Source: an optimization exercise on an open RTL-to-GDS flow (aim: small area). Production flows keep margins and buffers that such runs may drop.
In this exercise RTL edits were held to simulation tests only and were not proved equivalent to the original.
Not every run is shown, and edits may drop behaviour that the tests do not exercise.
Power and IR drop assume default switching activity.

**flow/twiddle_factors.mem**
```
11111111 10000000
11111111 10000000
11111111 10000000
11111111 10000000
11111111 10000000
10000000 00000000
11111111 10000000
10000000 00000000
11111111 11011010
10000000 00100101
10000000 00100101
00000000 00100101
```
**flow/run.sh**
```bash
#!/bin/bash
# synth_recipe.tcl (not shown) runs the flow's synth.tcl, then flattens the netlist and writes it again
# the make line also repeats each setting of config.mk as NAME=value (left out here)
make -C /OpenROAD-flow-scripts/flow DESIGN_CONFIG=/design/flow/config.mk WORK_HOME=/design/flow/orfs CLKGATE_MAP_FILE= SYNTH_SCRIPT=/design/flow/synth_recipe.tcl finish
```
**flow/config.mk**
```make
export PLATFORM = sky130hd
export DESIGN_NAME = scaler_SFFT
export DESIGN_NICKNAME = scaler_SFFT
export VERILOG_FILES = /design/flow/design.v
export SDC_FILE = /design/flow/constraint.sdc
export NUM_CORES = 4
export LEC_CHECK = 0
export CAP_MARGIN = 20
export CORE_MARGIN = 2
export CORE_UTILIZATION = 35
export SLEW_MARGIN = 20
```
**flow/constraint.sdc**
```tcl
create_clock -name core_clock -period 7.0 [get_ports {iClk}]
set_input_delay 1.4000 -clock core_clock [delete_from_list [all_inputs] [get_ports {iClk}]]
set_output_delay 1.4000 -clock core_clock [all_outputs]
set_load 0.01 [all_outputs]
```
**flow/design.v**
```verilog
module parallelcnt (
    input wire iA,
    input wire iB,
    output wire [1:0] PCout
);
    assign PCout = iA + iB;
endmodule
module uNSADD #(
    parameter BINPUT = 2
    ) (
    input wire iClk, 
    input wire iRstN,
    input wire iA, 
    input wire iB, 
    output wire oC
);
    wire [BINPUT-1:0] PCout;
    wire [BINPUT:0] PCout_s;
    reg [9:0] acc_pc;  
    reg [8:0] acc_off;
    reg [8:0] acc_out;
    reg [10:0] subOut;  
    wire [1:0] minOut;
    parallelcnt u_parallelcnt (
        .iA(iA),
        .iB(iB),
        .PCout(PCout)
    );
    assign PCout_s[2:0] = {PCout[1:0], 1'b0};  
    always@(posedge iClk or negedge iRstN) begin
        if(~iRstN) begin
            acc_pc <= 0;
        end else if(acc_off == 9'b011111111) begin
            acc_pc <= 0;
        end else begin 
            acc_pc <= acc_pc + PCout_s;
        end
    end
    always@(posedge iClk or negedge iRstN) begin
        if(~iRstN) begin
            acc_off <= 0;
        end else if(acc_off == 9'b011111111) begin
            acc_off <= 0;
        end else begin
            acc_off <= acc_off + 1;  
        end
    end
    always@(posedge iClk or negedge iRstN) begin
        if(~iRstN) begin
            subOut <= 0;
        end else if(acc_off == 9'b011111111)begin 
            subOut <= 0;
        end else begin 
            subOut <= acc_pc - acc_off;
        end
    end
    assign minOut = {(subOut > acc_out) & ~(subOut[10] == 1), 1'b0};
    always@(posedge iClk or negedge iRstN) begin
        if(~iRstN) begin
            acc_out <= 0;
        end else if(acc_off == 9'b011111111) begin
            acc_out <= 0;
        end else begin
            acc_out <= acc_out + minOut;
        end
    end
    assign oC = minOut[1];
endmodule
module cntwithen #(
    parameter BITWIDTH = 4  
) (
    input wire iClk,  
    input wire iRstN,  
    input wire iEn, 
    input wire iClr, 
    output reg [BITWIDTH - 1:0] oCnt
);
    always@(posedge iClk or negedge iRstN) begin
        if(~iRstN) begin
            oCnt <= 0;
        end else begin
            if(iClr) begin
                oCnt <= 0;
            end else begin
                oCnt <= oCnt + iEn;
            end
        end
    end
endmodule
module lsz # (
    parameter BITWIDTH = 4,
    parameter LOGBITWIDTH = $clog2(BITWIDTH)  
) (
    input wire [BITWIDTH - 1: 0] iGrey,  
    output wire [BITWIDTH - 1: 0] oOneHot,  
    output reg [LOGBITWIDTH - 1: 0] lszIdx  
);
    wire [BITWIDTH - 1: 0] tc;  
    genvar i;
    assign tc[0] = ~iGrey[0]; 
    generate 
        for (i = 1; i < BITWIDTH; i = i + 1) begin : g_tc
            assign tc[i] = tc[i - 1] | ~iGrey[i];
        end
    endgenerate
    genvar j;
    assign oOneHot[0] = tc[0];
    generate 
        for(j = 1; j < BITWIDTH; j = j + 1) begin : g_oOneHot
            assign oOneHot[j] = tc[j - 1] ^ tc[j];
        end
    endgenerate
    always@(*) begin
        case(oOneHot)
            'd1 : lszIdx = 'd0;
            'd2 : lszIdx = 'd1;
            'd4 : lszIdx = 'd2;
            'd8 : lszIdx = 'd3;
            'd16 : lszIdx = 'd4;
            'd32 : lszIdx = 'd5;
            'd64 : lszIdx = 'd6;
            'd128 : lszIdx = 'd7;
            'd256 : lszIdx = 'd8;
            'd512 : lszIdx = 'd9;
            default : lszIdx = 'd0;
        endcase
    end
endmodule
module sobolrng_core #(
    parameter BITWIDTH = 8
) (
    input wire iClk,  
    input wire iRstN,  
    input wire iEn,
    input wire iClr,
    input wire [BITWIDTH - 1: 0] iOneHot,  
    input wire [BITWIDTH*BITWIDTH - 1: 0] dirVec,
    output reg [BITWIDTH - 1: 0] oRand  
);
    wire [BITWIDTH * BITWIDTH - 1: 0] orVec;
    wire [BITWIDTH - 1: 0] vec;
    assign orVec[BITWIDTH - 1: 0] = iOneHot[0] ? dirVec[BITWIDTH - 1: 0] : 0;
    genvar i;
    generate 
        for(i = 1; i < BITWIDTH; i = i + 1) begin : g_orVec
            assign orVec[(i+1)*BITWIDTH-1:i*BITWIDTH] = orVec[i*BITWIDTH-1:(i-1)*BITWIDTH] | (iOneHot[i] ? dirVec[(i+1)*BITWIDTH-1 : i*BITWIDTH] : 0);
        end
    endgenerate
    assign vec = orVec[BITWIDTH*BITWIDTH - 1: (BITWIDTH-1)*BITWIDTH];
    always@(posedge iClk or negedge iRstN) begin
        if(~iRstN) begin
            oRand <= 0;
        end else begin
            if(iClr) begin
                oRand <= 0;
            end else begin
                if(iEn) begin
                    oRand <= oRand ^ vec;
                end else begin 
                    oRand <= oRand;
                end 
            end 
        end
    end
endmodule
module sobolrng #(
    parameter BITWIDTH = 8
) (
    input wire iClk,  
    input wire iRstN,  
    input wire iEn, 
    input wire iClr, 
    output wire [BITWIDTH - 1: 0] sobolseq
);
    wire [BITWIDTH - 1: 0] cntNum;
    wire [BITWIDTH - 1: 0] oneHot;
    wire [BITWIDTH*BITWIDTH - 1: 0] dirVec;
    cntwithen #(
        .BITWIDTH(BITWIDTH)
    ) u_cntwithen (
        .iClk(iClk),
        .iRstN(iRstN),
        .iEn(iEn),
        .iClr(iClr),
        .oCnt(cntNum)
    );
    lsz #(
        .BITWIDTH(BITWIDTH)
    ) u_lsz (
        .iGrey(cntNum),
        .oOneHot(oneHot),
        .lszIdx()
    );
        assign dirVec[1*BITWIDTH-1 : 0*BITWIDTH] = 'd128;
        assign dirVec[2*BITWIDTH-1 : 1*BITWIDTH] = 'd64;
        assign dirVec[3*BITWIDTH-1 : 2*BITWIDTH] = 'd32;
        assign dirVec[4*BITWIDTH-1 : 3*BITWIDTH] = 'd16;
        assign dirVec[5*BITWIDTH-1 : 4*BITWIDTH] = 'd8;
        assign dirVec[6*BITWIDTH-1 : 5*BITWIDTH] = 'd4;
        assign dirVec[7*BITWIDTH-1 : 6*BITWIDTH] = 'd2;
        assign dirVec[8*BITWIDTH-1 : 7*BITWIDTH] = 'd1;
    sobolrng_core #(
        .BITWIDTH(BITWIDTH)
    ) u_sobolrng_core (
        .iClk(iClk),
        .iRstN(iRstN),
        .iEn(iEn),
        .iClr(iClr),
        .iOneHot(oneHot),
        .dirVec(dirVec),
        .oRand(sobolseq)
    );
endmodule
module uMUL_bi #(
    parameter BITWIDTH = 8
) (
    input wire iClk,
    input wire iRstN,
    input wire iEn,
    input wire iA,
    input wire [BITWIDTH - 1: 0] iB,
    input wire loadB,
    input wire iClr,
    output reg oB,
    output reg oMult
);
    reg [BITWIDTH-1:0] iB_buff;  
    wire [BITWIDTH-1:0] sobolseqIn;
    wire [BITWIDTH-1:0] sobolseq;
    wire [BITWIDTH-1:0] sobolseqRan;
    wire andTop;
    wire andBot;
    wire iA_inv = ~iA;
    always@(posedge iClk or negedge iRstN) begin
        if(~iRstN) begin
            iB_buff <= 0;
        end else begin
            if(iEn) begin
                if(loadB) begin
                    iB_buff <= iB;
                end else begin
                    iB_buff <= iB_buff;
                end
            end else begin
                iB_buff <= iB_buff;
            end
        end
    end
    sobolrng #(
        .BITWIDTH(BITWIDTH)
    ) u_sobolrngTop (
        .iClk(iClk),
        .iRstN(iRstN),
        .iEn(iA_inv), 
        .iClr(iClr),
        .sobolseq(sobolseqIn)
    );
    sobolrng #(
        .BITWIDTH(BITWIDTH)
    ) u_sobolrngBot (
        .iClk(iClk),
        .iRstN(iRstN),
        .iEn(iA), 
        .iClr(iClr),
        .sobolseq(sobolseq)
    );
    sobolrng #(
        .BITWIDTH(BITWIDTH)
    ) u_sobolRandom (
        .iClk(iClk),
        .iRstN(iRstN),
        .iEn(iEn),
        .iClr(iClr),
        .sobolseq(sobolseqRan)
    );
    assign andTop = iA_inv & ~(iB_buff > sobolseqIn);
    assign andBot = iA & (iB_buff > sobolseq);
    always@(*) begin
        oMult <= andTop | andBot;
        oB <= (iB_buff > sobolseqRan); 
    end
endmodule
module uButterfly #(
    parameter BITWIDTH = 8,
    parameter BINPUT = 2
) (
    input wire iClk, iRstN, iEn, loadW, iClr,
    input wire iReal0, iImg0, iReal1, iImg1,
    input wire [BITWIDTH-1:0] iwReal, iwImg,   
    output wire oBReal, oBImg,
    output wire oReal0, oImg0, oReal1, oImg1
);
    wire eq_Real1_x_wReal;
    wire eq_Real1_x_wImg;
    wire eq_Img1_x_wReal;
    wire eq_Img1_x_wImg;
    wire scalerReal0;
    wire scalerImg0;
    wire real_eq;
    wire img_eq;
    uMUL_bi #(
        .BITWIDTH(BITWIDTH)
    )u_uMUL_bi_Real1_x_wReal (
        .iClk(iClk),
        .iRstN(iRstN),
        .iEn(iEn),
        .iA(iReal1),
        .iB(iwReal),
        .loadB(loadW),
        .iClr(iClr),
        .oB(oBReal),
        .oMult(eq_Real1_x_wReal)
    );
    uMUL_bi #(
        .BITWIDTH(BITWIDTH)
    ) u_uMUL_bi_Real1_x_wImg (
        .iClk(iClk),
        .iRstN(iRstN),
        .iEn(iEn),
        .iA(iReal1),
        .iB(iwImg),
        .loadB(loadW),
        .iClr(iClr),
        .oB(oBImg),
        .oMult(eq_Real1_x_wImg)
    );
    uMUL_bi #(
        .BITWIDTH(BITWIDTH)
    ) u_uMUL_bi_Img1_x_wReal (
        .iClk(iClk),
        .iRstN(iRstN),
        .iEn(iEn),
        .iA(iImg1),
        .iB(iwReal),
        .loadB(loadW),
        .iClr(iClr),
        .oMult(eq_Img1_x_wReal)
    );
    uMUL_bi #(
        .BITWIDTH(BITWIDTH)
    ) u_uMUL_bi_Img1_x_wImg (
        .iClk(iClk),
        .iRstN(iRstN),
        .iEn(iEn),
        .iA(iImg1),
        .iB(iwImg),
        .loadB(loadW),
        .iClr(iClr),
        .oMult(eq_Img1_x_wImg)
    );
    uNSADD #(
        .BINPUT(BINPUT)
    ) u_uSSUB_realeq (
        .iClk(iClk),
        .iRstN(iRstN),
        .iA(eq_Real1_x_wReal),
        .iB(~eq_Img1_x_wImg),
        .oC(real_eq)
    );
    uNSADD #(
        .BINPUT(BINPUT)
    ) u_uSADD_imgeq (
        .iClk(iClk),
        .iRstN(iRstN),
        .iA(eq_Real1_x_wImg),
        .iB(eq_Img1_x_wReal),
        .oC(img_eq) 
    );
    uNSADD #(
        .BINPUT(BINPUT)
    ) u_uNSADD_oReal0 (
        .iClk(iClk),
        .iRstN(iRstN),
        .iA(iReal0),
        .iB(real_eq),
        .oC(oReal0) 
    );
    uNSADD #(
        .BINPUT(BINPUT)
    ) u_uNSADD_oImg0 (
        .iClk(iClk),
        .iRstN(iRstN),
        .iA(iImg0),
        .iB(img_eq),
        .oC(oImg0) 
    );
    uNSADD #(
        .BINPUT(BINPUT)
    ) u_uNSSUB_oReal1 (
        .iClk(iClk),
        .iRstN(iRstN),
        .iA(iReal0),
        .iB(~real_eq),
        .oC(oReal1) 
    );
    uNSADD #(
        .BINPUT(BINPUT)
    ) u_uNSSUB_oImg1 (
        .iClk(iClk),
        .iRstN(iRstN),
        .iA(iImg0),
        .iB(~img_eq),
        .oC(oImg1) 
    );
endmodule
module scaler_SFFT #(
    parameter BITWIDTH = 8,
    parameter BINPUT = 2,
    parameter NUMINPUTS = 8,
    parameter LOG2N = $clog2(NUMINPUTS)
) (
    input wire iClk, iRstN, iEn, loadW, iClr,
    input wire [NUMINPUTS-1:0] iReal, iImg,
    output wire [NUMINPUTS*LOG2N-1:0] oB,  
    output wire [NUMINPUTS-1:0] oReal, oImg
);
    wire [(NUMINPUTS*LOG2N)-1:0] midReal, midImg;  
    reg [BITWIDTH-1:0] twiddle_mem [0:(NUMINPUTS*LOG2N)-1]; 
    initial begin 
        $readmemb("twiddle_factors.mem", twiddle_mem);
    end
    genvar b,i,j,stage;
    generate
        for(stage=0; stage<LOG2N; stage=stage+1) begin : g_stages
            for(b=2**(stage+1); b != -1; b = -1) begin : g_groupinputs
                for(i=0; i<NUMINPUTS; i=i+b) begin : g_totalinputs
                        for(j=0; j<(b/2); j=j+1) begin : g_step
                            if(stage == 0) begin
                                uButterfly #(
                                    .BITWIDTH(BITWIDTH), .BINPUT(BINPUT)
                                ) u_uButterfly_stage1 (
                                    .iClk(iClk), .iRstN(iRstN), .iEn(iEn), .loadW(loadW), .iClr(iClr),    
                                    .iReal0(iReal[i+j]), .iImg0(iImg[i+j]), .iReal1(iReal[i+j+b/2]), .iImg1(iImg[i+j+b/2]),
                                    .iwReal(twiddle_mem[i+j]), .iwImg(twiddle_mem[i+j+b/2]), .oBReal(oB[i+j]), .oBImg(oB[i+j+b/2]),
                                    .oReal0(midReal[(stage*NUMINPUTS)+i+j]), .oImg0(midImg[(stage*NUMINPUTS)+i+j]), .oReal1(midReal[(stage*NUMINPUTS)+i+j+b/2]), .oImg1(midImg[(stage*NUMINPUTS)+i+j+b/2]) 
                                );  
                            end else begin
                                uButterfly #(
                                    .BITWIDTH(BITWIDTH), .BINPUT(BINPUT)
                                ) u_uButterfly_stages (
                                    .iClk(iClk), .iRstN(iRstN), .iEn(iEn), .loadW(loadW), .iClr(iClr),    
                                    .iReal0(midReal[(stage*NUMINPUTS-NUMINPUTS)+i+j]), .iImg0(midImg[(stage*NUMINPUTS-NUMINPUTS)+i+j]), .iReal1(midReal[(stage*NUMINPUTS-NUMINPUTS)+i+j+b/2]), .iImg1(midImg[(stage*NUMINPUTS-NUMINPUTS)+i+j+b/2]),
                                    .iwReal(twiddle_mem[(stage*NUMINPUTS)+i+j]), .iwImg(twiddle_mem[(stage*NUMINPUTS)+i+j+b/2]), .oBReal(oB[(stage*NUMINPUTS)+i+j]), .oBImg(oB[(stage*NUMINPUTS)+i+j+b/2]),
                                    .oReal0(midReal[(stage*NUMINPUTS)+i+j]), .oImg0(midImg[(stage*NUMINPUTS)+i+j]), .oReal1(midReal[(stage*NUMINPUTS)+i+j+b/2]), .oImg1(midImg[(stage*NUMINPUTS)+i+j+b/2]) 
                                );  
                        end
                    end
                end 
                end       
            end
    endgenerate
    assign oReal = midReal[(NUMINPUTS*LOG2N)-1:(NUMINPUTS*LOG2N)-NUMINPUTS];
    assign oImg = midImg[(NUMINPUTS*LOG2N)-1:(NUMINPUTS*LOG2N)-NUMINPUTS];
endmodule
```
Fig. 1: run 1, met1 routing
(1 px per µm)
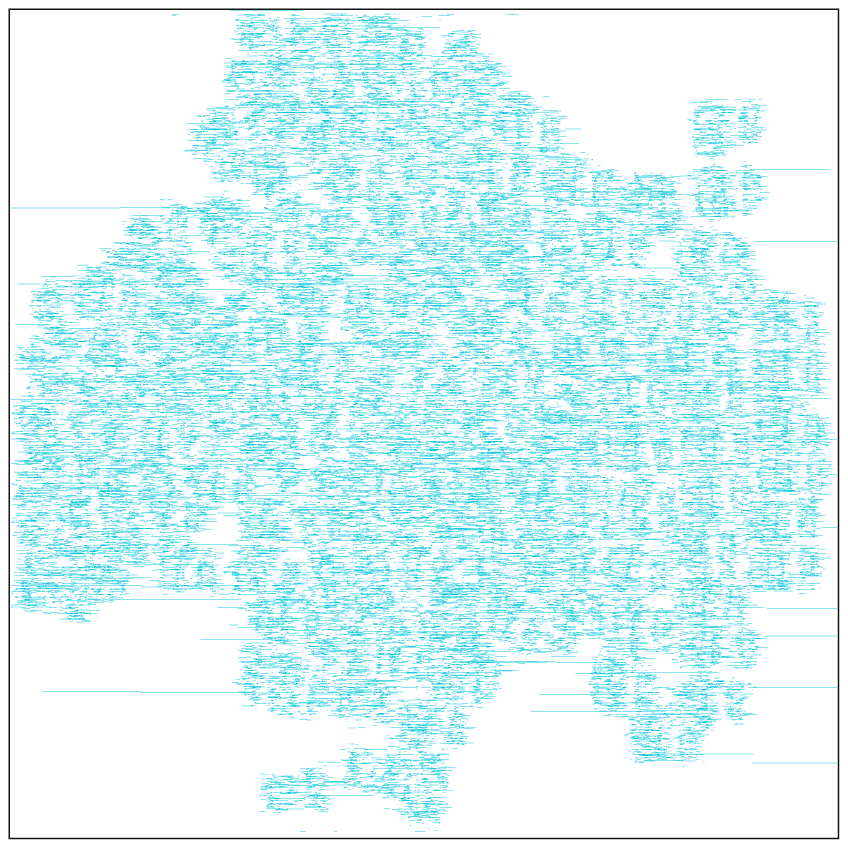
share of all routed wire: 48%
nets with wire on the layer: 25333
main direction: horizontal
total wire length: 452 mm
M1 GR Usage: 17.7%
Vias: 163000

Fig. 2: run 1, the metal 4 layer
(1 px per µm)
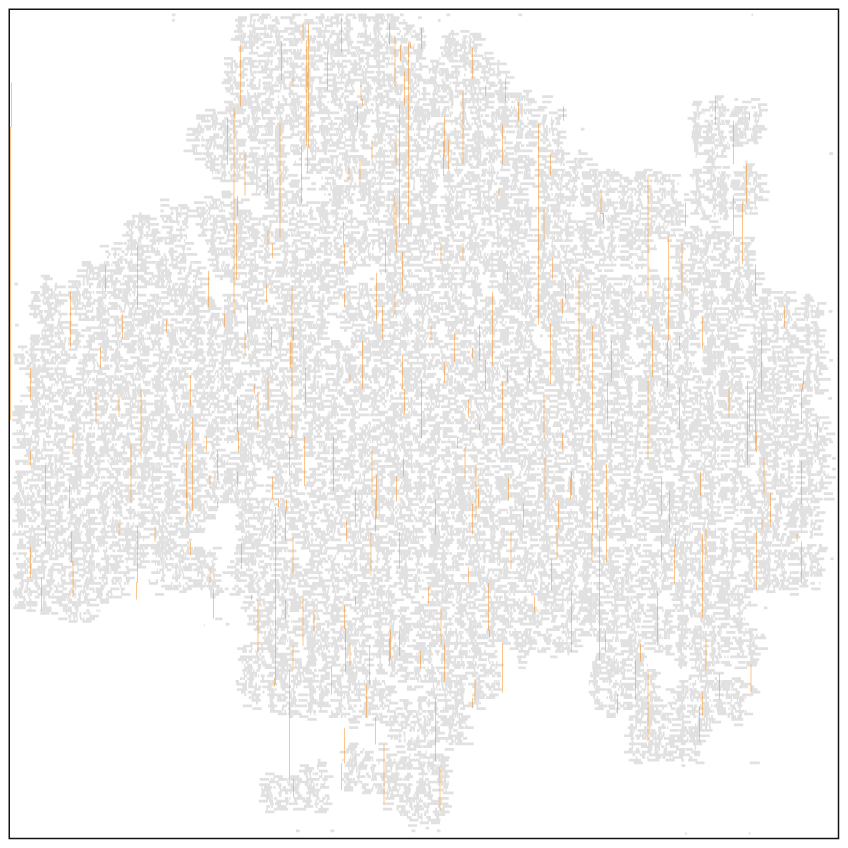
longest straight run: 293 µm
nets with wire on the layer: 90
main direction: vertical
share of all routed wire: 2.3%
wire length on this layer: 10400 µm

Fig. 3: run 1, signal wires on met3
(1 px per µm)
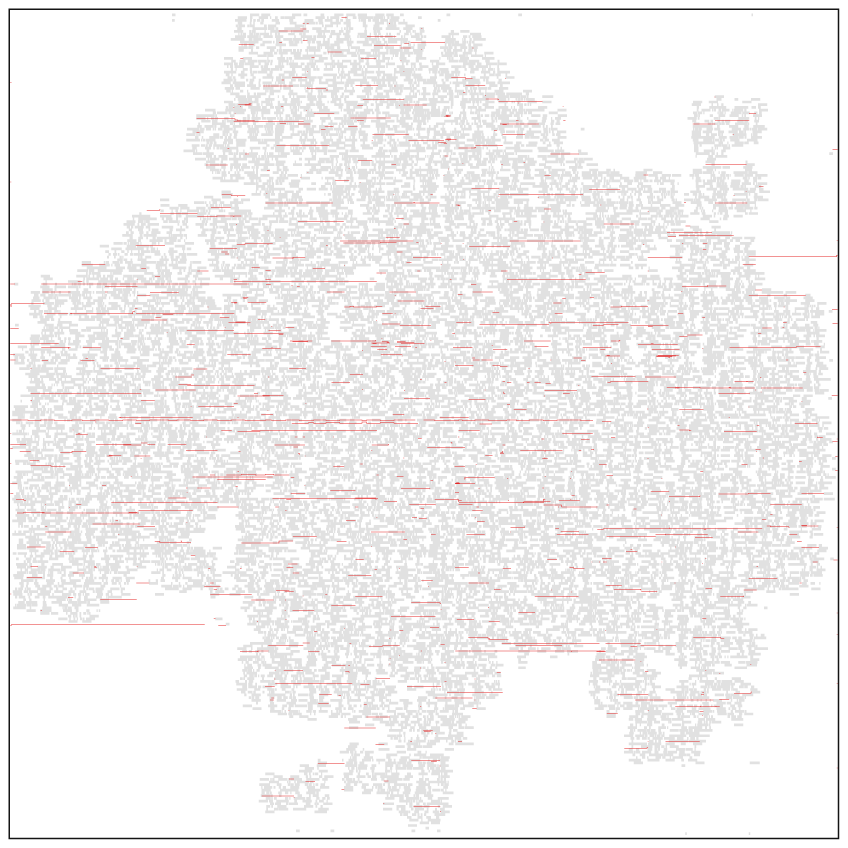
longest straight run: 207 µm
nets with wire on the layer: 305
share of all routed wire: 2.7%
M3 GR Usage: 1.58%

Fig. 4: run 1, critical path on the layout
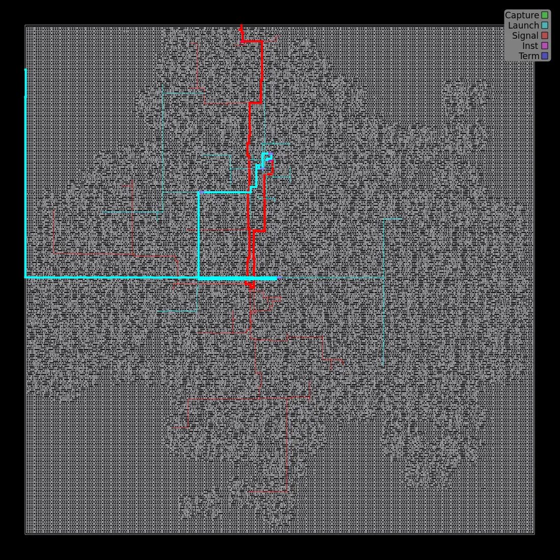
non-filler cells, final: 33500
Util after Layout: 39.3%
post-route setup TNS: 0 ns
Setup WS post-layout: 1.29 ns
Min Clock Period, post-route: 5.71 ns

==> key figures, run 1 <==
Logic synthesis
  • Mean Syn Cell Area: between 9 and 10 µm²
  • Post-synth EDFFs: 0
  • Post-synth top area cell: dfrtp_1
  • Post-Syn Area: between 200000 and 250000 µm²
  • Async set-reset flop share out of synthesis: 100%
  • FF+latch count, synth: about 4300
  • Synth Flop Type: dfrtp_1
  • Top-area cell type share of the netlist area: between 40% and 50%
  • Yosys cell types: 80
  • Synthesized instance count: ~24000
  • Yosys warns: 6
  • Seq/Total Area, Yosys: a little under half

Die
  • Die Width: between 800 and 900 µm
  • Starting Density: approximately a third
  • Die Y: 828 µm
  • Total I/O pin count: between 60 and 70
  • Die ar.: a little under 700000 µm²

Clock network
  • Worst-skew pair later-pin latency: 1.05 ns
  • CTS tree: yes
  • H-tree Lvls: 5
  • Clock Sinks: between 4000 and 5000
  • Root Buffer: clkbuf_16
  • CTS buffer count: ~480
  • Cts repair resizes: 0
  • Hold Buf Count CTS: 0
  • Clock transition at path regs: roughly 0.06 ns
  • Post-CTS setup repair buffer count: 0

Hold path
  • HP Class: primary input to async pin

Route
  • DRT antenna net count: 0
  • Initial drt markers: around 7600
  • Vias/cell: 4.87
  • WL/cell: around 13 µm
  • DRC Markers: 0

Setup path
  • Worst path top cell family by delay: buffers and inverters
  • Crit-path cells: inv_6 -> buf_4 -> ha_1 -> and4b_1 -> a2111oi_0 -> clkdlybuf4s50_1
  • Worst path bufs/invs: 3
  • Critical path type: flop to primary output
  • CP Capture Type: primary output
  • Crit path depth: 6
  • CP peak stage delay: about 0.67 ns
  • Worst endpoint required time: ~5.6 ns
  • R2R depth: 17
  • CP startpoint kind: flop
  • Worst R2R Setup Slack: ~2.2 ns

Place
  • Setup WS pre-CTS: about 2.1 ns
  • Number of I/O port buffers: 57
  • Placed cell area: between 200000 and 250000 µm²
  • RD Place Congestion: roughly 0.79
  • Detail Placement HPWL: roughly 310 mm

Global route
  • Largest net degree at the start of global routing: between 150 and 200
  • Total GRT Usage: a little over an eighth
  • Initial antenna violation count: 12
  • Vias in the first global route: about 170k

STA
  • Worst-Margin Slew: between 1 and 1.5 ns
  • Crit share post-route: between 80 and 90%
  • Final clock skew: around 0.10 ns
  • WHS: 0.283 ns
  • Setup repair after global routing missed its margin: false
  • # setup viols final: 0
  • Fin. max-slew vios: 0
  • Fin. Hold Viols: 0

Pwr
  • Clock power frac: 27.4%
  • Leakage power: roughly 120 nW
  • P_int: about 63 mW
  • Sequential share of power: a little under two fifths
  • Worst IR Drop VDD: around 0.00027 V
  • Switching Share: between 30% and 40%
  • P per Cell Area: about 360 nW/µm²

Cells and area
  • Layout cells sized above 1: roughly 5.4%
  • Commonest non-fill, non-tap cell in the layout: dfrtp_1
  • P&R area growth vs syn: 11.9%
  • Commonest non-fill, non-tap cells in the layout: 4344 x dfrtp_1, 3211 x nor2_1, 2194 x ha_1
  • Cell area after layout: 266000 µm²

Outcome
  • Status: finished clean

Run
  • # Max-Cap Violations: 0
-- run 1: cell type report --
cell class	count	area, µm²
diodes	8	20.0
flip-flops and latches	4345	109000
clock inverters	193	2710
multi-input cells	17200	119000
fillers	66100	411000
repair buffers	261	2610
inverters	1897	7130
well taps	8968	11200
clock buffers	703	14100
-- run 1: routing by layer --
metal,global-route usage [%],share of wire [%],routed length (µm)
met2,22.8,47,213000
met5,0,0.0029,13
met4,3.09,2.3,10400
met3,1.58,2.7,12300
met1,17.7,48,216000
-- run 1: logic make-up after synthesis --
kind of cell	after synthesis	share of synthesized area, %
fa+ha+maj	2338	12.8
buf+inv	2531	4.08
simple gates	8694	18.3
other cells	1	0.00158
mux	159	0.754
xor+xnor	2483	9.16
flops	4345	45.8
compound gates	3477	9.19
-- run 1: cell usage after synthesis, types with 319 or more instances --
library cell,number
ha_1,2194
xnor2_1,1770
dfrtp_1,4345
inv_1,1892
nand4_1,322
xor2_1,713
nor3_1,385
nor2b_1,997
nor2_1,3211
clkbuf_1,567
nand2_1,839
or3_1,561
nand3_1,1101
o21ai_0,1011
a21oi_1,1003
a21o_1,319
-- run 1: stage by stage --
| stage | instances | power, mW | util (%) |
|---|---|---|---|
| after floorplan | 24000 | 62.1 | - |
| after global placement | 32600 | 69.5 | 36.8 |
| after detailed placement | 32600 | 70.9 | 36.8 |
| after CTS | 33500 | 98.3 | 39.3 |
| after global routing | 33500 | 105 | 39.3 |
| final | 33500 | 96.6 | 39.3 |
-- run 1: power by group through the flow --
| stage | clock network, mW | logic, mW | registers (mW) |
|---|---|---|---|
| finish | 26.5 | 34.3 | 35.8 |
| floorplan | 0 | 27.3 | 34.8 |
| CTS | 27.5 | 34.9 | 35.9 |
| global placement | 0 | 33.4 | 36.2 |
| detailed placement | 0 | 34.6 | 36.3 |
| global route | 28.5 | 40.0 | 36.7 |
-- run 1: how the worst max path moves through the flow --
stage / startpoint / to / slack, ns
after CTS: flop / oB[23] / 1.05
after detailed placement: iImg[3] / flop / 2.13
after floorplan: flop / oB[23] / 0.19
after global routing: flop / oB[23] / 0.97
final: flop / oB[23] / 1.29
after global placement: iImg[3] / flop / 2.13
-- run 1: worst reg2reg max path: cells and delay by family (launching register included) --
kind / cells / cell delay [ns]
xor gates and xnor gates: 1 / 0.15
and+or+nand+nor: 7 / 1.11
adders and majority gates: 4 / 1.35
AOI/OAI and AO/OA: 2 / 1.01
buffers and inverters: 3 / 0.72
DFF: 1 / 0.36
Fig. 5: run 1, top view of the die
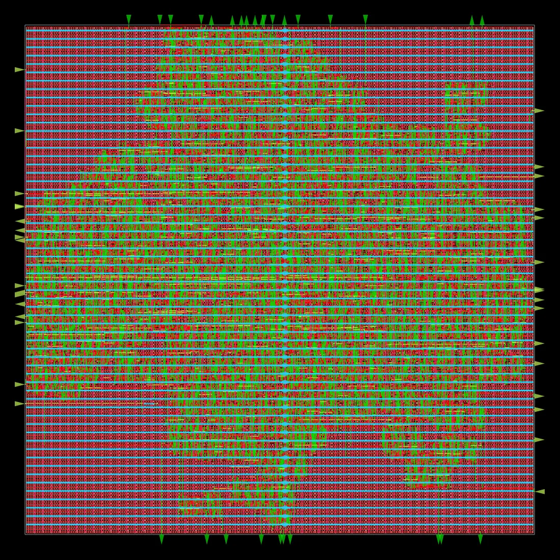

--- run 2 (changed files replaced; the others as in run 1) ---
==> flow/design.v <==
module sfft_nsadd (
    input  wire       iClk,
    input  wire       iRstN,
    input  wire       iWinClr,   
    input  wire       iEven,     
    input  wire       iAp,       
    input  wire       iBp,       
    output wire       oC
);
    reg       c;        
    reg [5:0] u_low;
    reg       l;
    wire [6:0] u = {~c, u_low};
    wire [2:0] s = {2'd0, l} + {2'd0, iAp} + {2'd0, iBp} + {2'd0, ~c} + {2'd0, ~iEven};
    wire up = s[2];               
    wire dn = ~s[2] & ~s[1];      
    wire [6:0] uc, dc;
    assign uc[0] = up;
    assign dc[0] = dn;
    genvar i;
    generate
        for (i = 1; i < 7; i = i + 1) begin : g_chain
            assign uc[i] = uc[i-1] & u[i-1];
            assign dc[i] = dc[i-1] & ~u[i-1];
        end
    endgenerate
    wire [6:0] un = u ^ (uc | dc);
    always @(posedge iClk or negedge iRstN) begin
        if (~iRstN)
            c <= 1'b0;
        else
            c <= ~iWinClr & ~un[6];
    end
    always @(posedge iClk) begin
        u_low <= iWinClr ? 6'h3F : un[5:0];
        l     <= iWinClr | s[0];
    end
    assign oC = c;
endmodule
module sfft_butterfly (
    input  wire       iClk, iRstN,
    input  wire       iWinClr, iEven,
    input  wire       iLoaded, iClr,
    input  wire [8:0] iT,           
    input  wire [8:0] iT170,        
    input  wire [8:0] iT341,        
    input  wire       iReal0, iImg0, iReal1, iImg1,
    input  wire [7:0] iwReal, iwImg,
    output wire       oReal0, oImg0, oReal1, oImg1
);
    function automatic [7:0] sob;
        input [8:0] n;
        integer q;
        reg [7:0] g;
        begin
            g = n[7:0] ^ n[8:1];
            for (q = 0; q < 8; q = q + 1) sob[q] = g[7 - q];
        end
    endfunction
    function automatic gt_top;
        input [7:0] w;
        input [8:0] n;
        begin
            gt_top = w > sob(n);
        end
    endfunction
    function automatic gt_bot;
        input [7:0] w;
        input [8:0] nt;
        input [8:0] t;
        input [8:0] t170;
        input [8:0] t341;
        reg [8:0] nb;
        begin
            nb = t - nt;
            if (w == 8'hFF)        
                gt_bot = ~((nt == t170) | (nt == t341));
            else if (w == 8'h80)   
                gt_bot = ~(nb[0] ^ nb[1]);
            else if (w == 8'h00)
                gt_bot = 1'b0;
            else
                gt_bot = w > sob(nb);
        end
    endfunction
    reg [8:0] ntR, ntI;
    always @(posedge iClk or negedge iRstN) begin
        if (~iRstN) begin
            ntR <= 9'd0;
            ntI <= 9'd0;
        end else if (iClr) begin
            ntR <= 9'd0;
            ntI <= 9'd0;
        end else begin
            ntR <= ntR + {8'd0, ~iReal1};
            ntI <= ntI + {8'd0, ~iImg1};
        end
    end
    wire [7:0] wR = iLoaded ? iwReal : 8'd0;
    wire [7:0] wI = iLoaded ? iwImg  : 8'd0;
    wire eqRR = iReal1 ? gt_bot(wR, ntR, iT, iT170, iT341) : ~gt_top(wR, ntR);
    wire eqRI = iReal1 ? gt_bot(wI, ntR, iT, iT170, iT341) : ~gt_top(wI, ntR);
    wire eqIR = iImg1  ? gt_bot(wR, ntI, iT, iT170, iT341) : ~gt_top(wR, ntI);
    wire eqII = iImg1  ? gt_bot(wI, ntI, iT, iT170, iT341) : ~gt_top(wI, ntI);
    wire real_eq, img_eq;
    reg pRR, pRI, pIR, pII, pR0, pI0, pReq, pIeq;
    always @(posedge iClk) begin
        pRR <= eqRR;  pRI <= eqRI;  pIR <= eqIR;  pII <= eqII;
        pR0 <= iReal0; pI0 <= iImg0; pReq <= real_eq; pIeq <= img_eq;
    end
    sfft_nsadd u_realeq (.iClk(iClk), .iRstN(iRstN), .iWinClr(iWinClr), .iEven(iEven), .iAp(pRR), .iBp(~pII), .oC(real_eq));
    sfft_nsadd u_imgeq  (.iClk(iClk), .iRstN(iRstN), .iWinClr(iWinClr), .iEven(iEven), .iAp(pRI), .iBp(pIR),  .oC(img_eq));
    sfft_nsadd u_oReal0 (.iClk(iClk), .iRstN(iRstN), .iWinClr(iWinClr), .iEven(iEven), .iAp(pR0), .iBp(pReq), .oC(oReal0));
    sfft_nsadd u_oImg0  (.iClk(iClk), .iRstN(iRstN), .iWinClr(iWinClr), .iEven(iEven), .iAp(pI0), .iBp(pIeq), .oC(oImg0));
    sfft_nsadd u_oReal1 (.iClk(iClk), .iRstN(iRstN), .iWinClr(iWinClr), .iEven(iEven), .iAp(pR0), .iBp(~pReq), .oC(oReal1));
    sfft_nsadd u_oImg1  (.iClk(iClk), .iRstN(iRstN), .iWinClr(iWinClr), .iEven(iEven), .iAp(pI0), .iBp(~pIeq), .oC(oImg1));
endmodule
module scaler_SFFT #(
    parameter BITWIDTH = 8,
    parameter BINPUT = 2,
    parameter NUMINPUTS = 8,
    parameter LOG2N = $clog2(NUMINPUTS)
) (
    input wire iClk, iRstN, iEn, loadW, iClr,
    input wire [NUMINPUTS-1:0] iReal, iImg,
    output wire [NUMINPUTS*LOG2N-1:0] oB,  
    output wire [NUMINPUTS-1:0] oReal, oImg
);
    reg [BITWIDTH-1:0] twiddle_mem [0:(NUMINPUTS*LOG2N)-1];
    initial begin
        $readmemb("twiddle_factors.mem", twiddle_mem);
    end
    reg [7:0] win;
    always @(posedge iClk or negedge iRstN) begin
        if (~iRstN) win <= 8'd0;
        else        win <= win + 8'd1;
    end
    wire winClr = (win == 8'hFF) | (win == 8'h00);
    wire even = ~win[0];
    reg loaded;
    always @(posedge iClk or negedge iRstN) begin
        if (~iRstN)              loaded <= 1'b0;
        else if (iEn & loadW)    loaded <= 1'b1;
    end
    reg [8:0] T, nB;
    always @(posedge iClk or negedge iRstN) begin
        if (~iRstN) begin
            T  <= 9'd0;
            nB <= 9'd0;
        end else if (iClr) begin
            T  <= 9'd0;
            nB <= 9'd0;
        end else begin
            T  <= T + 9'd1;
            nB <= nB + {8'd0, iEn};
        end
    end
    wire [8:0] T170 = T - 9'd170;
    wire [8:0] T341 = T - 9'd341;
    wire [7:0] gB = nB[7:0] ^ nB[8:1];
    wire [7:0] xB = {gB[0], gB[1], gB[2], gB[3], gB[4], gB[5], gB[6], gB[7]};
    genvar k;
    generate
        for (k = 0; k < NUMINPUTS*LOG2N; k = k + 1) begin : g_oB
            assign oB[k] = loaded & (twiddle_mem[k] > xB);
        end
    endgenerate
    wire [(NUMINPUTS*LOG2N)-1:0] midReal, midImg;
    genvar b, i, j, stage;
    generate
        for (stage = 0; stage < LOG2N; stage = stage + 1) begin : g_stages
            for (b = 2**(stage+1); b != -1; b = -1) begin : g_groupinputs
                for (i = 0; i < NUMINPUTS; i = i + b) begin : g_totalinputs
                    for (j = 0; j < (b/2); j = j + 1) begin : g_step
                        wire r0, i0, r1, i1;
                        if (stage == 0) begin : g_in
                            assign r0 = iReal[i+j];
                            assign i0 = iImg[i+j];
                            assign r1 = iReal[i+j+b/2];
                            assign i1 = iImg[i+j+b/2];
                        end else begin : g_in
                            assign r0 = midReal[(stage-1)*NUMINPUTS+i+j];
                            assign i0 = midImg[(stage-1)*NUMINPUTS+i+j];
                            assign r1 = midReal[(stage-1)*NUMINPUTS+i+j+b/2];
                            assign i1 = midImg[(stage-1)*NUMINPUTS+i+j+b/2];
                        end
                        sfft_butterfly u_bf (
                            .iClk(iClk), .iRstN(iRstN),
                            .iWinClr(winClr), .iEven(even),
                            .iLoaded(loaded), .iClr(iClr),
                            .iT(T), .iT170(T170), .iT341(T341),
                            .iReal0(r0), .iImg0(i0), .iReal1(r1), .iImg1(i1),
                            .iwReal(twiddle_mem[stage*NUMINPUTS+i+j]),
                            .iwImg(twiddle_mem[stage*NUMINPUTS+i+j+b/2]),
                            .oReal0(midReal[stage*NUMINPUTS+i+j]),
                            .oImg0(midImg[stage*NUMINPUTS+i+j]),
                            .oReal1(midReal[stage*NUMINPUTS+i+j+b/2]),
                            .oImg1(midImg[stage*NUMINPUTS+i+j+b/2])
                        );
                    end
                end
            end
        end
    endgenerate
    assign oReal = midReal[(NUMINPUTS*LOG2N)-1:(NUMINPUTS*LOG2N)-NUMINPUTS];
    assign oImg  = midImg[(NUMINPUTS*LOG2N)-1:(NUMINPUTS*LOG2N)-NUMINPUTS];
endmodule
Fig. 6: run 2, top view of the die
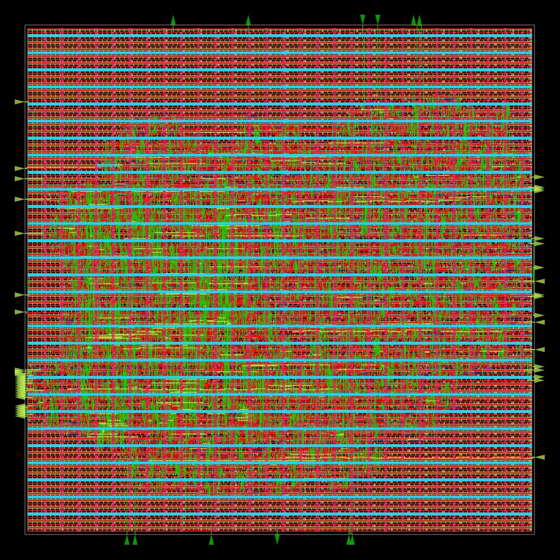
total I/O pin count: 61
total wire length: 117 mm
num rows: 147

Fig. 7: run 2, critical path on the layout
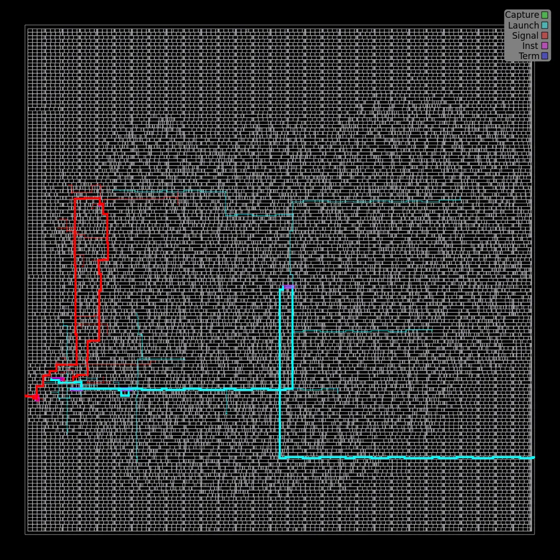
Min Clock Period, post-route: 5.25 ns
Util after Layout: 39.2%

Fig. 8: run 2, met1 routing
(1.5 px per µm)
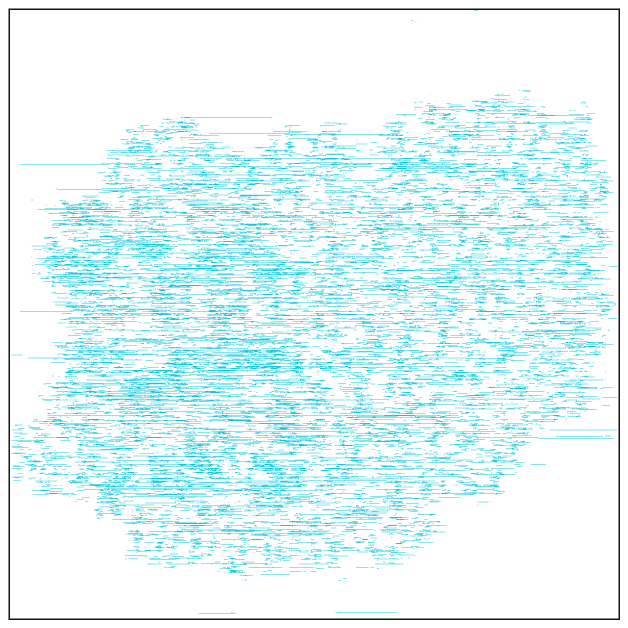
share of all routed wire: 49%
main direction: horizontal
M1 GR Usage: 19.5%
Vias: 39200

==> key figures, run 2 <==
Logic synthesis
  • Ranking of synthesized cells by area: dfxtp_1 21%, dfrtp_1 14%, ha_1 13%, xnor2_1 10%, xor2_1 6.1%
  • Async set-reset flop share out of synthesis: 34.5% (-65 points)
  • Yosys warns: 3 (-3)
  • Most frequent cells after synthesis: 716 x nand2_1, 656 x xnor2_1, 598 x dfxtp_1, 593 x ha_1, 521 x inv_1
  • Synth Flop Type: dfxtp_1
  • Yosys cell types: 89 (+11%)
  • Top-area cell type share of the netlist area: 21.2% (-25 points)
  • Post-Synth Simple-Gate Area: 16.9% (-1.4 points)
  • Seq/Total Area, Yosys: 35.2% (-11 points)
  • Synthesized instance count: 6012 (-75%)
  • Post-Synth XOR/XNOR Area: 16.4% (+7.3 points)
  • FF+latch count, synth: 913 (-79%)
  • Synth Area in Adders: 18.9% (+6.1 points)
  • Largest family of logic cells by synthesized area: adder cells
  • Post-synth top area cell: dfxtp_1
  • Count leader, synth: nand2_1
  • Compound-cell area share of the yosys netlist: 6.17% (-3.0 points)
  • Post-Syn Area: 56500 µm² (-76%)
  • Post-synth EDFFs: 0 (unchanged)
  • Mux share of post-synthesis cell area: 1.31% (+0.56 points)
  • Mean Syn Cell Area: 9.39 µm² (-5.0%)

Run
  • # Max-Cap Violations: 0 (unchanged)

STA
  • Fmax: roughly 190 MHz
  • Setup repair after global routing missed its margin: false
  • Fin. Hold Viols: 0 (unchanged)
  • Final clock skew: 0.0400 ns (-0.0606 ns)
  • Post-route setup TNS: 0 ns (unchanged)
  • Crit share post-route: 75.0% (-6.6 points)
  • Slew margin rel.: around a third
  • # setup viols final: 0 (unchanged)
  • Fin. max-slew vios: 0 (unchanged)
  • Worst-Margin Slew: 1.01 ns (-0.0507 ns)

Global route
  • Overflow after GRT: 0
  • First-pass GRT wire length: 195 mm
  • Vias in the first global route: 39000 (-77%)
  • Initial antenna violation count: 1 (-11)
  • Largest net degree at the start of global routing: 131 (-26%)
  • Total GRT Usage: 14.4% (+1.2 points)

Clock network
  • Post-CTS setup repair buffer count: 0 (unchanged)
  • Cts repair resizes: 0 (unchanged)
  • Worst-skew pair later-pin latency: 0.72 ns (-0.33 ns)
  • Max clock buf depth: 3
  • Clock Sinks: 913 (-79%)
  • Hold Buf Count CTS: 0 (unchanged)
  • CTS tree: yes
  • CTS buffer count: 99 (-79%)
  • H-tree Lvls: 3 (-2)
  • Root Buffer: clkbuf_16
  • Clock transition at path regs: 0.06 ns (about the same)

Outcome
  • Status: finished clean

Die
  • Die Width: 406 µm (-51%)
  • Die ar.: 165000 µm² (-76%)
  • Die Y: 406 µm (-51%)
  • Starting Density: 35.2% (+0.088 points)
  • Core area: between 150000 and 200000 µm²

Pwr
  • Final Power: 26.1 mW (-73%)
  • P per Cell Area: 415 nW/µm² (+14%)
  • Worst IR Drop VDD: 0.000228 V (-16%)
  • Leakage power: 28.2 nW (-76%)

Route
  • Initial drt markers: 1765 (-77%)
  • DRC Markers: 0 (unchanged)
  • DRT antenna net count: 0 (unchanged)
  • WL/cell: 14.2 µm (+5.1%)
  • Vias/cell: 4.75 (-2.4%)
  • Drt pass-1 iters: 5

Setup path
  • CP startpoint kind: flop
  • CP peak stage delay: 0.86 ns (+0.19 ns)
  • CP Capture Type: primary output
  • Arrival time of the worst setup path: ~3.9 ns
  • Worst path bufs/invs: 2 (-1)
  • Worst-path maximum fanout: 45
  • Worst endpoint required time: 5.60 ns (about the same)
  • Worst R2R Setup Slack: 2.87 ns (+0.71 ns)
  • Critical path type: flop to primary output
  • Worst path top cell family by delay: buffers and inverters
  • Crit-path slowest cell: a2111oi_0
  • Crit-path cells: clkinv_1 -> a2111oi_0 -> clkdlybuf4s50_1

Cells and area
  • Layout fillers: 15900 (-76%)
  • Final net count: between 6000 and 7000
  • Layout cells sized above 1: 4.35% (-1.1 points)
  • P&R area growth vs syn: 11.3%
  • Commonest non-fill, non-tap cells in the layout: 716 x nand2_1, 655 x xnor2_1, 598 x dfxtp_1
  • Commonest non-fill, non-tap cell in the layout: nand2_1

Hold path
  • HP Class: flop to flop

Place
  • Number of I/O port buffers: 57 (unchanged)
  • Detail Placement HPWL: 79.2 mm (-75%)
  • RD Place Congestion: 0.829 (+4.3%)
[run 2: cell types whose count changed in the layout (fill, tap and decap cells not counted), moves of 917 or more]
cell     change
dfrtp_1   -4032
nor2_1    -2843
ha_1      -1602
inv_1     -1373
xnor2_1   -1115
nand3_1    -964
nor2b_1    -917
[run 2: final timing paths]
path	startpoint	to	depth (start not counted)
setup / recovery	loaded$_DFFE_PN0P_	oB[21]	3
hold / removal	flop	flop	0
setup reg to reg	win[0]$_DFF_PN0_	flop	11
hold reg to reg	flop	flop	0
max in group asynchronous	iRstN	loaded$_DFFE_PN0P_	2
min in group asynchronous	iRstN	async pin	1
[run 2: logic make-up (layout without fill, tap and decap cells)]
logic type               count (synthesis)  in the layout
flip-flops                             913            913
multiplexers                            74             74
other                                    1              5
AO/OA/AOI/OAI                          537            537
AND/OR/NAND/NOR                       1954           1954
buffers and inverters                  725            803
adder cells (fa/ha/maj)                755            755
XOR/XNOR                              1053           1053
[run 2: area by class of cell]
class                   count  area (µm²)  share of cell area (%)
clock inverters            43         651                    1.04
well taps                2160        2700                    4.30
inverters                 521        1960                    3.12
repair buffers             95         912                    1.45
clock buffers             144        3000                    4.78
flip-flops and latches    913       19900                    31.6
multi-input cells        4376       33800                    53.7
diodes                      2        5.00                 0.00796
[run 2: metal layers]
layer / GRT usage, % / vias to the layer above / routed length (µm)
met1: 19.5 / 18700 / 57000
met2: 23.9 / 498 / 52900
met5: 0 / - / 13
met3: 2.21 / 168 / 4350
met4: 3.52 / 2 / 2600
li1: - / 19800 / -
[run 2: metrics by stage]
stage          hold slack [ns]  cell area, µm²  instances  worst slack, ns
2_1_floorplan            0.347           56500       6014            0.300
3_3_place_gp             0.354           59200       8065             2.48
3_5_place_dp             0.359           59200       8065             2.38
4_1_cts                  0.375           62800       8252             1.58
5_1_grt                  0.392           62800       8252             1.41
6_report                 0.373           62800       8254             1.75
[run 2: power by group]
part	total (mW)	leakage, nW	switching, mW	internal (mW)
sequential	9.88	9.20	2.33	7.55
clock	5.74	1.78	2.30	3.44
combinational	10.4	17.3	5.07	5.38
Fig. 9: run 2, met2 routing
(1 px per µm)
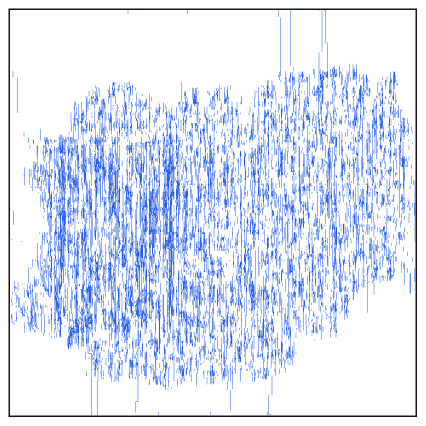

==> run 2 -> run 3 <==
--- a/flow/design.v
+++ b/flow/design.v
@@ -42,3 +42,4 @@
     input  wire       iWinClr, iEven,
-    input  wire       iLoaded, iClr,
+    input  wire       iLoadedP,     
+    input  wire       iClrP,        
     input  wire [8:0] iT,           
@@ -85,2 +86,11 @@
     endfunction
+    reg pA_R, pA_I;      
+    reg pR0, pI0;        
+    reg pReq, pIeq;      
+    wire real_eq, img_eq;
+    always @(posedge iClk) begin
+        pA_R <= iReal1;  pA_I <= iImg1;
+        pR0  <= iReal0;  pI0  <= iImg0;
+        pReq <= real_eq; pIeq <= img_eq;
+    end
     reg [8:0] ntR, ntI;
@@ -90,3 +100,3 @@
             ntI <= 9'd0;
-        end else if (iClr) begin
+        end else if (iClrP) begin
             ntR <= 9'd0;
@@ -94,18 +104,10 @@
         end else begin
-            ntR <= ntR + {8'd0, ~iReal1};
-            ntI <= ntI + {8'd0, ~iImg1};
-        end
-    end
-    wire [7:0] wR = iLoaded ? iwReal : 8'd0;
-    wire [7:0] wI = iLoaded ? iwImg  : 8'd0;
-    wire eqRR = iReal1 ? gt_bot(wR, ntR, iT, iT170, iT341) : ~gt_top(wR, ntR);
-    wire eqRI = iReal1 ? gt_bot(wI, ntR, iT, iT170, iT341) : ~gt_top(wI, ntR);
-    wire eqIR = iImg1  ? gt_bot(wR, ntI, iT, iT170, iT341) : ~gt_top(wR, ntI);
-    wire eqII = iImg1  ? gt_bot(wI, ntI, iT, iT170, iT341) : ~gt_top(wI, ntI);
-    wire real_eq, img_eq;
-    reg pRR, pRI, pIR, pII, pR0, pI0, pReq, pIeq;
-    always @(posedge iClk) begin
-        pRR <= eqRR;  pRI <= eqRI;  pIR <= eqIR;  pII <= eqII;
-        pR0 <= iReal0; pI0 <= iImg0; pReq <= real_eq; pIeq <= img_eq;
-    end
+            ntR <= ntR + {8'd0, ~pA_R};
+            ntI <= ntI + {8'd0, ~pA_I};
+        end
+    end
+    wire pRR = pA_R ? (iLoadedP & gt_bot(iwReal, ntR, iT, iT170, iT341)) : ~(iLoadedP & gt_top(iwReal, ntR));
+    wire pRI = pA_R ? (iLoadedP & gt_bot(iwImg,  ntR, iT, iT170, iT341)) : ~(iLoadedP & gt_top(iwImg,  ntR));
+    wire pIR = pA_I ? (iLoadedP & gt_bot(iwReal, ntI, iT, iT170, iT341)) : ~(iLoadedP & gt_top(iwReal, ntI));
+    wire pII = pA_I ? (iLoadedP & gt_bot(iwImg,  ntI, iT, iT170, iT341)) : ~(iLoadedP & gt_top(iwImg,  ntI));
     sfft_nsadd u_realeq (.iClk(iClk), .iRstN(iRstN), .iWinClr(iWinClr), .iEven(iEven), .iAp(pRR), .iBp(~pII), .oC(real_eq));
@@ -144,2 +146,12 @@
     end
+    reg clrP, loadedP;
+    always @(posedge iClk or negedge iRstN) begin
+        if (~iRstN) begin
+            clrP    <= 1'b1;
+            loadedP <= 1'b0;
+        end else begin
+            clrP    <= iClr;
+            loadedP <= loaded;
+        end
+    end
     reg [8:0] T, nB;
@@ -149,8 +161,5 @@
             nB <= 9'd0;
-        end else if (iClr) begin
-            T  <= 9'd0;
-            nB <= 9'd0;
         end else begin
-            T  <= T + 9'd1;
-            nB <= nB + {8'd0, iEn};
+            T  <= clrP ? 9'd0 : T + 9'd1;
+            nB <= iClr ? 9'd0 : nB + {8'd0, iEn};
         end
@@ -189,3 +198,3 @@
                             .iWinClr(winClr), .iEven(even),
-                            .iLoaded(loaded), .iClr(iClr),
+                            .iLoadedP(loadedP), .iClrP(clrP),
                             .iT(T), .iT170(T170), .iT341(T341),
==> flow/flow/run.sh (new file) <==
#!/bin/bash
# Standard ORFS synthesis, then an area-oriented re-mapping of the
# combinational logic (flip-flops untouched), then the standard layout.
set -euo pipefail
WORK=$(pwd)
FLOWDIR=$WORK/flow
RES=$WORK/orfs/results/${FLOW_PLATFORM}/scaler_SFFT/base

bash standard.sh synth > $WORK/std_synth.log 2>&1

cp $RES/1_2_yosys.v $WORK/1_2_yosys.std.v
DU=""
for c in $(sed -n '/DONT_USE_CELLS/,/^#/p' $FLOW_HOME/platforms/${FLOW_PLATFORM}/config.mk | grep -o 'sky130_fd_sc_hd__[a-z0-9_]*'); do
  DU="$DU -dont_use $c"
done
export REMAP_LIB=$FLOW_HOME/platforms/${FLOW_PLATFORM}/lib/sky130_fd_sc_hd__tt_025C_1v80.lib
export REMAP_IN=$WORK/1_2_yosys.std.v
export REMAP_OUT=$WORK/1_2_yosys.remap.v
export REMAP_SCRIPT=$FLOWDIR/area.abc
export REMAP_DONT_USE="$DU"
yosys -c $FLOWDIR/remap.tcl > $WORK/remap.log 2>&1
cp $REMAP_OUT $RES/1_2_yosys.v
touch $RES/1_2_yosys.v

bash standard.sh > $WORK/layout.log 2>&1
==> flow/flow/area.abc (new file) <==
&get -n
&st
&dch -f
&nf -a -R 1000
&put
topo
==> flow/flow/remap.tcl (new file) <==
# Re-map the combinational logic of the standard synthesis for area.
# The flip-flop cells are kept as they are (same instances, names and types).
yosys read_liberty -ignore_miss_func $::env(REMAP_LIB)
yosys blackbox sky130_fd_sc_hd__df*
yosys read_verilog $::env(REMAP_IN)
yosys hierarchy -top $::env(FLOW_TOP)
yosys flatten
yosys opt_clean
yosys stat
yosys abc -script $::env(REMAP_SCRIPT) -liberty $::env(REMAP_LIB) {*}$::env(REMAP_DONT_USE)
yosys opt_clean -purge
yosys hilomap -singleton -hicell sky130_fd_sc_hd__conb_1 HI -locell sky130_fd_sc_hd__conb_1 LO
yosys insbuf -buf sky130_fd_sc_hd__buf_4 A X
yosys opt_clean -purge
yosys stat -liberty $::env(REMAP_LIB)
yosys write_verilog -noattr -noexpr -nohex -nodec -selected $::env(REMAP_OUT)
==> flow/standard.sh (new file) <==
#!/bin/bash
# synth_recipe.tcl (not shown) runs the flow's synth.tcl, then flattens the netlist and writes it again
# the make line also repeats each setting of config.mk as NAME=value (left out here)
make -C /OpenROAD-flow-scripts/flow DESIGN_CONFIG=/design/flow/config.mk WORK_HOME=/design/flow/orfs CLKGATE_MAP_FILE= SYNTH_SCRIPT=/design/flow/synth_recipe.tcl "${@:-finish}"
removed: flow/run.sh
Fig. 10: run 3, met2 routing
(1 px per µm)
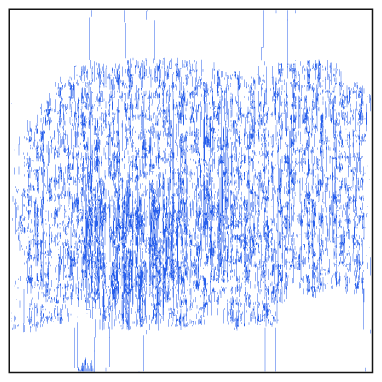
main direction: vertical
share of all routed wire: 45%
total wire length: 101 mm
Vias: 37400
Global Route met2 Usage: 25.2%

Fig. 11: run 3, top view of the die
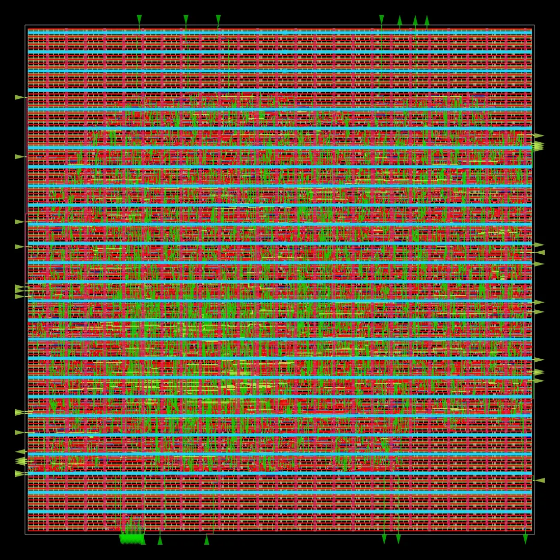
cell area after layout: 50900 µm²
Die ar.: 131000 µm²
Die Width: 362 µm

Fig. 12: run 3, the metal 4 layer
(1.5 px per µm)
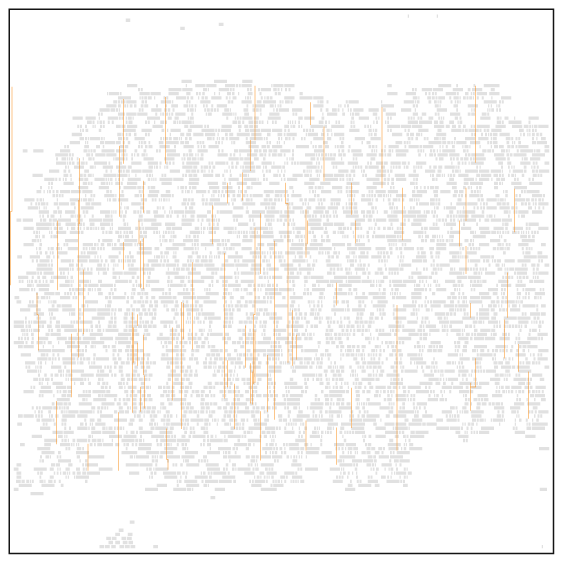
main direction: vertical
nets with wire on the layer: 32
wire length on this layer: 2790 µm

==> key figures, run 3 <==
STA
  • # setup viols final: 0 (unchanged)
  • Final clock skew: 0.0365 ns (-0.00351 ns)
  • Min Clock Period, post-route: 5.80 ns (+0.552 ns)
  • Worst-Margin Slew: 1.12 ns (+0.112 ns)
  • Fin. max-slew vios: 0 (unchanged)
  • Slew margin rel.: 25.4% (-7.4 points)
  • Fmax: 172 MHz (-9.5%)
  • Crit share post-route: 82.9% (+7.9 points)
  • Post-route setup TNS: 0 ns (unchanged)
  • Setup repair after global routing missed its margin: false
  • Fin. Hold Viols: 0 (unchanged)
  • WHS: 0.375 ns (+0.00158 ns)

Setup path
  • Crit-path cells: buf_4 -> o21ai_0 -> nand2b_1 -> xnor2_2 -> buf_4 -> xor2_1 -> nand3_1 -> a311oi_1 -> nand4_1 -> nor2b_1 -> or3_1 -> a22oi_1 -> xnor2_1 -> nand2_1 -> a21oi_1 -> nand2_1 -> or3_1 -> or3_1 -> nor2_1 -> nor2_1 -> a21oi_1 -> o21ai_0 -> a21oi_1
  • CP startpoint kind: flop
  • Worst-path maximum fanout: 29 (-36%)
  • Worst endpoint required time: 7.61 ns (+2.01 ns)
  • Worst path top cell family by delay: simple AND/OR/NAND/NOR gates
  • Arrival time of the worst setup path: 6.41 ns (+2.56 ns)
  • Critical path type: flop to flop
  • Worst path bufs/invs: 2 (unchanged)
  • Crit-path slowest cell: o21ai_0
  • CP Capture Type: flop
  • CP peak stage delay: 0.60 ns (-0.26 ns)

Die
  • Starting Density: 35.2% (about the same)
  • Core area: 127000 µm² (-21%)
  • Num rows: 131 (-11%)
  • Total I/O pin count: 61 (unchanged)

Route
  • WL/cell: 14.0 µm (-0.99%)
  • Initial drt markers: 2315 (+31%)
  • DRT antenna net count: 0 (unchanged)
  • DRC Markers: 0 (unchanged)
  • Drt pass-1 iters: 6 (+1)
  • Vias/cell: 5.20 (+9.6%)

Logic synthesis
  • Post-Syn Area: 44800 µm² (-21%)
  • Yosys warns: 3 (unchanged)
  • Mean Syn Cell Area: 8.47 µm² (-9.9%)
  • Synthesized instance count: 5293 (-12%)

Clock network
  • Cts repair resizes: 0 (unchanged)
  • Root Buffer: clkbuf_16
  • Worst-skew pair later-pin latency: 0.70 ns (-0.02 ns)
  • Clock Sinks: 851 (-6.8%)
  • CTS tree: yes
  • Clock transition at path regs: 0.06 ns (about the same)
  • Max clock buf depth: 3 (unchanged)
  • Post-CTS setup repair buffer count: 0 (unchanged)
  • H-tree Lvls: 3 (unchanged)
  • Hold Buf Count CTS: 0 (unchanged)
  • CTS buffer count: 93 (-6.1%)

Cells and area
  • Final net count: 5476 (-19%)
  • Util after Layout: 40.0% (+0.79 points)
  • P&R area growth vs syn: 13.6%
  • Commonest non-fill, non-tap cells in the layout: 699 x a21oi_1, 576 x dfxtp_1, 570 x nor2_1
  • Commonest non-fill, non-tap cell in the layout: a21oi_1
  • Layout cells sized above 1: 3.71% (-0.64 points)

Global route
  • Largest net degree at the start of global routing: 173 (+32%)
  • Overflow after GRT: 0 (unchanged)
  • Initial antenna violation count: 0 (-1)
  • Total GRT Usage: 15.2% (+0.79 points)
  • First-pass GRT wire length: 168 mm (-14%)
  • Vias in the first global route: 33800 (-13%)

Place
  • Detail Placement HPWL: 66.4 mm (-16%)
  • RD Place Congestion: 0.846 (+2.1%)
  • Number of I/O port buffers: 57 (unchanged)

Pwr
  • Leakage power: 19.1 nW (-32%)
  • P per Cell Area: 458 nW/µm² (+11%)
  • Worst IR Drop VDD: 0.000291 V (+28%)

Outcome
  • Status: finished clean

Run
  • # Max-Cap Violations: 0 (unchanged)

Hold path
  • HP Class: flop to flop
## run 3: final cells by class
cell class              count  area [µm²]
diodes                      1        2.50
clock buffers             142        2770
clock inverters            31         467
fillers                 12600       76400
inverters                 149         559
multi-input cells        4259       25700
flip-flops and latches    851       18400
well taps                1662        2080
repair buffers            101         956
## run 3: worst paths after layout
check	endpoint	slack, ns	start	cells past startpoint
setup / recovery	flop	1.20	T[1]$_DFF_PN0_	23
hold / removal	flop	0.37	flop	0
setup reg to reg	flop	1.20	T[1]$_DFF_PN0_	23
hold reg to reg	flop	0.37	flop	0
max in group asynchronous	loadedP$_DFF_PN0_	4.99	iRstN	2
min in group asynchronous	async pin	0.71	iRstN	1
## run 3: metrics by stage
stage                     worst slack [ns]  power (mW)  area, µm²  instances
after CTS                            0.968        23.6      50900       7195
after detailed placement              1.04        18.2      47700       7022
after floorplan                      0.749        16.4      44800       5295
final                                 1.20        23.3      50900       7196
after global routing                 0.560        25.5      50900       7195
after global placement                1.07        17.8      47700       7022
## run 3: power breakdown
group	switching (mW)	internal (mW)	total (mW)
Clock	2.07	3.13	5.21
Combinational	4.39	4.36	8.75
Sequential	2.35	7.03	9.38
## run 3: metal layers
layer	track usage, %	vias to the layer above	part of all wire (%)
met4	4.63	0	2.8
met1	20.1	17200	49
met2	25.2	494	45
met3	2.44	179	3.5
li1	-	19500	-
met5	0	-	0
Fig. 13: run 3, signal wires on met3
(1 px per µm)
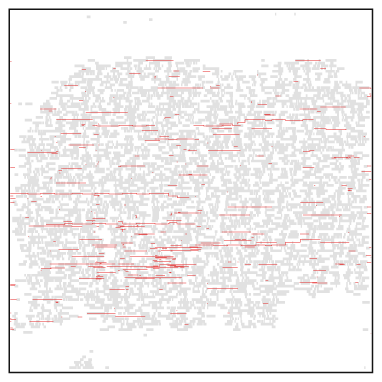

==> run 3 -> run 4 <==
--- a/flow/design.v
+++ b/flow/design.v
@@ -96,7 +96,4 @@
     reg [8:0] ntR, ntI;
-    always @(posedge iClk or negedge iRstN) begin
-        if (~iRstN) begin
-            ntR <= 9'd0;
-            ntI <= 9'd0;
-        end else if (iClrP) begin
+    always @(posedge iClk) begin
+        if (iClrP) begin
             ntR <= 9'd0;
@@ -148,19 +145,20 @@
     always @(posedge iClk or negedge iRstN) begin
-        if (~iRstN) begin
-            clrP    <= 1'b1;
-            loadedP <= 1'b0;
-        end else begin
-            clrP    <= iClr;
-            loadedP <= loaded;
-        end
-    end
-    reg [8:0] T, nB;
-    always @(posedge iClk or negedge iRstN) begin
-        if (~iRstN) begin
-            T  <= 9'd0;
+        if (~iRstN)
+            clrP <= 1'b1;
+        else
+            clrP <= iClr;
+    end
+    always @(posedge iClk) begin
+        loadedP <= loaded;
+    end
+    reg [8:0] T;
+    always @(posedge iClk) begin
+        T <= clrP ? 9'd0 : T + 9'd1;
+    end
+    reg [8:0] nB;
+    always @(posedge iClk or negedge iRstN) begin
+        if (~iRstN)
             nB <= 9'd0;
-        end else begin
-            T  <= clrP ? 9'd0 : T + 9'd1;
+        else
             nB <= iClr ? 9'd0 : nB + {8'd0, iEn};
-        end
     end
--- a/flow/flow/run.sh
+++ b/flow/flow/run.sh
@@ -2,3 +2,4 @@
 # Standard ORFS synthesis, then an area-oriented re-mapping of the
-# combinational logic (flip-flops untouched), then the standard layout.
+# combinational logic (flip-flops untouched), then the standard layout
+# with a leaner clock tree (settings in flow/extra.mk).
 set -euo pipefail
@@ -7,2 +8,4 @@
 RES=$WORK/orfs/results/${FLOW_PLATFORM}/scaler_SFFT/base
+
+cat $FLOWDIR/extra.mk >> $WORK/config.mk
 
==> flow/flow/area.abc (replaced) <==
strash
ifraig
dch -f
amap
topo
==> flow/flow/extra.mk (new file) <==
export CTS_ARGS = -sink_clustering_enable -repair_clock_nets -dont_use_dummy_load -buf_list {sky130_fd_sc_hd__clkbuf_8 sky130_fd_sc_hd__clkbuf_16} -sink_clustering_size 20 -sink_clustering_max_diameter 100
export BUFFER_PORTS_ARGS = -buffer_cell sky130_fd_sc_hd__buf_1
--- a/flow/config.mk
+++ b/flow/config.mk
@@ -9,3 +9,5 @@
 export CORE_MARGIN = 2
-export CORE_UTILIZATION = 35
+export CORE_UTILIZATION = 60
 export SLEW_MARGIN = 20
+export CTS_ARGS = -sink_clustering_enable -repair_clock_nets -dont_use_dummy_load -buf_list {sky130_fd_sc_hd__clkbuf_8 sky130_fd_sc_hd__clkbuf_16} -sink_clustering_size 20 -sink_clustering_max_diameter 100
+export BUFFER_PORTS_ARGS = -buffer_cell sky130_fd_sc_hd__buf_1
Fig. 14: run 4, signal wires on met3
(1.5 px per µm)
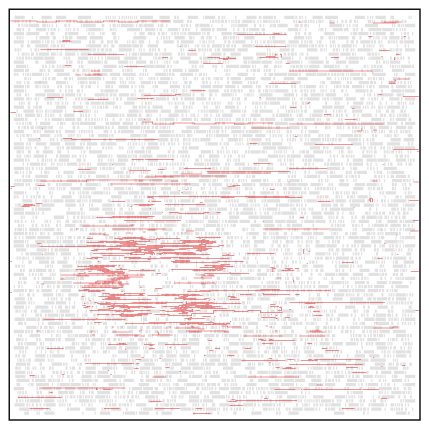
nets with wire on the layer: 286
longest straight run: 119 µm
wire length on this layer: 5810 µm
main direction: horizontal
M3 GR Usage: 4.01%
Vias: 41500
total wire length: 105 mm

Fig. 15: run 4, critical path on the layout
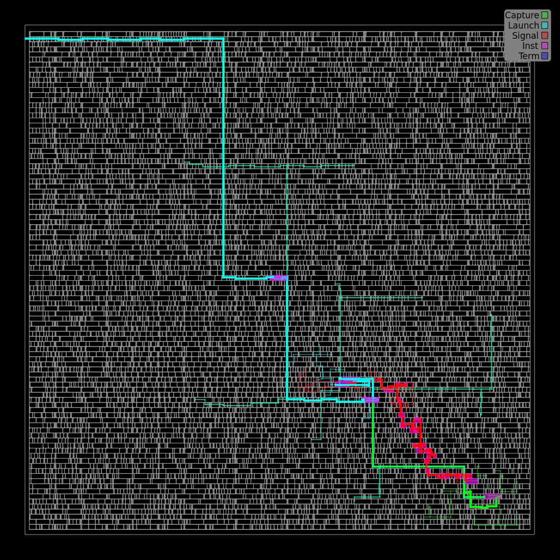
Util after Layout: 64.5%
Setup WS post-layout: 0.935 ns
Min Clock Period, post-route: 6.06 ns
non-filler cells, final: 7056

Fig. 16: run 4, met2 routing
(1.5 px per µm)
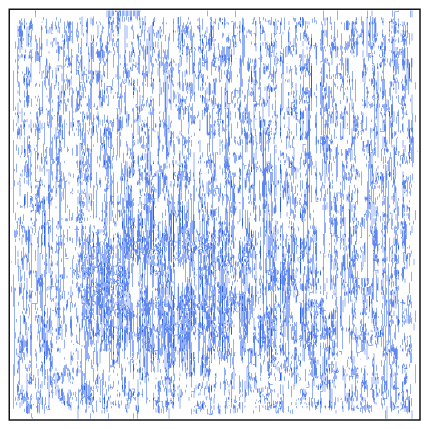
share of all routed wire: 44%
nets with wire on the layer: 4972
Global Route met2 Usage: 46.0%

==> key figures, run 4 <==
Outcome
  • Status: finished clean

Route
  • Vias/cell: 5.88 (+13%)
  • DRT antenna net count: 0 (unchanged)
  • Initial drt markers: 3196 (+38%)
  • Drt pass-1 iters: 9 (+3)
  • DRC Markers: 0 (unchanged)
  • WL/cell: 14.8 µm (+5.7%)

Cells and area
  • Multi-input logic area: 23000 µm² (-10%)
  • Final net count: 6129 (+12%)
  • Layout fillers: 6448 (-49%)
  • Layout cells sized above 1: 1.59% (-2.1 points)
  • Commonest non-fill, non-tap cells in the layout: 908 x nor2_1, 759 x dfxtp_1, 709 x clkinv_1
  • Sequential standard cell area: 17500 µm² (-5.0%)
  • P&R area growth vs syn: 6.35%
  • Commonest non-fill, non-tap cell in the layout: nor2_1
  • ANT cells: 0 (-1)

Setup path
  • CP peak stage delay: 0.56 ns (-0.04 ns)
  • Crit-path slowest cell: dfxtp_1
  • CP startpoint: T[4]$_SDFF_PP0_
  • Top cell by count, worst path: clkinv_1
  • Critical path type: flop to flop
  • Worst path bufs/invs: 6 (+4)
  • Crit path depth: 30 (+30%)
  • Worst-path maximum fanout: 11 (-62%)
  • R2R depth: 30 (+30%)
  • Worst endpoint required time: 7.51 ns (-0.10 ns)
  • Worst R2R Setup Slack: 0.94 ns (-0.26 ns)
  • Arrival time of the worst setup path: 6.57 ns (+0.16 ns)
  • CP Capture Type: flop
  • Worst reg2reg path startpoint: T[4]$_SDFF_PP0_
  • CP startpoint kind: flop
  • Worst path top cell family by delay: compound AO/OA/AOI/OAI gates

Clock network
  • Root Buffer: clkbuf_16
  • Post-CTS setup repair buffer count: 0 (unchanged)
  • CTS tree: yes
  • H-tree Lvls: 2 (-1)
  • Worst-skew pair later-pin latency: 0.63 ns (-0.07 ns)
  • Clock Sinks: 851 (unchanged)
  • Cts repair resizes: 0 (unchanged)
  • Hold Buf Count CTS: 0 (unchanged)
  • Clock transition at path regs: 0.08 ns (+0.02 ns)
  • Max clock buf depth: 3 (unchanged)
  • CTS buffer count: 49 (-47%)

STA
  • Setup repair after global routing missed its margin: false
  • Fin. max-slew vios: 0 (unchanged)
  • Slew margin rel.: 32.3% (+6.9 points)
  • Fin. Hold Viols: 0 (unchanged)
  • Fmax: 165 MHz (-4.4%)
  • Crit share post-route: 86.6% (+3.8 points)
  • Final clock skew: 0.0663 ns (+0.0298 ns)
  • Worst-Margin Slew: 1.02 ns (-0.104 ns)
  • # setup viols final: 0 (unchanged)

Hold path
  • HP Class: flop to flop

Global route
  • M1 GR Usage: 36.9% (+17 points)
  • First-pass GRT wire length: 174 mm (+3.7%)
  • Initial antenna violation count: 1 (+1)
  • Vias in the first global route: 36400 (+7.8%)
  • Most Crowded Layer GR: met2
  • Overflow after GRT: 0 (unchanged)
  • Largest net degree at the start of global routing: 168 (-2.9%)
  • Total GRT Usage: 27.7% (+13 points)

Pwr
  • Worst IR Drop VDD: 0.000289 V (-0.78%)
  • Final Power: 20.2 mW (-14%)
  • P per Cell Area: 438 nW/µm² (-4.6%)
  • Leakage power: 16.0 nW (-16%)

Die
  • Core area: 71500 µm² (-44%)
  • Total I/O pin count: 61 (unchanged)
  • Die Width: 273 µm (-25%)
  • Die ar.: 74400 µm² (-43%)
  • Starting Density: 60.7% (+25 points)
  • Num rows: 98 (-25%)
  • Die Y: approximately 270 µm

Logic synthesis
  • Synthesized instance count: 5998 (+13%)
  • Yosys warns: 3 (unchanged)
  • Mean Syn Cell Area: 7.23 µm² (-15%)
  • Post-Syn Area: 43400 µm² (-3.2%)

Place
  • Detail Placement HPWL: 71.9 mm (+8.3%)
  • Number of I/O port buffers: 57 (unchanged)
  • Cell count after placement: 7007 (-0.21%)
  • RD Place Congestion: 0.958 (+13%)
  • Setup WS pre-CTS: 1.09 ns (+0.0512 ns)

Run
  • # Max-Cap Violations: 0 (unchanged)
run 4: per-layer routing:
layer	routed length, µm	vias to the layer above
met5	9	-
met4	3490	2
met3	5810	227
met2	46500	967
met1	48800	18400
li1	-	21900
run 4: layout make-up:
type / count / share of cell area (%)
inverters: 712 / 5.88
clock buffers: 49 / 2.66
multi-input cells: 4401 / 49.8
well taps: 950 / 2.58
flip-flops and latches: 851 / 38.0
repair buffers: 93 / 1.11
run 4: worst reg2reg max path, delay by kind of cell, from the launching register on:
kind | cells | cell delay [ns]
AND/OR/NAND/NOR | 11 | 1.58
flip-flops | 1 | 0.56
AO/OA/AOI/OAI | 13 | 2.76
buffers and inverters | 6 | 1.09
run 4: how the worst min path moves through the flow:
stage / from / to / slack [ns] / cells after the start
3_3_place_gp: flop / flop / 0.36 / 0
5_1_grt: flop / flop / 0.41 / 0
2_1_floorplan: flop / flop / 0.35 / 0
4_1_cts: flop / flop / 0.38 / 0
3_5_place_dp: flop / flop / 0.36 / 0
6_report: flop / flop / 0.38 / 0
run 4: power by group:
part	total, mW	internal (mW)	switching (mW)
clock network	2.81	1.24	1.57
registers	8.96	6.97	1.99
logic	8.41	3.49	4.92
total	20.2	11.7	8.47
run 4: per-stage QoR:
| stage | TNS [ns] | hold slack [ns] | instance area, µm² |
|---|---|---|---|
| after detailed placement | 0 | 0.361 | 44900 |
| after global routing | 0 | 0.411 | 46100 |
| final | 0 | 0.379 | 46100 |
| after floorplan | -1422.53 | 0.354 | 43400 |
| after global placement | 0 | 0.361 | 44900 |
| after CTS | 0 | 0.382 | 46100 |
Fig. 17: run 4, the metal 4 layer
(2 px per µm)
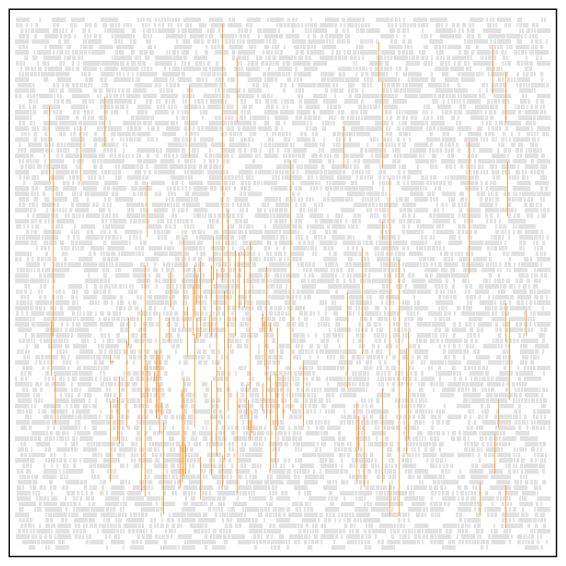

==> run 4 -> run 5 <==
==> flow/flow/extra.mk (replaced) <==
export CTS_ARGS = -sink_clustering_enable -repair_clock_nets -dont_use_dummy_load -buf_list {sky130_fd_sc_hd__clkbuf_8} -sink_clustering_size 16 -sink_clustering_max_diameter 100
export BUFFER_PORTS_ARGS = -buffer_cell sky130_fd_sc_hd__buf_1
--- a/flow/config.mk
+++ b/flow/config.mk
@@ -11,3 +11,3 @@
 export SLEW_MARGIN = 20
-export CTS_ARGS = -sink_clustering_enable -repair_clock_nets -dont_use_dummy_load -buf_list {sky130_fd_sc_hd__clkbuf_8 sky130_fd_sc_hd__clkbuf_16} -sink_clustering_size 20 -sink_clustering_max_diameter 100
+export CTS_ARGS = -sink_clustering_enable -repair_clock_nets -dont_use_dummy_load -buf_list {sky130_fd_sc_hd__clkbuf_8} -sink_clustering_size 16 -sink_clustering_max_diameter 100
 export BUFFER_PORTS_ARGS = -buffer_cell sky130_fd_sc_hd__buf_1
Fig. 18: run 5, the metal 4 layer
(2 px per µm)
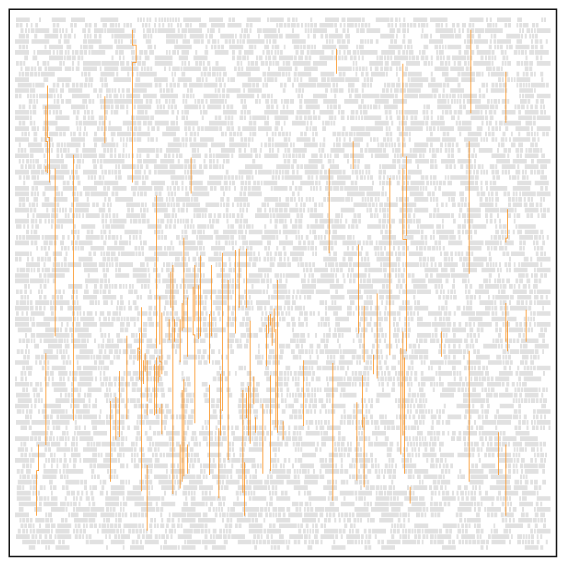
nets with wire on the layer: 74
share of all routed wire: 3.5%
main direction: vertical
wire length on this layer: 3690 µm
longest straight run: 133 µm
Vias: 41500
total wire length: 105 mm

Fig. 19: run 5, critical path on the layout
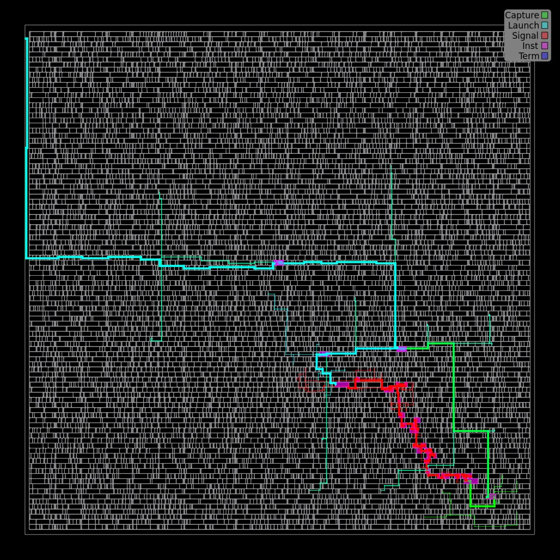
Setup WS post-layout: 0.939 ns
Min Clock Period, post-route: 6.06 ns
non-filler cells, final: 7067
Util after Layout: 63.9%

==> key figures, run 5 <==
STA
  • Slew margin rel.: 32.3% (-0.034 points)
  • Fin. max-slew vios: 0 (unchanged)
  • Final clock skew: 0.0527 ns (-0.0135 ns)
  • Fmax: 165 MHz (about the same)
  • Crit share post-route: 86.6% (about the same)
  • Fin. Hold Viols: 0 (unchanged)
  • # setup viols final: 0 (unchanged)
  • Worst-Margin Slew: 1.02 ns (+0.000519 ns)
  • Setup repair after global routing missed its margin: false

Clock network
  • Hold Buf Count CTS: 0 (unchanged)
  • Root Buffer: clkbuf_8
  • CTS tree: yes
  • H-tree Lvls: 2 (unchanged)
  • CTS buffer count: 59 (+20%)
  • Clock Sinks: 851 (unchanged)
  • Cts repair resizes: 0 (unchanged)
  • Post-CTS setup repair buffer count: 0 (unchanged)
  • Worst-skew pair later-pin latency: 0.72 ns (+0.09 ns)
  • Max clock buf depth: 3 (unchanged)
  • Clock transition at path regs: 0.10 ns (+0.02 ns)

Pwr
  • Leakage power: 15.8 nW (-1.1%)
  • Sw power: 8.41 mW (-0.78%)
  • P_int: 11.2 mW (-4.2%)
  • Comb pwr share: 42.8% (+1.1 points)
  • Final Power: 19.6 mW (-2.8%)
  • Clock power frac: 11.5% (-2.4 points)
  • Sequential share of power: 45.6% (+1.2 points)
  • Switching Share: 42.9% (+0.86 points)
  • P per Cell Area: 429 nW/µm² (-1.9%)

Setup path
  • CP Capture Type: flop
  • Top cell by count, worst path: clkinv_1
  • Crit path depth: 30 (unchanged)
  • Critical path type: flop to flop
  • Worst path bufs/invs: 6 (unchanged)
  • CP peak stage delay: 0.58 ns (+0.02 ns)
  • Worst R2R Setup Slack: 0.94 ns (about the same)
  • Worst path top cell family by delay: compound AO/OA/AOI/OAI gates
  • CP startpoint kind: flop
  • Arrival time of the worst setup path: 6.66 ns (+0.09 ns)
  • Crit-path slowest cell: dfxtp_1

Global route
  • First-pass GRT wire length: 174 mm (-0.11%)
  • Vias in the first global route: 36400 (-0.019%)
  • Overflow after GRT: 0 (unchanged)
  • Initial antenna violation count: 1 (unchanged)
  • Largest net degree at the start of global routing: 168 (unchanged)

Die
  • Starting Density: 60.7% (unchanged)
  • Die Width: 273 µm (unchanged)
  • Die Y: 273 µm (unchanged)
  • Total I/O pin count: 61 (unchanged)
  • Die ar.: 74400 µm² (unchanged)

Place
  • RD Place Congestion: 0.958 (unchanged)
  • Detail Placement HPWL: 71.9 mm (unchanged)
  • Number of I/O port buffers: 57 (unchanged)
  • Placed cell area: 44900 µm² (unchanged)
  • Setup WS pre-CTS: 1.09 ns (unchanged)
  • Cell count after placement: 7007 (unchanged)

Route
  • DRC Markers: 0 (unchanged)
  • WL/cell: 14.8 µm (-0.14%)
  • Drt pass-1 iters: 7 (-2)
  • DRT antenna net count: 0 (unchanged)
  • Initial drt markers: 3155 (-1.3%)

Cells and area
  • Cell area after layout: 45700 µm² (-0.89%)
  • Final net count: 6139 (+0.16%)
  • Commonest non-fill, non-tap cell in the layout: nor2_1
  • Layout cells sized above 1: 1.75% (+0.16 points)
  • P&R area growth vs syn: 5.40%

Logic synthesis
  • Synthesized instance count: 5998 (unchanged)
  • Post-Syn Area: 43400 µm² (unchanged)
  • Mean Syn Cell Area: 7.23 µm² (unchanged)
  • Yosys warns: 3 (unchanged)

Run
  • # Max-Cap Violations: 0 (unchanged)

Hold path
  • HP Class: flop to flop
  • Hold path depth: 0 (unchanged)

Outcome
  • Status: finished clean
Fig. 20: run 5, signal wires on met3
(1.5 px per µm)
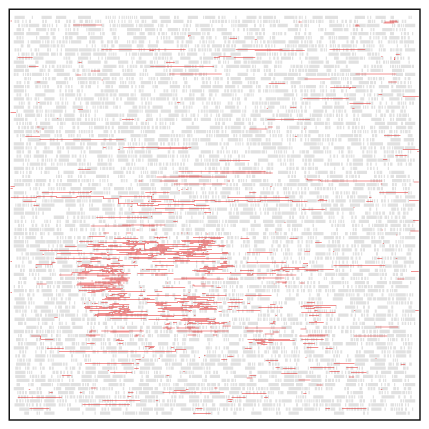
main direction: horizontal
longest straight run: 77.5 µm
share of all routed wire: 5.4%
wire length on this layer: 5640 µm
nets with wire on the layer: 303
M3 GR Usage: 3.26%

run 5: metrics by stage:
| stage | util [%] | setup TNS (ns) | hold WS [ns] |
|---|---|---|---|
| 2_1_floorplan | - | -1422.53 | 0.354 |
| 5_1_grt | 63.9 | 0 | 0.417 |
| 3_5_place_dp | 62.8 | 0 | 0.361 |
| 6_report | 63.9 | 0 | 0.387 |
| 4_1_cts | 63.9 | 0 | 0.387 |
| 3_3_place_gp | 62.8 | 0 | 0.361 |
run 5: how the worst max path moves through the flow:
stage	from	to	slack [ns]
after global placement	T[4]$_SDFF_PP0_	flop	1.30
after detailed placement	T[4]$_SDFF_PP0_	flop	1.09
after global routing	T[4]$_SDFF_PP0_	flop	0.16
final	T[4]$_SDFF_PP0_	flop	0.94
after floorplan	win[0]$_DFF_PN0_	flop	-4.40
after CTS	T[4]$_SDFF_PP0_	flop	1.07
run 5: layout make-up:
class	instances	area (µm²)
well taps	950	1190
repair buffers	93	513
fillers	6501	25800
multi-input cells	4401	23000
clock buffers	59	812
flip-flops and latches	851	17500
diodes	1	2.50
inverters	712	2710
run 5: power groups by stage:
stage | Sequential, mW | Combinational (mW) | Clock (mW)
after global routing | 9.29 | 9.88 | 2.53
after detailed placement | 9.03 | 8.37 | 0
after CTS | 8.94 | 8.39 | 2.35
after global placement | 8.97 | 8.04 | 0
final | 8.95 | 8.40 | 2.26
after floorplan | 8.49 | 7.19 | 0
run 5: routing by layer:
layer,global-route usage [%],vias up,wire length (µm)
met3,3.26,247,5640
met4,9.62,0,3690
met5,0,-,0
met1,37.1,18300,48800
met2,46.1,1026,46400
li1,-,22000,-
Fig. 21: run 5, top view of the die
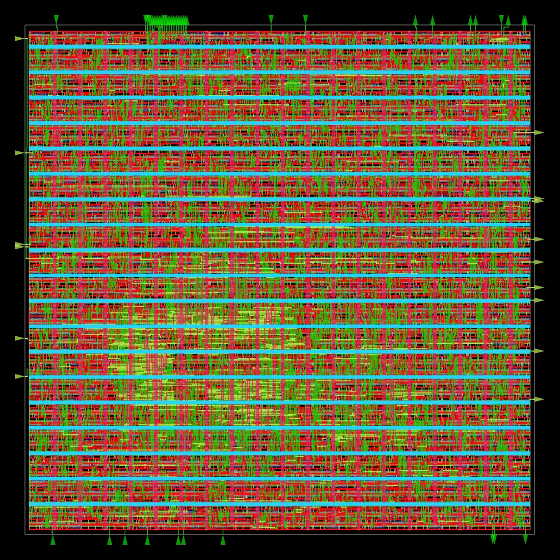

==> run 5 -> run 6 <==
==> flow/flow/area.abc (replaced) <==
&get -n
&deepsyn -T 300
&put
ifraig
dch -f
amap
topo
Fig. 22: run 6, top view of the die
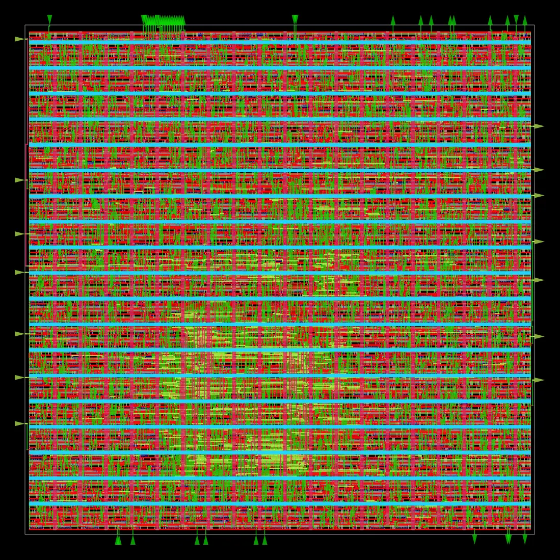
cell area after layout: 44900 µm²
Die ar.: 73100 µm²
non-filler cells, final: 6774
total wire length: 99.3 mm
Die Y: 270 µm

Fig. 23: run 6, met1 routing
(2 px per µm)
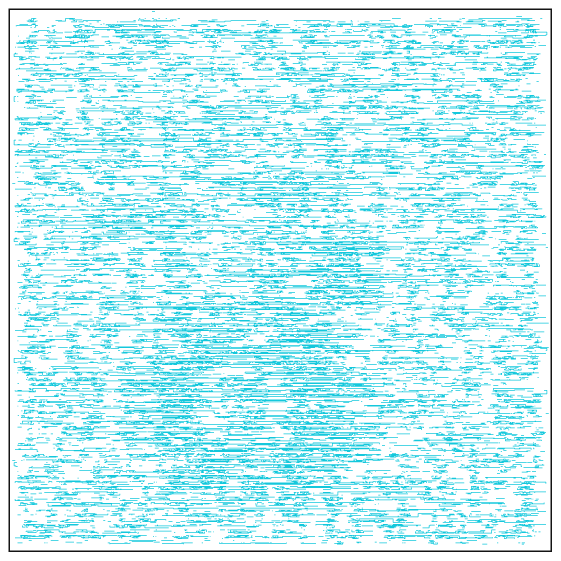
longest straight run: 62.1 µm
wire length on this layer: 46.9 mm
nets with wire on the layer: 5728
M1 GR Usage: 35.6%
Vias: 39800

==> key figures, run 6 <==
Outcome
  • Status: finished clean

Pwr
  • Sequential share of power: 46.3% (+0.7 points)
  • P_int: 11.2 mW (-0.14%)
  • Sw power: 7.88 mW (-6.3%)
  • Comb pwr share: 41.9% (-0.9 points)
  • Switching Share: 41.3% (-1.5 points)
  • Clock power frac: 11.9% (+0.4 points)
  • Leakage power: 15.9 nW (+0.54%)
  • Worst IR Drop VDD: ~0.00029 V
  • P per Cell Area: 425 nW/µm² (-1.0%)

Setup path
  • Top cell by count, worst path: nor2_1
  • Worst path bufs/invs: 6 (unchanged)
  • CP startpoint kind: flop
  • CP Capture Type: flop
  • Worst endpoint required time: ~7.6 ns
  • Worst-path maximum fanout: 15
  • Crit-path slowest cell: dfxtp_1
  • Arrival time of the worst setup path: 6.54 ns (-0.12 ns)
  • Worst path top cell family by delay: simple AND/OR/NAND/NOR gates
  • Critical path type: flop to flop
  • CP peak stage delay: 0.57 ns (about the same)

STA
  • Crit share post-route: 85.0% (-1.6 points)
  • # setup viols final: 0 (unchanged)
  • WHS: 0.389 ns (+0.00248 ns)
  • Fin. Hold Viols: 0 (unchanged)
  • Final clock skew: 0.0672 ns (+0.0145 ns)
  • Slew margin rel.: 28.7% (-3.6 points)
  • Worst-Margin Slew: 1.07 ns (+0.0540 ns)
  • Fmax: 168 MHz (+1.8%)
  • Setup repair after global routing missed its margin: false
  • Fin. max-slew vios: 0 (unchanged)

Global route
  • Vias in the first global route: 35000 (-3.9%)
  • Largest net degree at the start of global routing: 124 (-26%)
  • Overflow after GRT: 0 (unchanged)
  • Initial antenna violation count: 1 (unchanged)
  • First-pass GRT wire length: 165 mm (-5.0%)
  • Total GRT Usage: about a quarter

Die
  • Total I/O pin count: 61 (unchanged)
  • Core area: ~70000 µm²
  • Starting Density: 60.6% (about the same)
  • Num rows: 97
  • Die Width: 270 µm (-0.93%)

Cells and area
  • Commonest non-fill, non-tap cell in the layout: nor2_1
  • Commonest non-fill, non-tap cells in the layout: 916 x nor2_1, 759 x dfxtp_1, 632 x clkinv_1
  • Layout cells sized above 1: 1.89% (+0.14 points)
  • Multi-input logic area: 22400 µm² (-2.3%)
  • Final net count: 5854 (-4.6%)
  • Sequential standard cell area: 17500 µm² (unchanged)
  • Layout fillers: 6432 (-1.1%)
  • P&R area growth vs syn: 5.53%

Clock network
  • CTS buffer count: 59 (unchanged)
  • Post-CTS setup repair buffer count: 0 (unchanged)
  • Clock transition at path regs: 0.12 ns (+0.02 ns)
  • Hold Buf Count CTS: 0 (unchanged)
  • Cts repair resizes: 0 (unchanged)
  • Max clock buf depth: 3 (unchanged)
  • Clock Sinks: 851 (unchanged)
  • Root Buffer: clkbuf_8
  • Worst-skew pair later-pin latency: 0.73 ns (about the same)
  • CTS tree: yes
  • H-tree Lvls: 2 (unchanged)

Hold path
  • HP Class: flop to flop

Route
  • DRC Markers: 0 (unchanged)
  • Initial drt markers: 2980 (-5.5%)
  • Drt pass-1 iters: 6 (-1)
  • Vias/cell: 5.87
  • DRT antenna net count: 0 (unchanged)
  • WL/cell: 14.7 µm (-0.93%)

Place
  • Cell count after placement: 6712 (-4.2%)
  • RD Place Congestion: 0.908 (-5.3%)
  • Placed cell area: 44100 µm² (-1.8%)
  • Detail Placement HPWL: 67.3 mm (-6.4%)
  • Number of I/O port buffers: 57 (unchanged)

Logic synthesis
  • Yosys warns: 3 (unchanged)
  • Synthesized instance count: 5710 (-4.8%)
  • Mean Syn Cell Area: 7.45 µm² (+3.1%)
  • Post-Syn Area: 42500 µm² (-1.9%)

Run
  • # Max-Cap Violations: 0 (unchanged)
Fig. 24: run 6, critical path on the layout
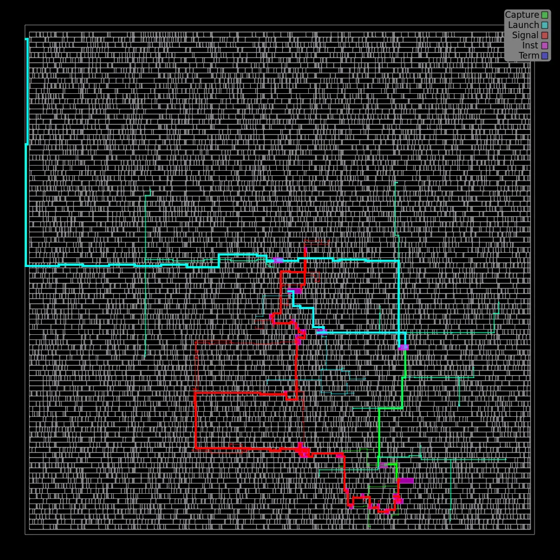
Min Clock Period, post-route: 5.95 ns
Util after Layout: 64.0%
Setup WS post-layout: 1.05 ns

[run 6: power by group through the flow]
stage | clock (mW) | sequential, mW | combinational, mW
final | 2.26 | 8.82 | 7.98
after CTS | 2.36 | 8.81 | 8.01
after global routing | 2.52 | 9.15 | 9.39
after detailed placement | 0 | 8.89 | 7.98
after floorplan | 0 | 8.40 | 6.88
after global placement | 0 | 8.84 | 7.66
[run 6: area by class of cell]
class	count	area share (%)
Tap cell	940	2.62
Inverter	635	5.39
Multi-Input combinational cell	4190	50.0
Sequential cell	851	39.0
Timing Repair Buffer	96	1.19
Clock buffer	59	1.81
Antenna cell	3	0.0167
[run 6: final timing paths]
check / depth (start not counted) / slack [ns] / start / end
min reg2reg: 0 / 0.39 / flop / flop
min: 0 / 0.39 / flop / flop
min in group asynchronous: 1 / 0.81 / iRstN / async pin
max: 26 / 1.05 / T[2]$_SDFF_PP0_ / flop
max in group asynchronous: 2 / 5.12 / iRstN / win[0]$_DFF_PN0_
max reg2reg: 26 / 1.05 / T[2]$_SDFF_PP0_ / flop
[run 6: metal layers]
layer	global-route usage (%)	wire length (µm)
met1	35.6	46900
met2	44.7	44300
met3	3.01	5360
met4	8.00	2820
met5	0	0
[run 6: per-stage QoR]
stage / worst slack, ns / setup TNS [ns] / power [mW]
2_1_floorplan: -3.59 / -1270.90 / 15.3
3_3_place_gp: 1.40 / 0 / 16.5
3_5_place_dp: 1.21 / 0 / 16.9
4_1_cts: 1.15 / 0 / 19.2
5_1_grt: 0.370 / 0 / 21.1
6_report: 1.05 / 0 / 19.1
Fig. 25: run 6, met2 routing
(1.5 px per µm)
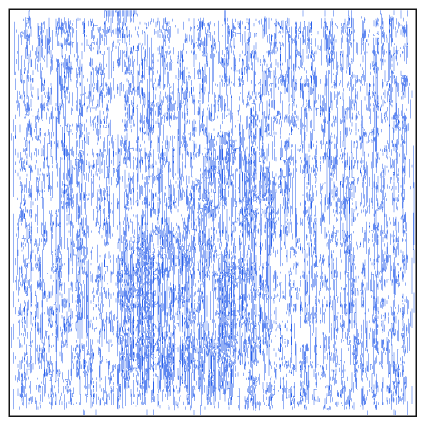

==> run 6 -> run 7 <==
--- a/flow/design.v
+++ b/flow/design.v
@@ -158,7 +158,9 @@
     reg [8:0] nB;
-    always @(posedge iClk or negedge iRstN) begin
-        if (~iRstN)
+    always @(posedge iClk) begin
+        if (iClr)
             nB <= 9'd0;
+        else if (clrP)
+            nB <= {8'd0, iEn};
         else
-            nB <= iClr ? 9'd0 : nB + {8'd0, iEn};
+            nB <= nB + {8'd0, iEn};
     end
==> flow/flow/area.abc (replaced) <==
&get -n
&deepsyn -T 200
&put
ifraig
dch -f
amap
topo
strash
&get -n
&deepsyn -T 200
&put
ifraig
dch -f
amap
topo
==> flow/flow/extra.mk (replaced) <==
export CTS_ARGS = -sink_clustering_enable -repair_clock_nets -dont_use_dummy_load -buf_list {sky130_fd_sc_hd__clkbuf_8} -sink_clustering_size 12 -sink_clustering_max_diameter 100
export BUFFER_PORTS_ARGS = -buffer_cell sky130_fd_sc_hd__buf_1
--- a/flow/config.mk
+++ b/flow/config.mk
@@ -11,3 +11,3 @@
 export SLEW_MARGIN = 20
-export CTS_ARGS = -sink_clustering_enable -repair_clock_nets -dont_use_dummy_load -buf_list {sky130_fd_sc_hd__clkbuf_8} -sink_clustering_size 16 -sink_clustering_max_diameter 100
+export CTS_ARGS = -sink_clustering_enable -repair_clock_nets -dont_use_dummy_load -buf_list {sky130_fd_sc_hd__clkbuf_8} -sink_clustering_size 12 -sink_clustering_max_diameter 100
 export BUFFER_PORTS_ARGS = -buffer_cell sky130_fd_sc_hd__buf_1
Fig. 26: run 7, met2 routing
(1.5 px per µm)
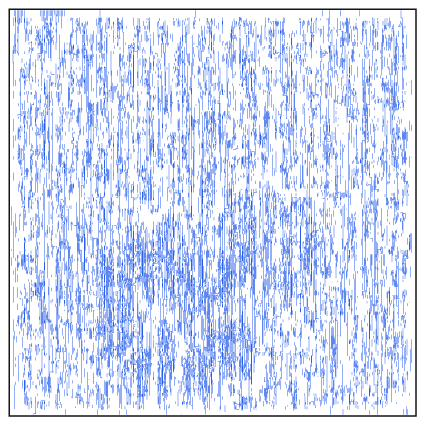
share of all routed wire: 45%
main direction: vertical
longest straight run: 94.2 µm
nets with wire on the layer: 4808
Global Route met2 Usage: 45.1%
total wire length: 99.2 mm
Vias: 40000

Fig. 27: run 7, met1 routing
(2 px per µm)
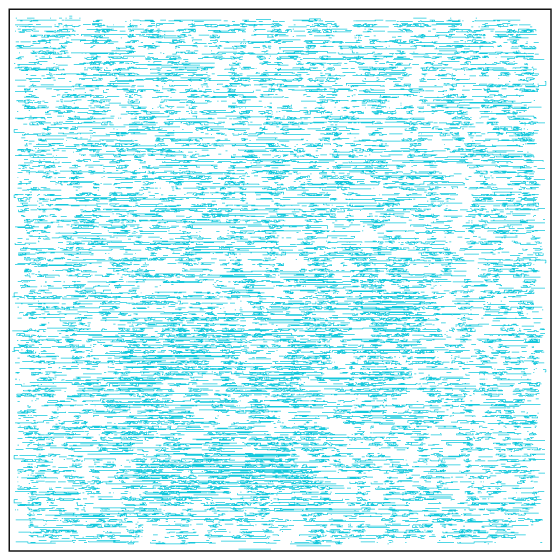
nets with wire on the layer: 5722
main direction: horizontal
M1 GR Usage: 34.9%

Fig. 28: run 7, top view of the die
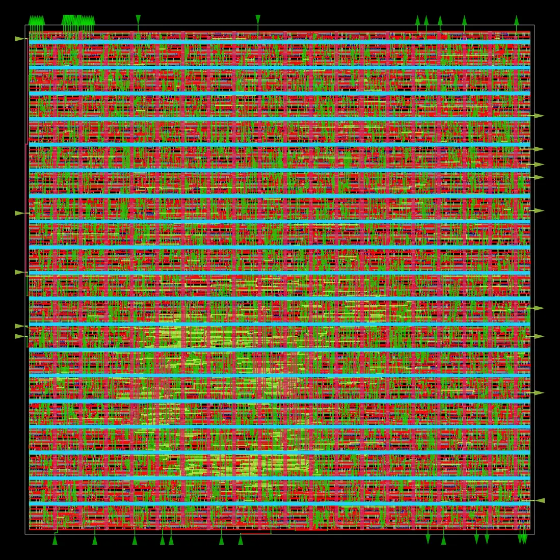
Util after Layout: 64.4%
non-filler cells, final: 6798

==> key figures, run 7 <==
Cells and area
  • Multi-input logic area: 22400 µm² (unchanged)
  • Final net count: 5880 (+0.44%)
  • Layout cells sized above 1: 2.12% (+0.23 points)
  • P&R area growth vs syn: 6.09%
  • Commonest non-fill, non-tap cells in the layout: 872 x nor2_1, 768 x dfxtp_1, 628 x clkinv_1
  • Sequential standard cell area: 17500 µm² (-0.26%)
  • Layout fillers: 6284 (-2.3%)
  • Commonest non-fill, non-tap cell in the layout: nor2_1

STA
  • Fmax: 178 MHz (+6.1%)
  • Setup repair after global routing missed its margin: false
  • Min Clock Period, post-route: 5.61 ns (-0.344 ns)
  • Fin. Hold Viols: 0 (unchanged)
  • # setup viols final: 0 (unchanged)
  • Final clock skew: 0.0757 ns (+0.00848 ns)
  • WHS: 0.384 ns (-0.00518 ns)
  • Crit share post-route: 80.1% (-4.9 points)

Logic synthesis
  • Mean Syn Cell Area: 7.43 µm² (-0.30%)
  • Synthesized instance count: 5720 (+0.18%)
  • Post-Syn Area: 42500 µm² (-0.12%)
  • Yosys warns: 3 (unchanged)

Route
  • Drt pass-1 iters: 9 (+3)
  • WL/cell: 14.6 µm (-0.46%)
  • DRC Markers: 0 (unchanged)
  • DRT antenna net count: 0 (unchanged)
  • Initial drt markers: 2492 (-16%)

Die
  • Die Y: 270 µm (about the same)
  • Core area: 70000 µm² (-0.17%)
  • Num rows: 97 (unchanged)
  • Die ar.: 73000 µm² (-0.12%)
  • Starting Density: 60.7% (about the same)
  • Die Width: 270 µm (about the same)

Setup path
  • Worst reg2reg path startpoint: T[1]$_SDFF_PP0_
  • Worst-path maximum fanout: 11 (-4)
  • Crit-path slowest cell: clkinv_1
  • Worst path top cell family by delay: compound AO/OA/AOI/OAI gates
  • Critical path type: flop to flop
  • Arrival time of the worst setup path: 6.17 ns (-0.37 ns)
  • Worst endpoint required time: 7.56 ns (-0.03 ns)
  • Worst R2R Setup Slack: 1.39 ns (+0.34 ns)
  • CP peak stage delay: 0.56 ns (about the same)
  • CP Capture Type: flop
  • Crit path depth: 23 (-12%)
  • Worst path bufs/invs: 2 (-4)

Run
  • # Max-Cap Violations: 0 (unchanged)

Global route
  • Initial antenna violation count: 1 (unchanged)
  • Largest net degree at the start of global routing: 196 (+58%)
  • First-pass GRT wire length: 167 mm (+1.0%)
  • Total GRT Usage: 26.7% (+0.23 points)
  • Overflow after GRT: 0 (unchanged)
  • Vias in the first global route: 35800 (+2.2%)

Clock network
  • CTS tree: yes
  • Clock transition at path regs: 0.08 ns (-0.04 ns)
  • Max clock buf depth: 3 (unchanged)
  • Cts repair resizes: 0 (unchanged)
  • Hold Buf Count CTS: 0 (unchanged)
  • Post-CTS setup repair buffer count: 0 (unchanged)
  • H-tree Lvls: 3 (+1)
  • Root Buffer: clkbuf_8
  • Clock Sinks: 851 (unchanged)
  • CTS buffer count: 80 (+36%)

Place
  • Detail Placement HPWL: 65.5 mm (-2.7%)
  • Cell count after placement: 6716 (+0.060%)
  • Number of I/O port buffers: 57 (unchanged)
  • RD Place Congestion: 0.898 (-1.1%)

Pwr
  • Worst IR Drop VDD: 0.000247 V (-14%)
  • P per Cell Area: 430 nW/µm² (+1.2%)
  • Leakage power: 15.9 nW (about the same)

Hold path
  • Hold path depth: 0 (unchanged)

Outcome
  • Status: finished clean
run 7: cell types whose count changed in the layout (fill, tap and decap cells not counted), moves of 13 or more:
cell,delta
clkbuf_8,+21
nand2_1,+48
nor2_1,-44
nor3_1,-22
nor4_1,+13
o211ai_1,+14
o21ai_0,+40
o221ai_1,-15
o22ai_1,+13
run 7: worst max-delay path by stage:
stage	start	slack [ns]	end
final	T[1]$_SDFF_PP0_	1.39	flop
after global routing	T[1]$_SDFF_PP0_	0.57	flop
after CTS	T[1]$_SDFF_PP0_	1.46	flop
after detailed placement	T[1]$_SDFF_PP0_	1.49	flop
after global placement	T[1]$_SDFF_PP0_	1.61	flop
after floorplan	win[0]$_DFF_PN0_	-3.51	flop
run 7: per-stage QoR:
step	utilization, %	TNS, ns	power [mW]	setup slack, ns	instance area [µm²]
floorplan	-	-1229.26	15.3	-3.51	42500
global placement	62.8	0	16.5	1.61	44000
detailed placement	62.8	0	16.8	1.49	44000
CTS	64.3	0	19.5	1.46	45100
global route	64.4	0	21.4	0.575	45100
finish	64.4	0	19.4	1.39	45100
run 7: report_power, final:
| part | internal, mW | switching (mW) |
|---|---|---|
| registers | 6.97 | 1.82 |
| clock network | 1.02 | 1.59 |
| logic | 3.45 | 4.54 |
run 7: worst register-to-register path, stage by stage, from the launching register on:
cell and delay, ns:
dfxtp_1 0.50, clkinv_1 0.56, o22ai_1 0.48, o22ai_1 0.16, nand2_1 0.10, o21ai_0 0.11
a21oi_1 0.34, clkinv_1 0.21, a21oi_1 0.19, or2_0 0.13, a31oi_1 0.07, or4_1 0.42
a31oi_1 0.19, a31oi_1 0.08, nor2b_1 0.18, nor2_1 0.15, xnor2_1 0.18, o22ai_1 0.16
nor4_1 0.44, nand2_1 0.13, o21ai_0 0.30, o21ai_0 0.18, a21oi_1 0.17, o21ai_1 0.08
run 7: layout make-up:
| type | count | area share [%] |
|---|---|---|
| Antenna cell | 1 | 0.00555 |
| Sequential cell | 851 | 38.7 |
| Tap cell | 940 | 2.61 |
| Timing Repair Buffer | 91 | 1.15 |
| Clock buffer | 80 | 2.44 |
| Inverter | 630 | 5.29 |
| Multi-Input combinational cell | 4205 | 49.8 |
run 7: layer usage:
metal  up-vias  part of all wire, %  global-route usage [%]
li1      21100                    -                       -
met1     17800                   46                    34.9
met2       865                   45                    45.1
met3       240                  5.3                    3.66
met4         0                  3.5                    9.62
met5         -                    0                       0

## what the ideal ports hide
Ports are ideal in the flow. The routed layouts listed here were re-timed in OpenROAD.
Step 1 assumes that a clkbuf_16 drives the clock port and a buf_2 every other input.
Step 2 also shifts input and output timing later by t, the mid clock arrival at the registers, as if the neighbouring blocks saw the same clock.
a / b / c = ideal / step 1 / step 2; a / b = the first two.
| run | t, ns | setup slack, ns | worst data-port slew with drivers (ns) |
|---|---|---|---|
| run 1 | 1.124 | 1.291 / 1.170 / 2.160 | 0.21 |
| run 2 | 0.778 | 1.751 / 1.678 / 2.455 | 0.08 |
| run 3 | 0.746 | 1.200 / 1.200 / 1.200 | 0.05 |
| run 4 | 0.670 | 0.935 / 0.935 / 0.935 | 0.05 |
| run 5 | 0.758 | 0.939 / 0.939 / 0.939 | 0.05 |
| run 6 | 0.756 | 1.048 / 1.048 / 1.048 | 0.07 |
| run 7 | 0.732 | 1.391 / 1.391 / 1.391 | 0.04 |
After both steps every run listed still meets setup and hold.
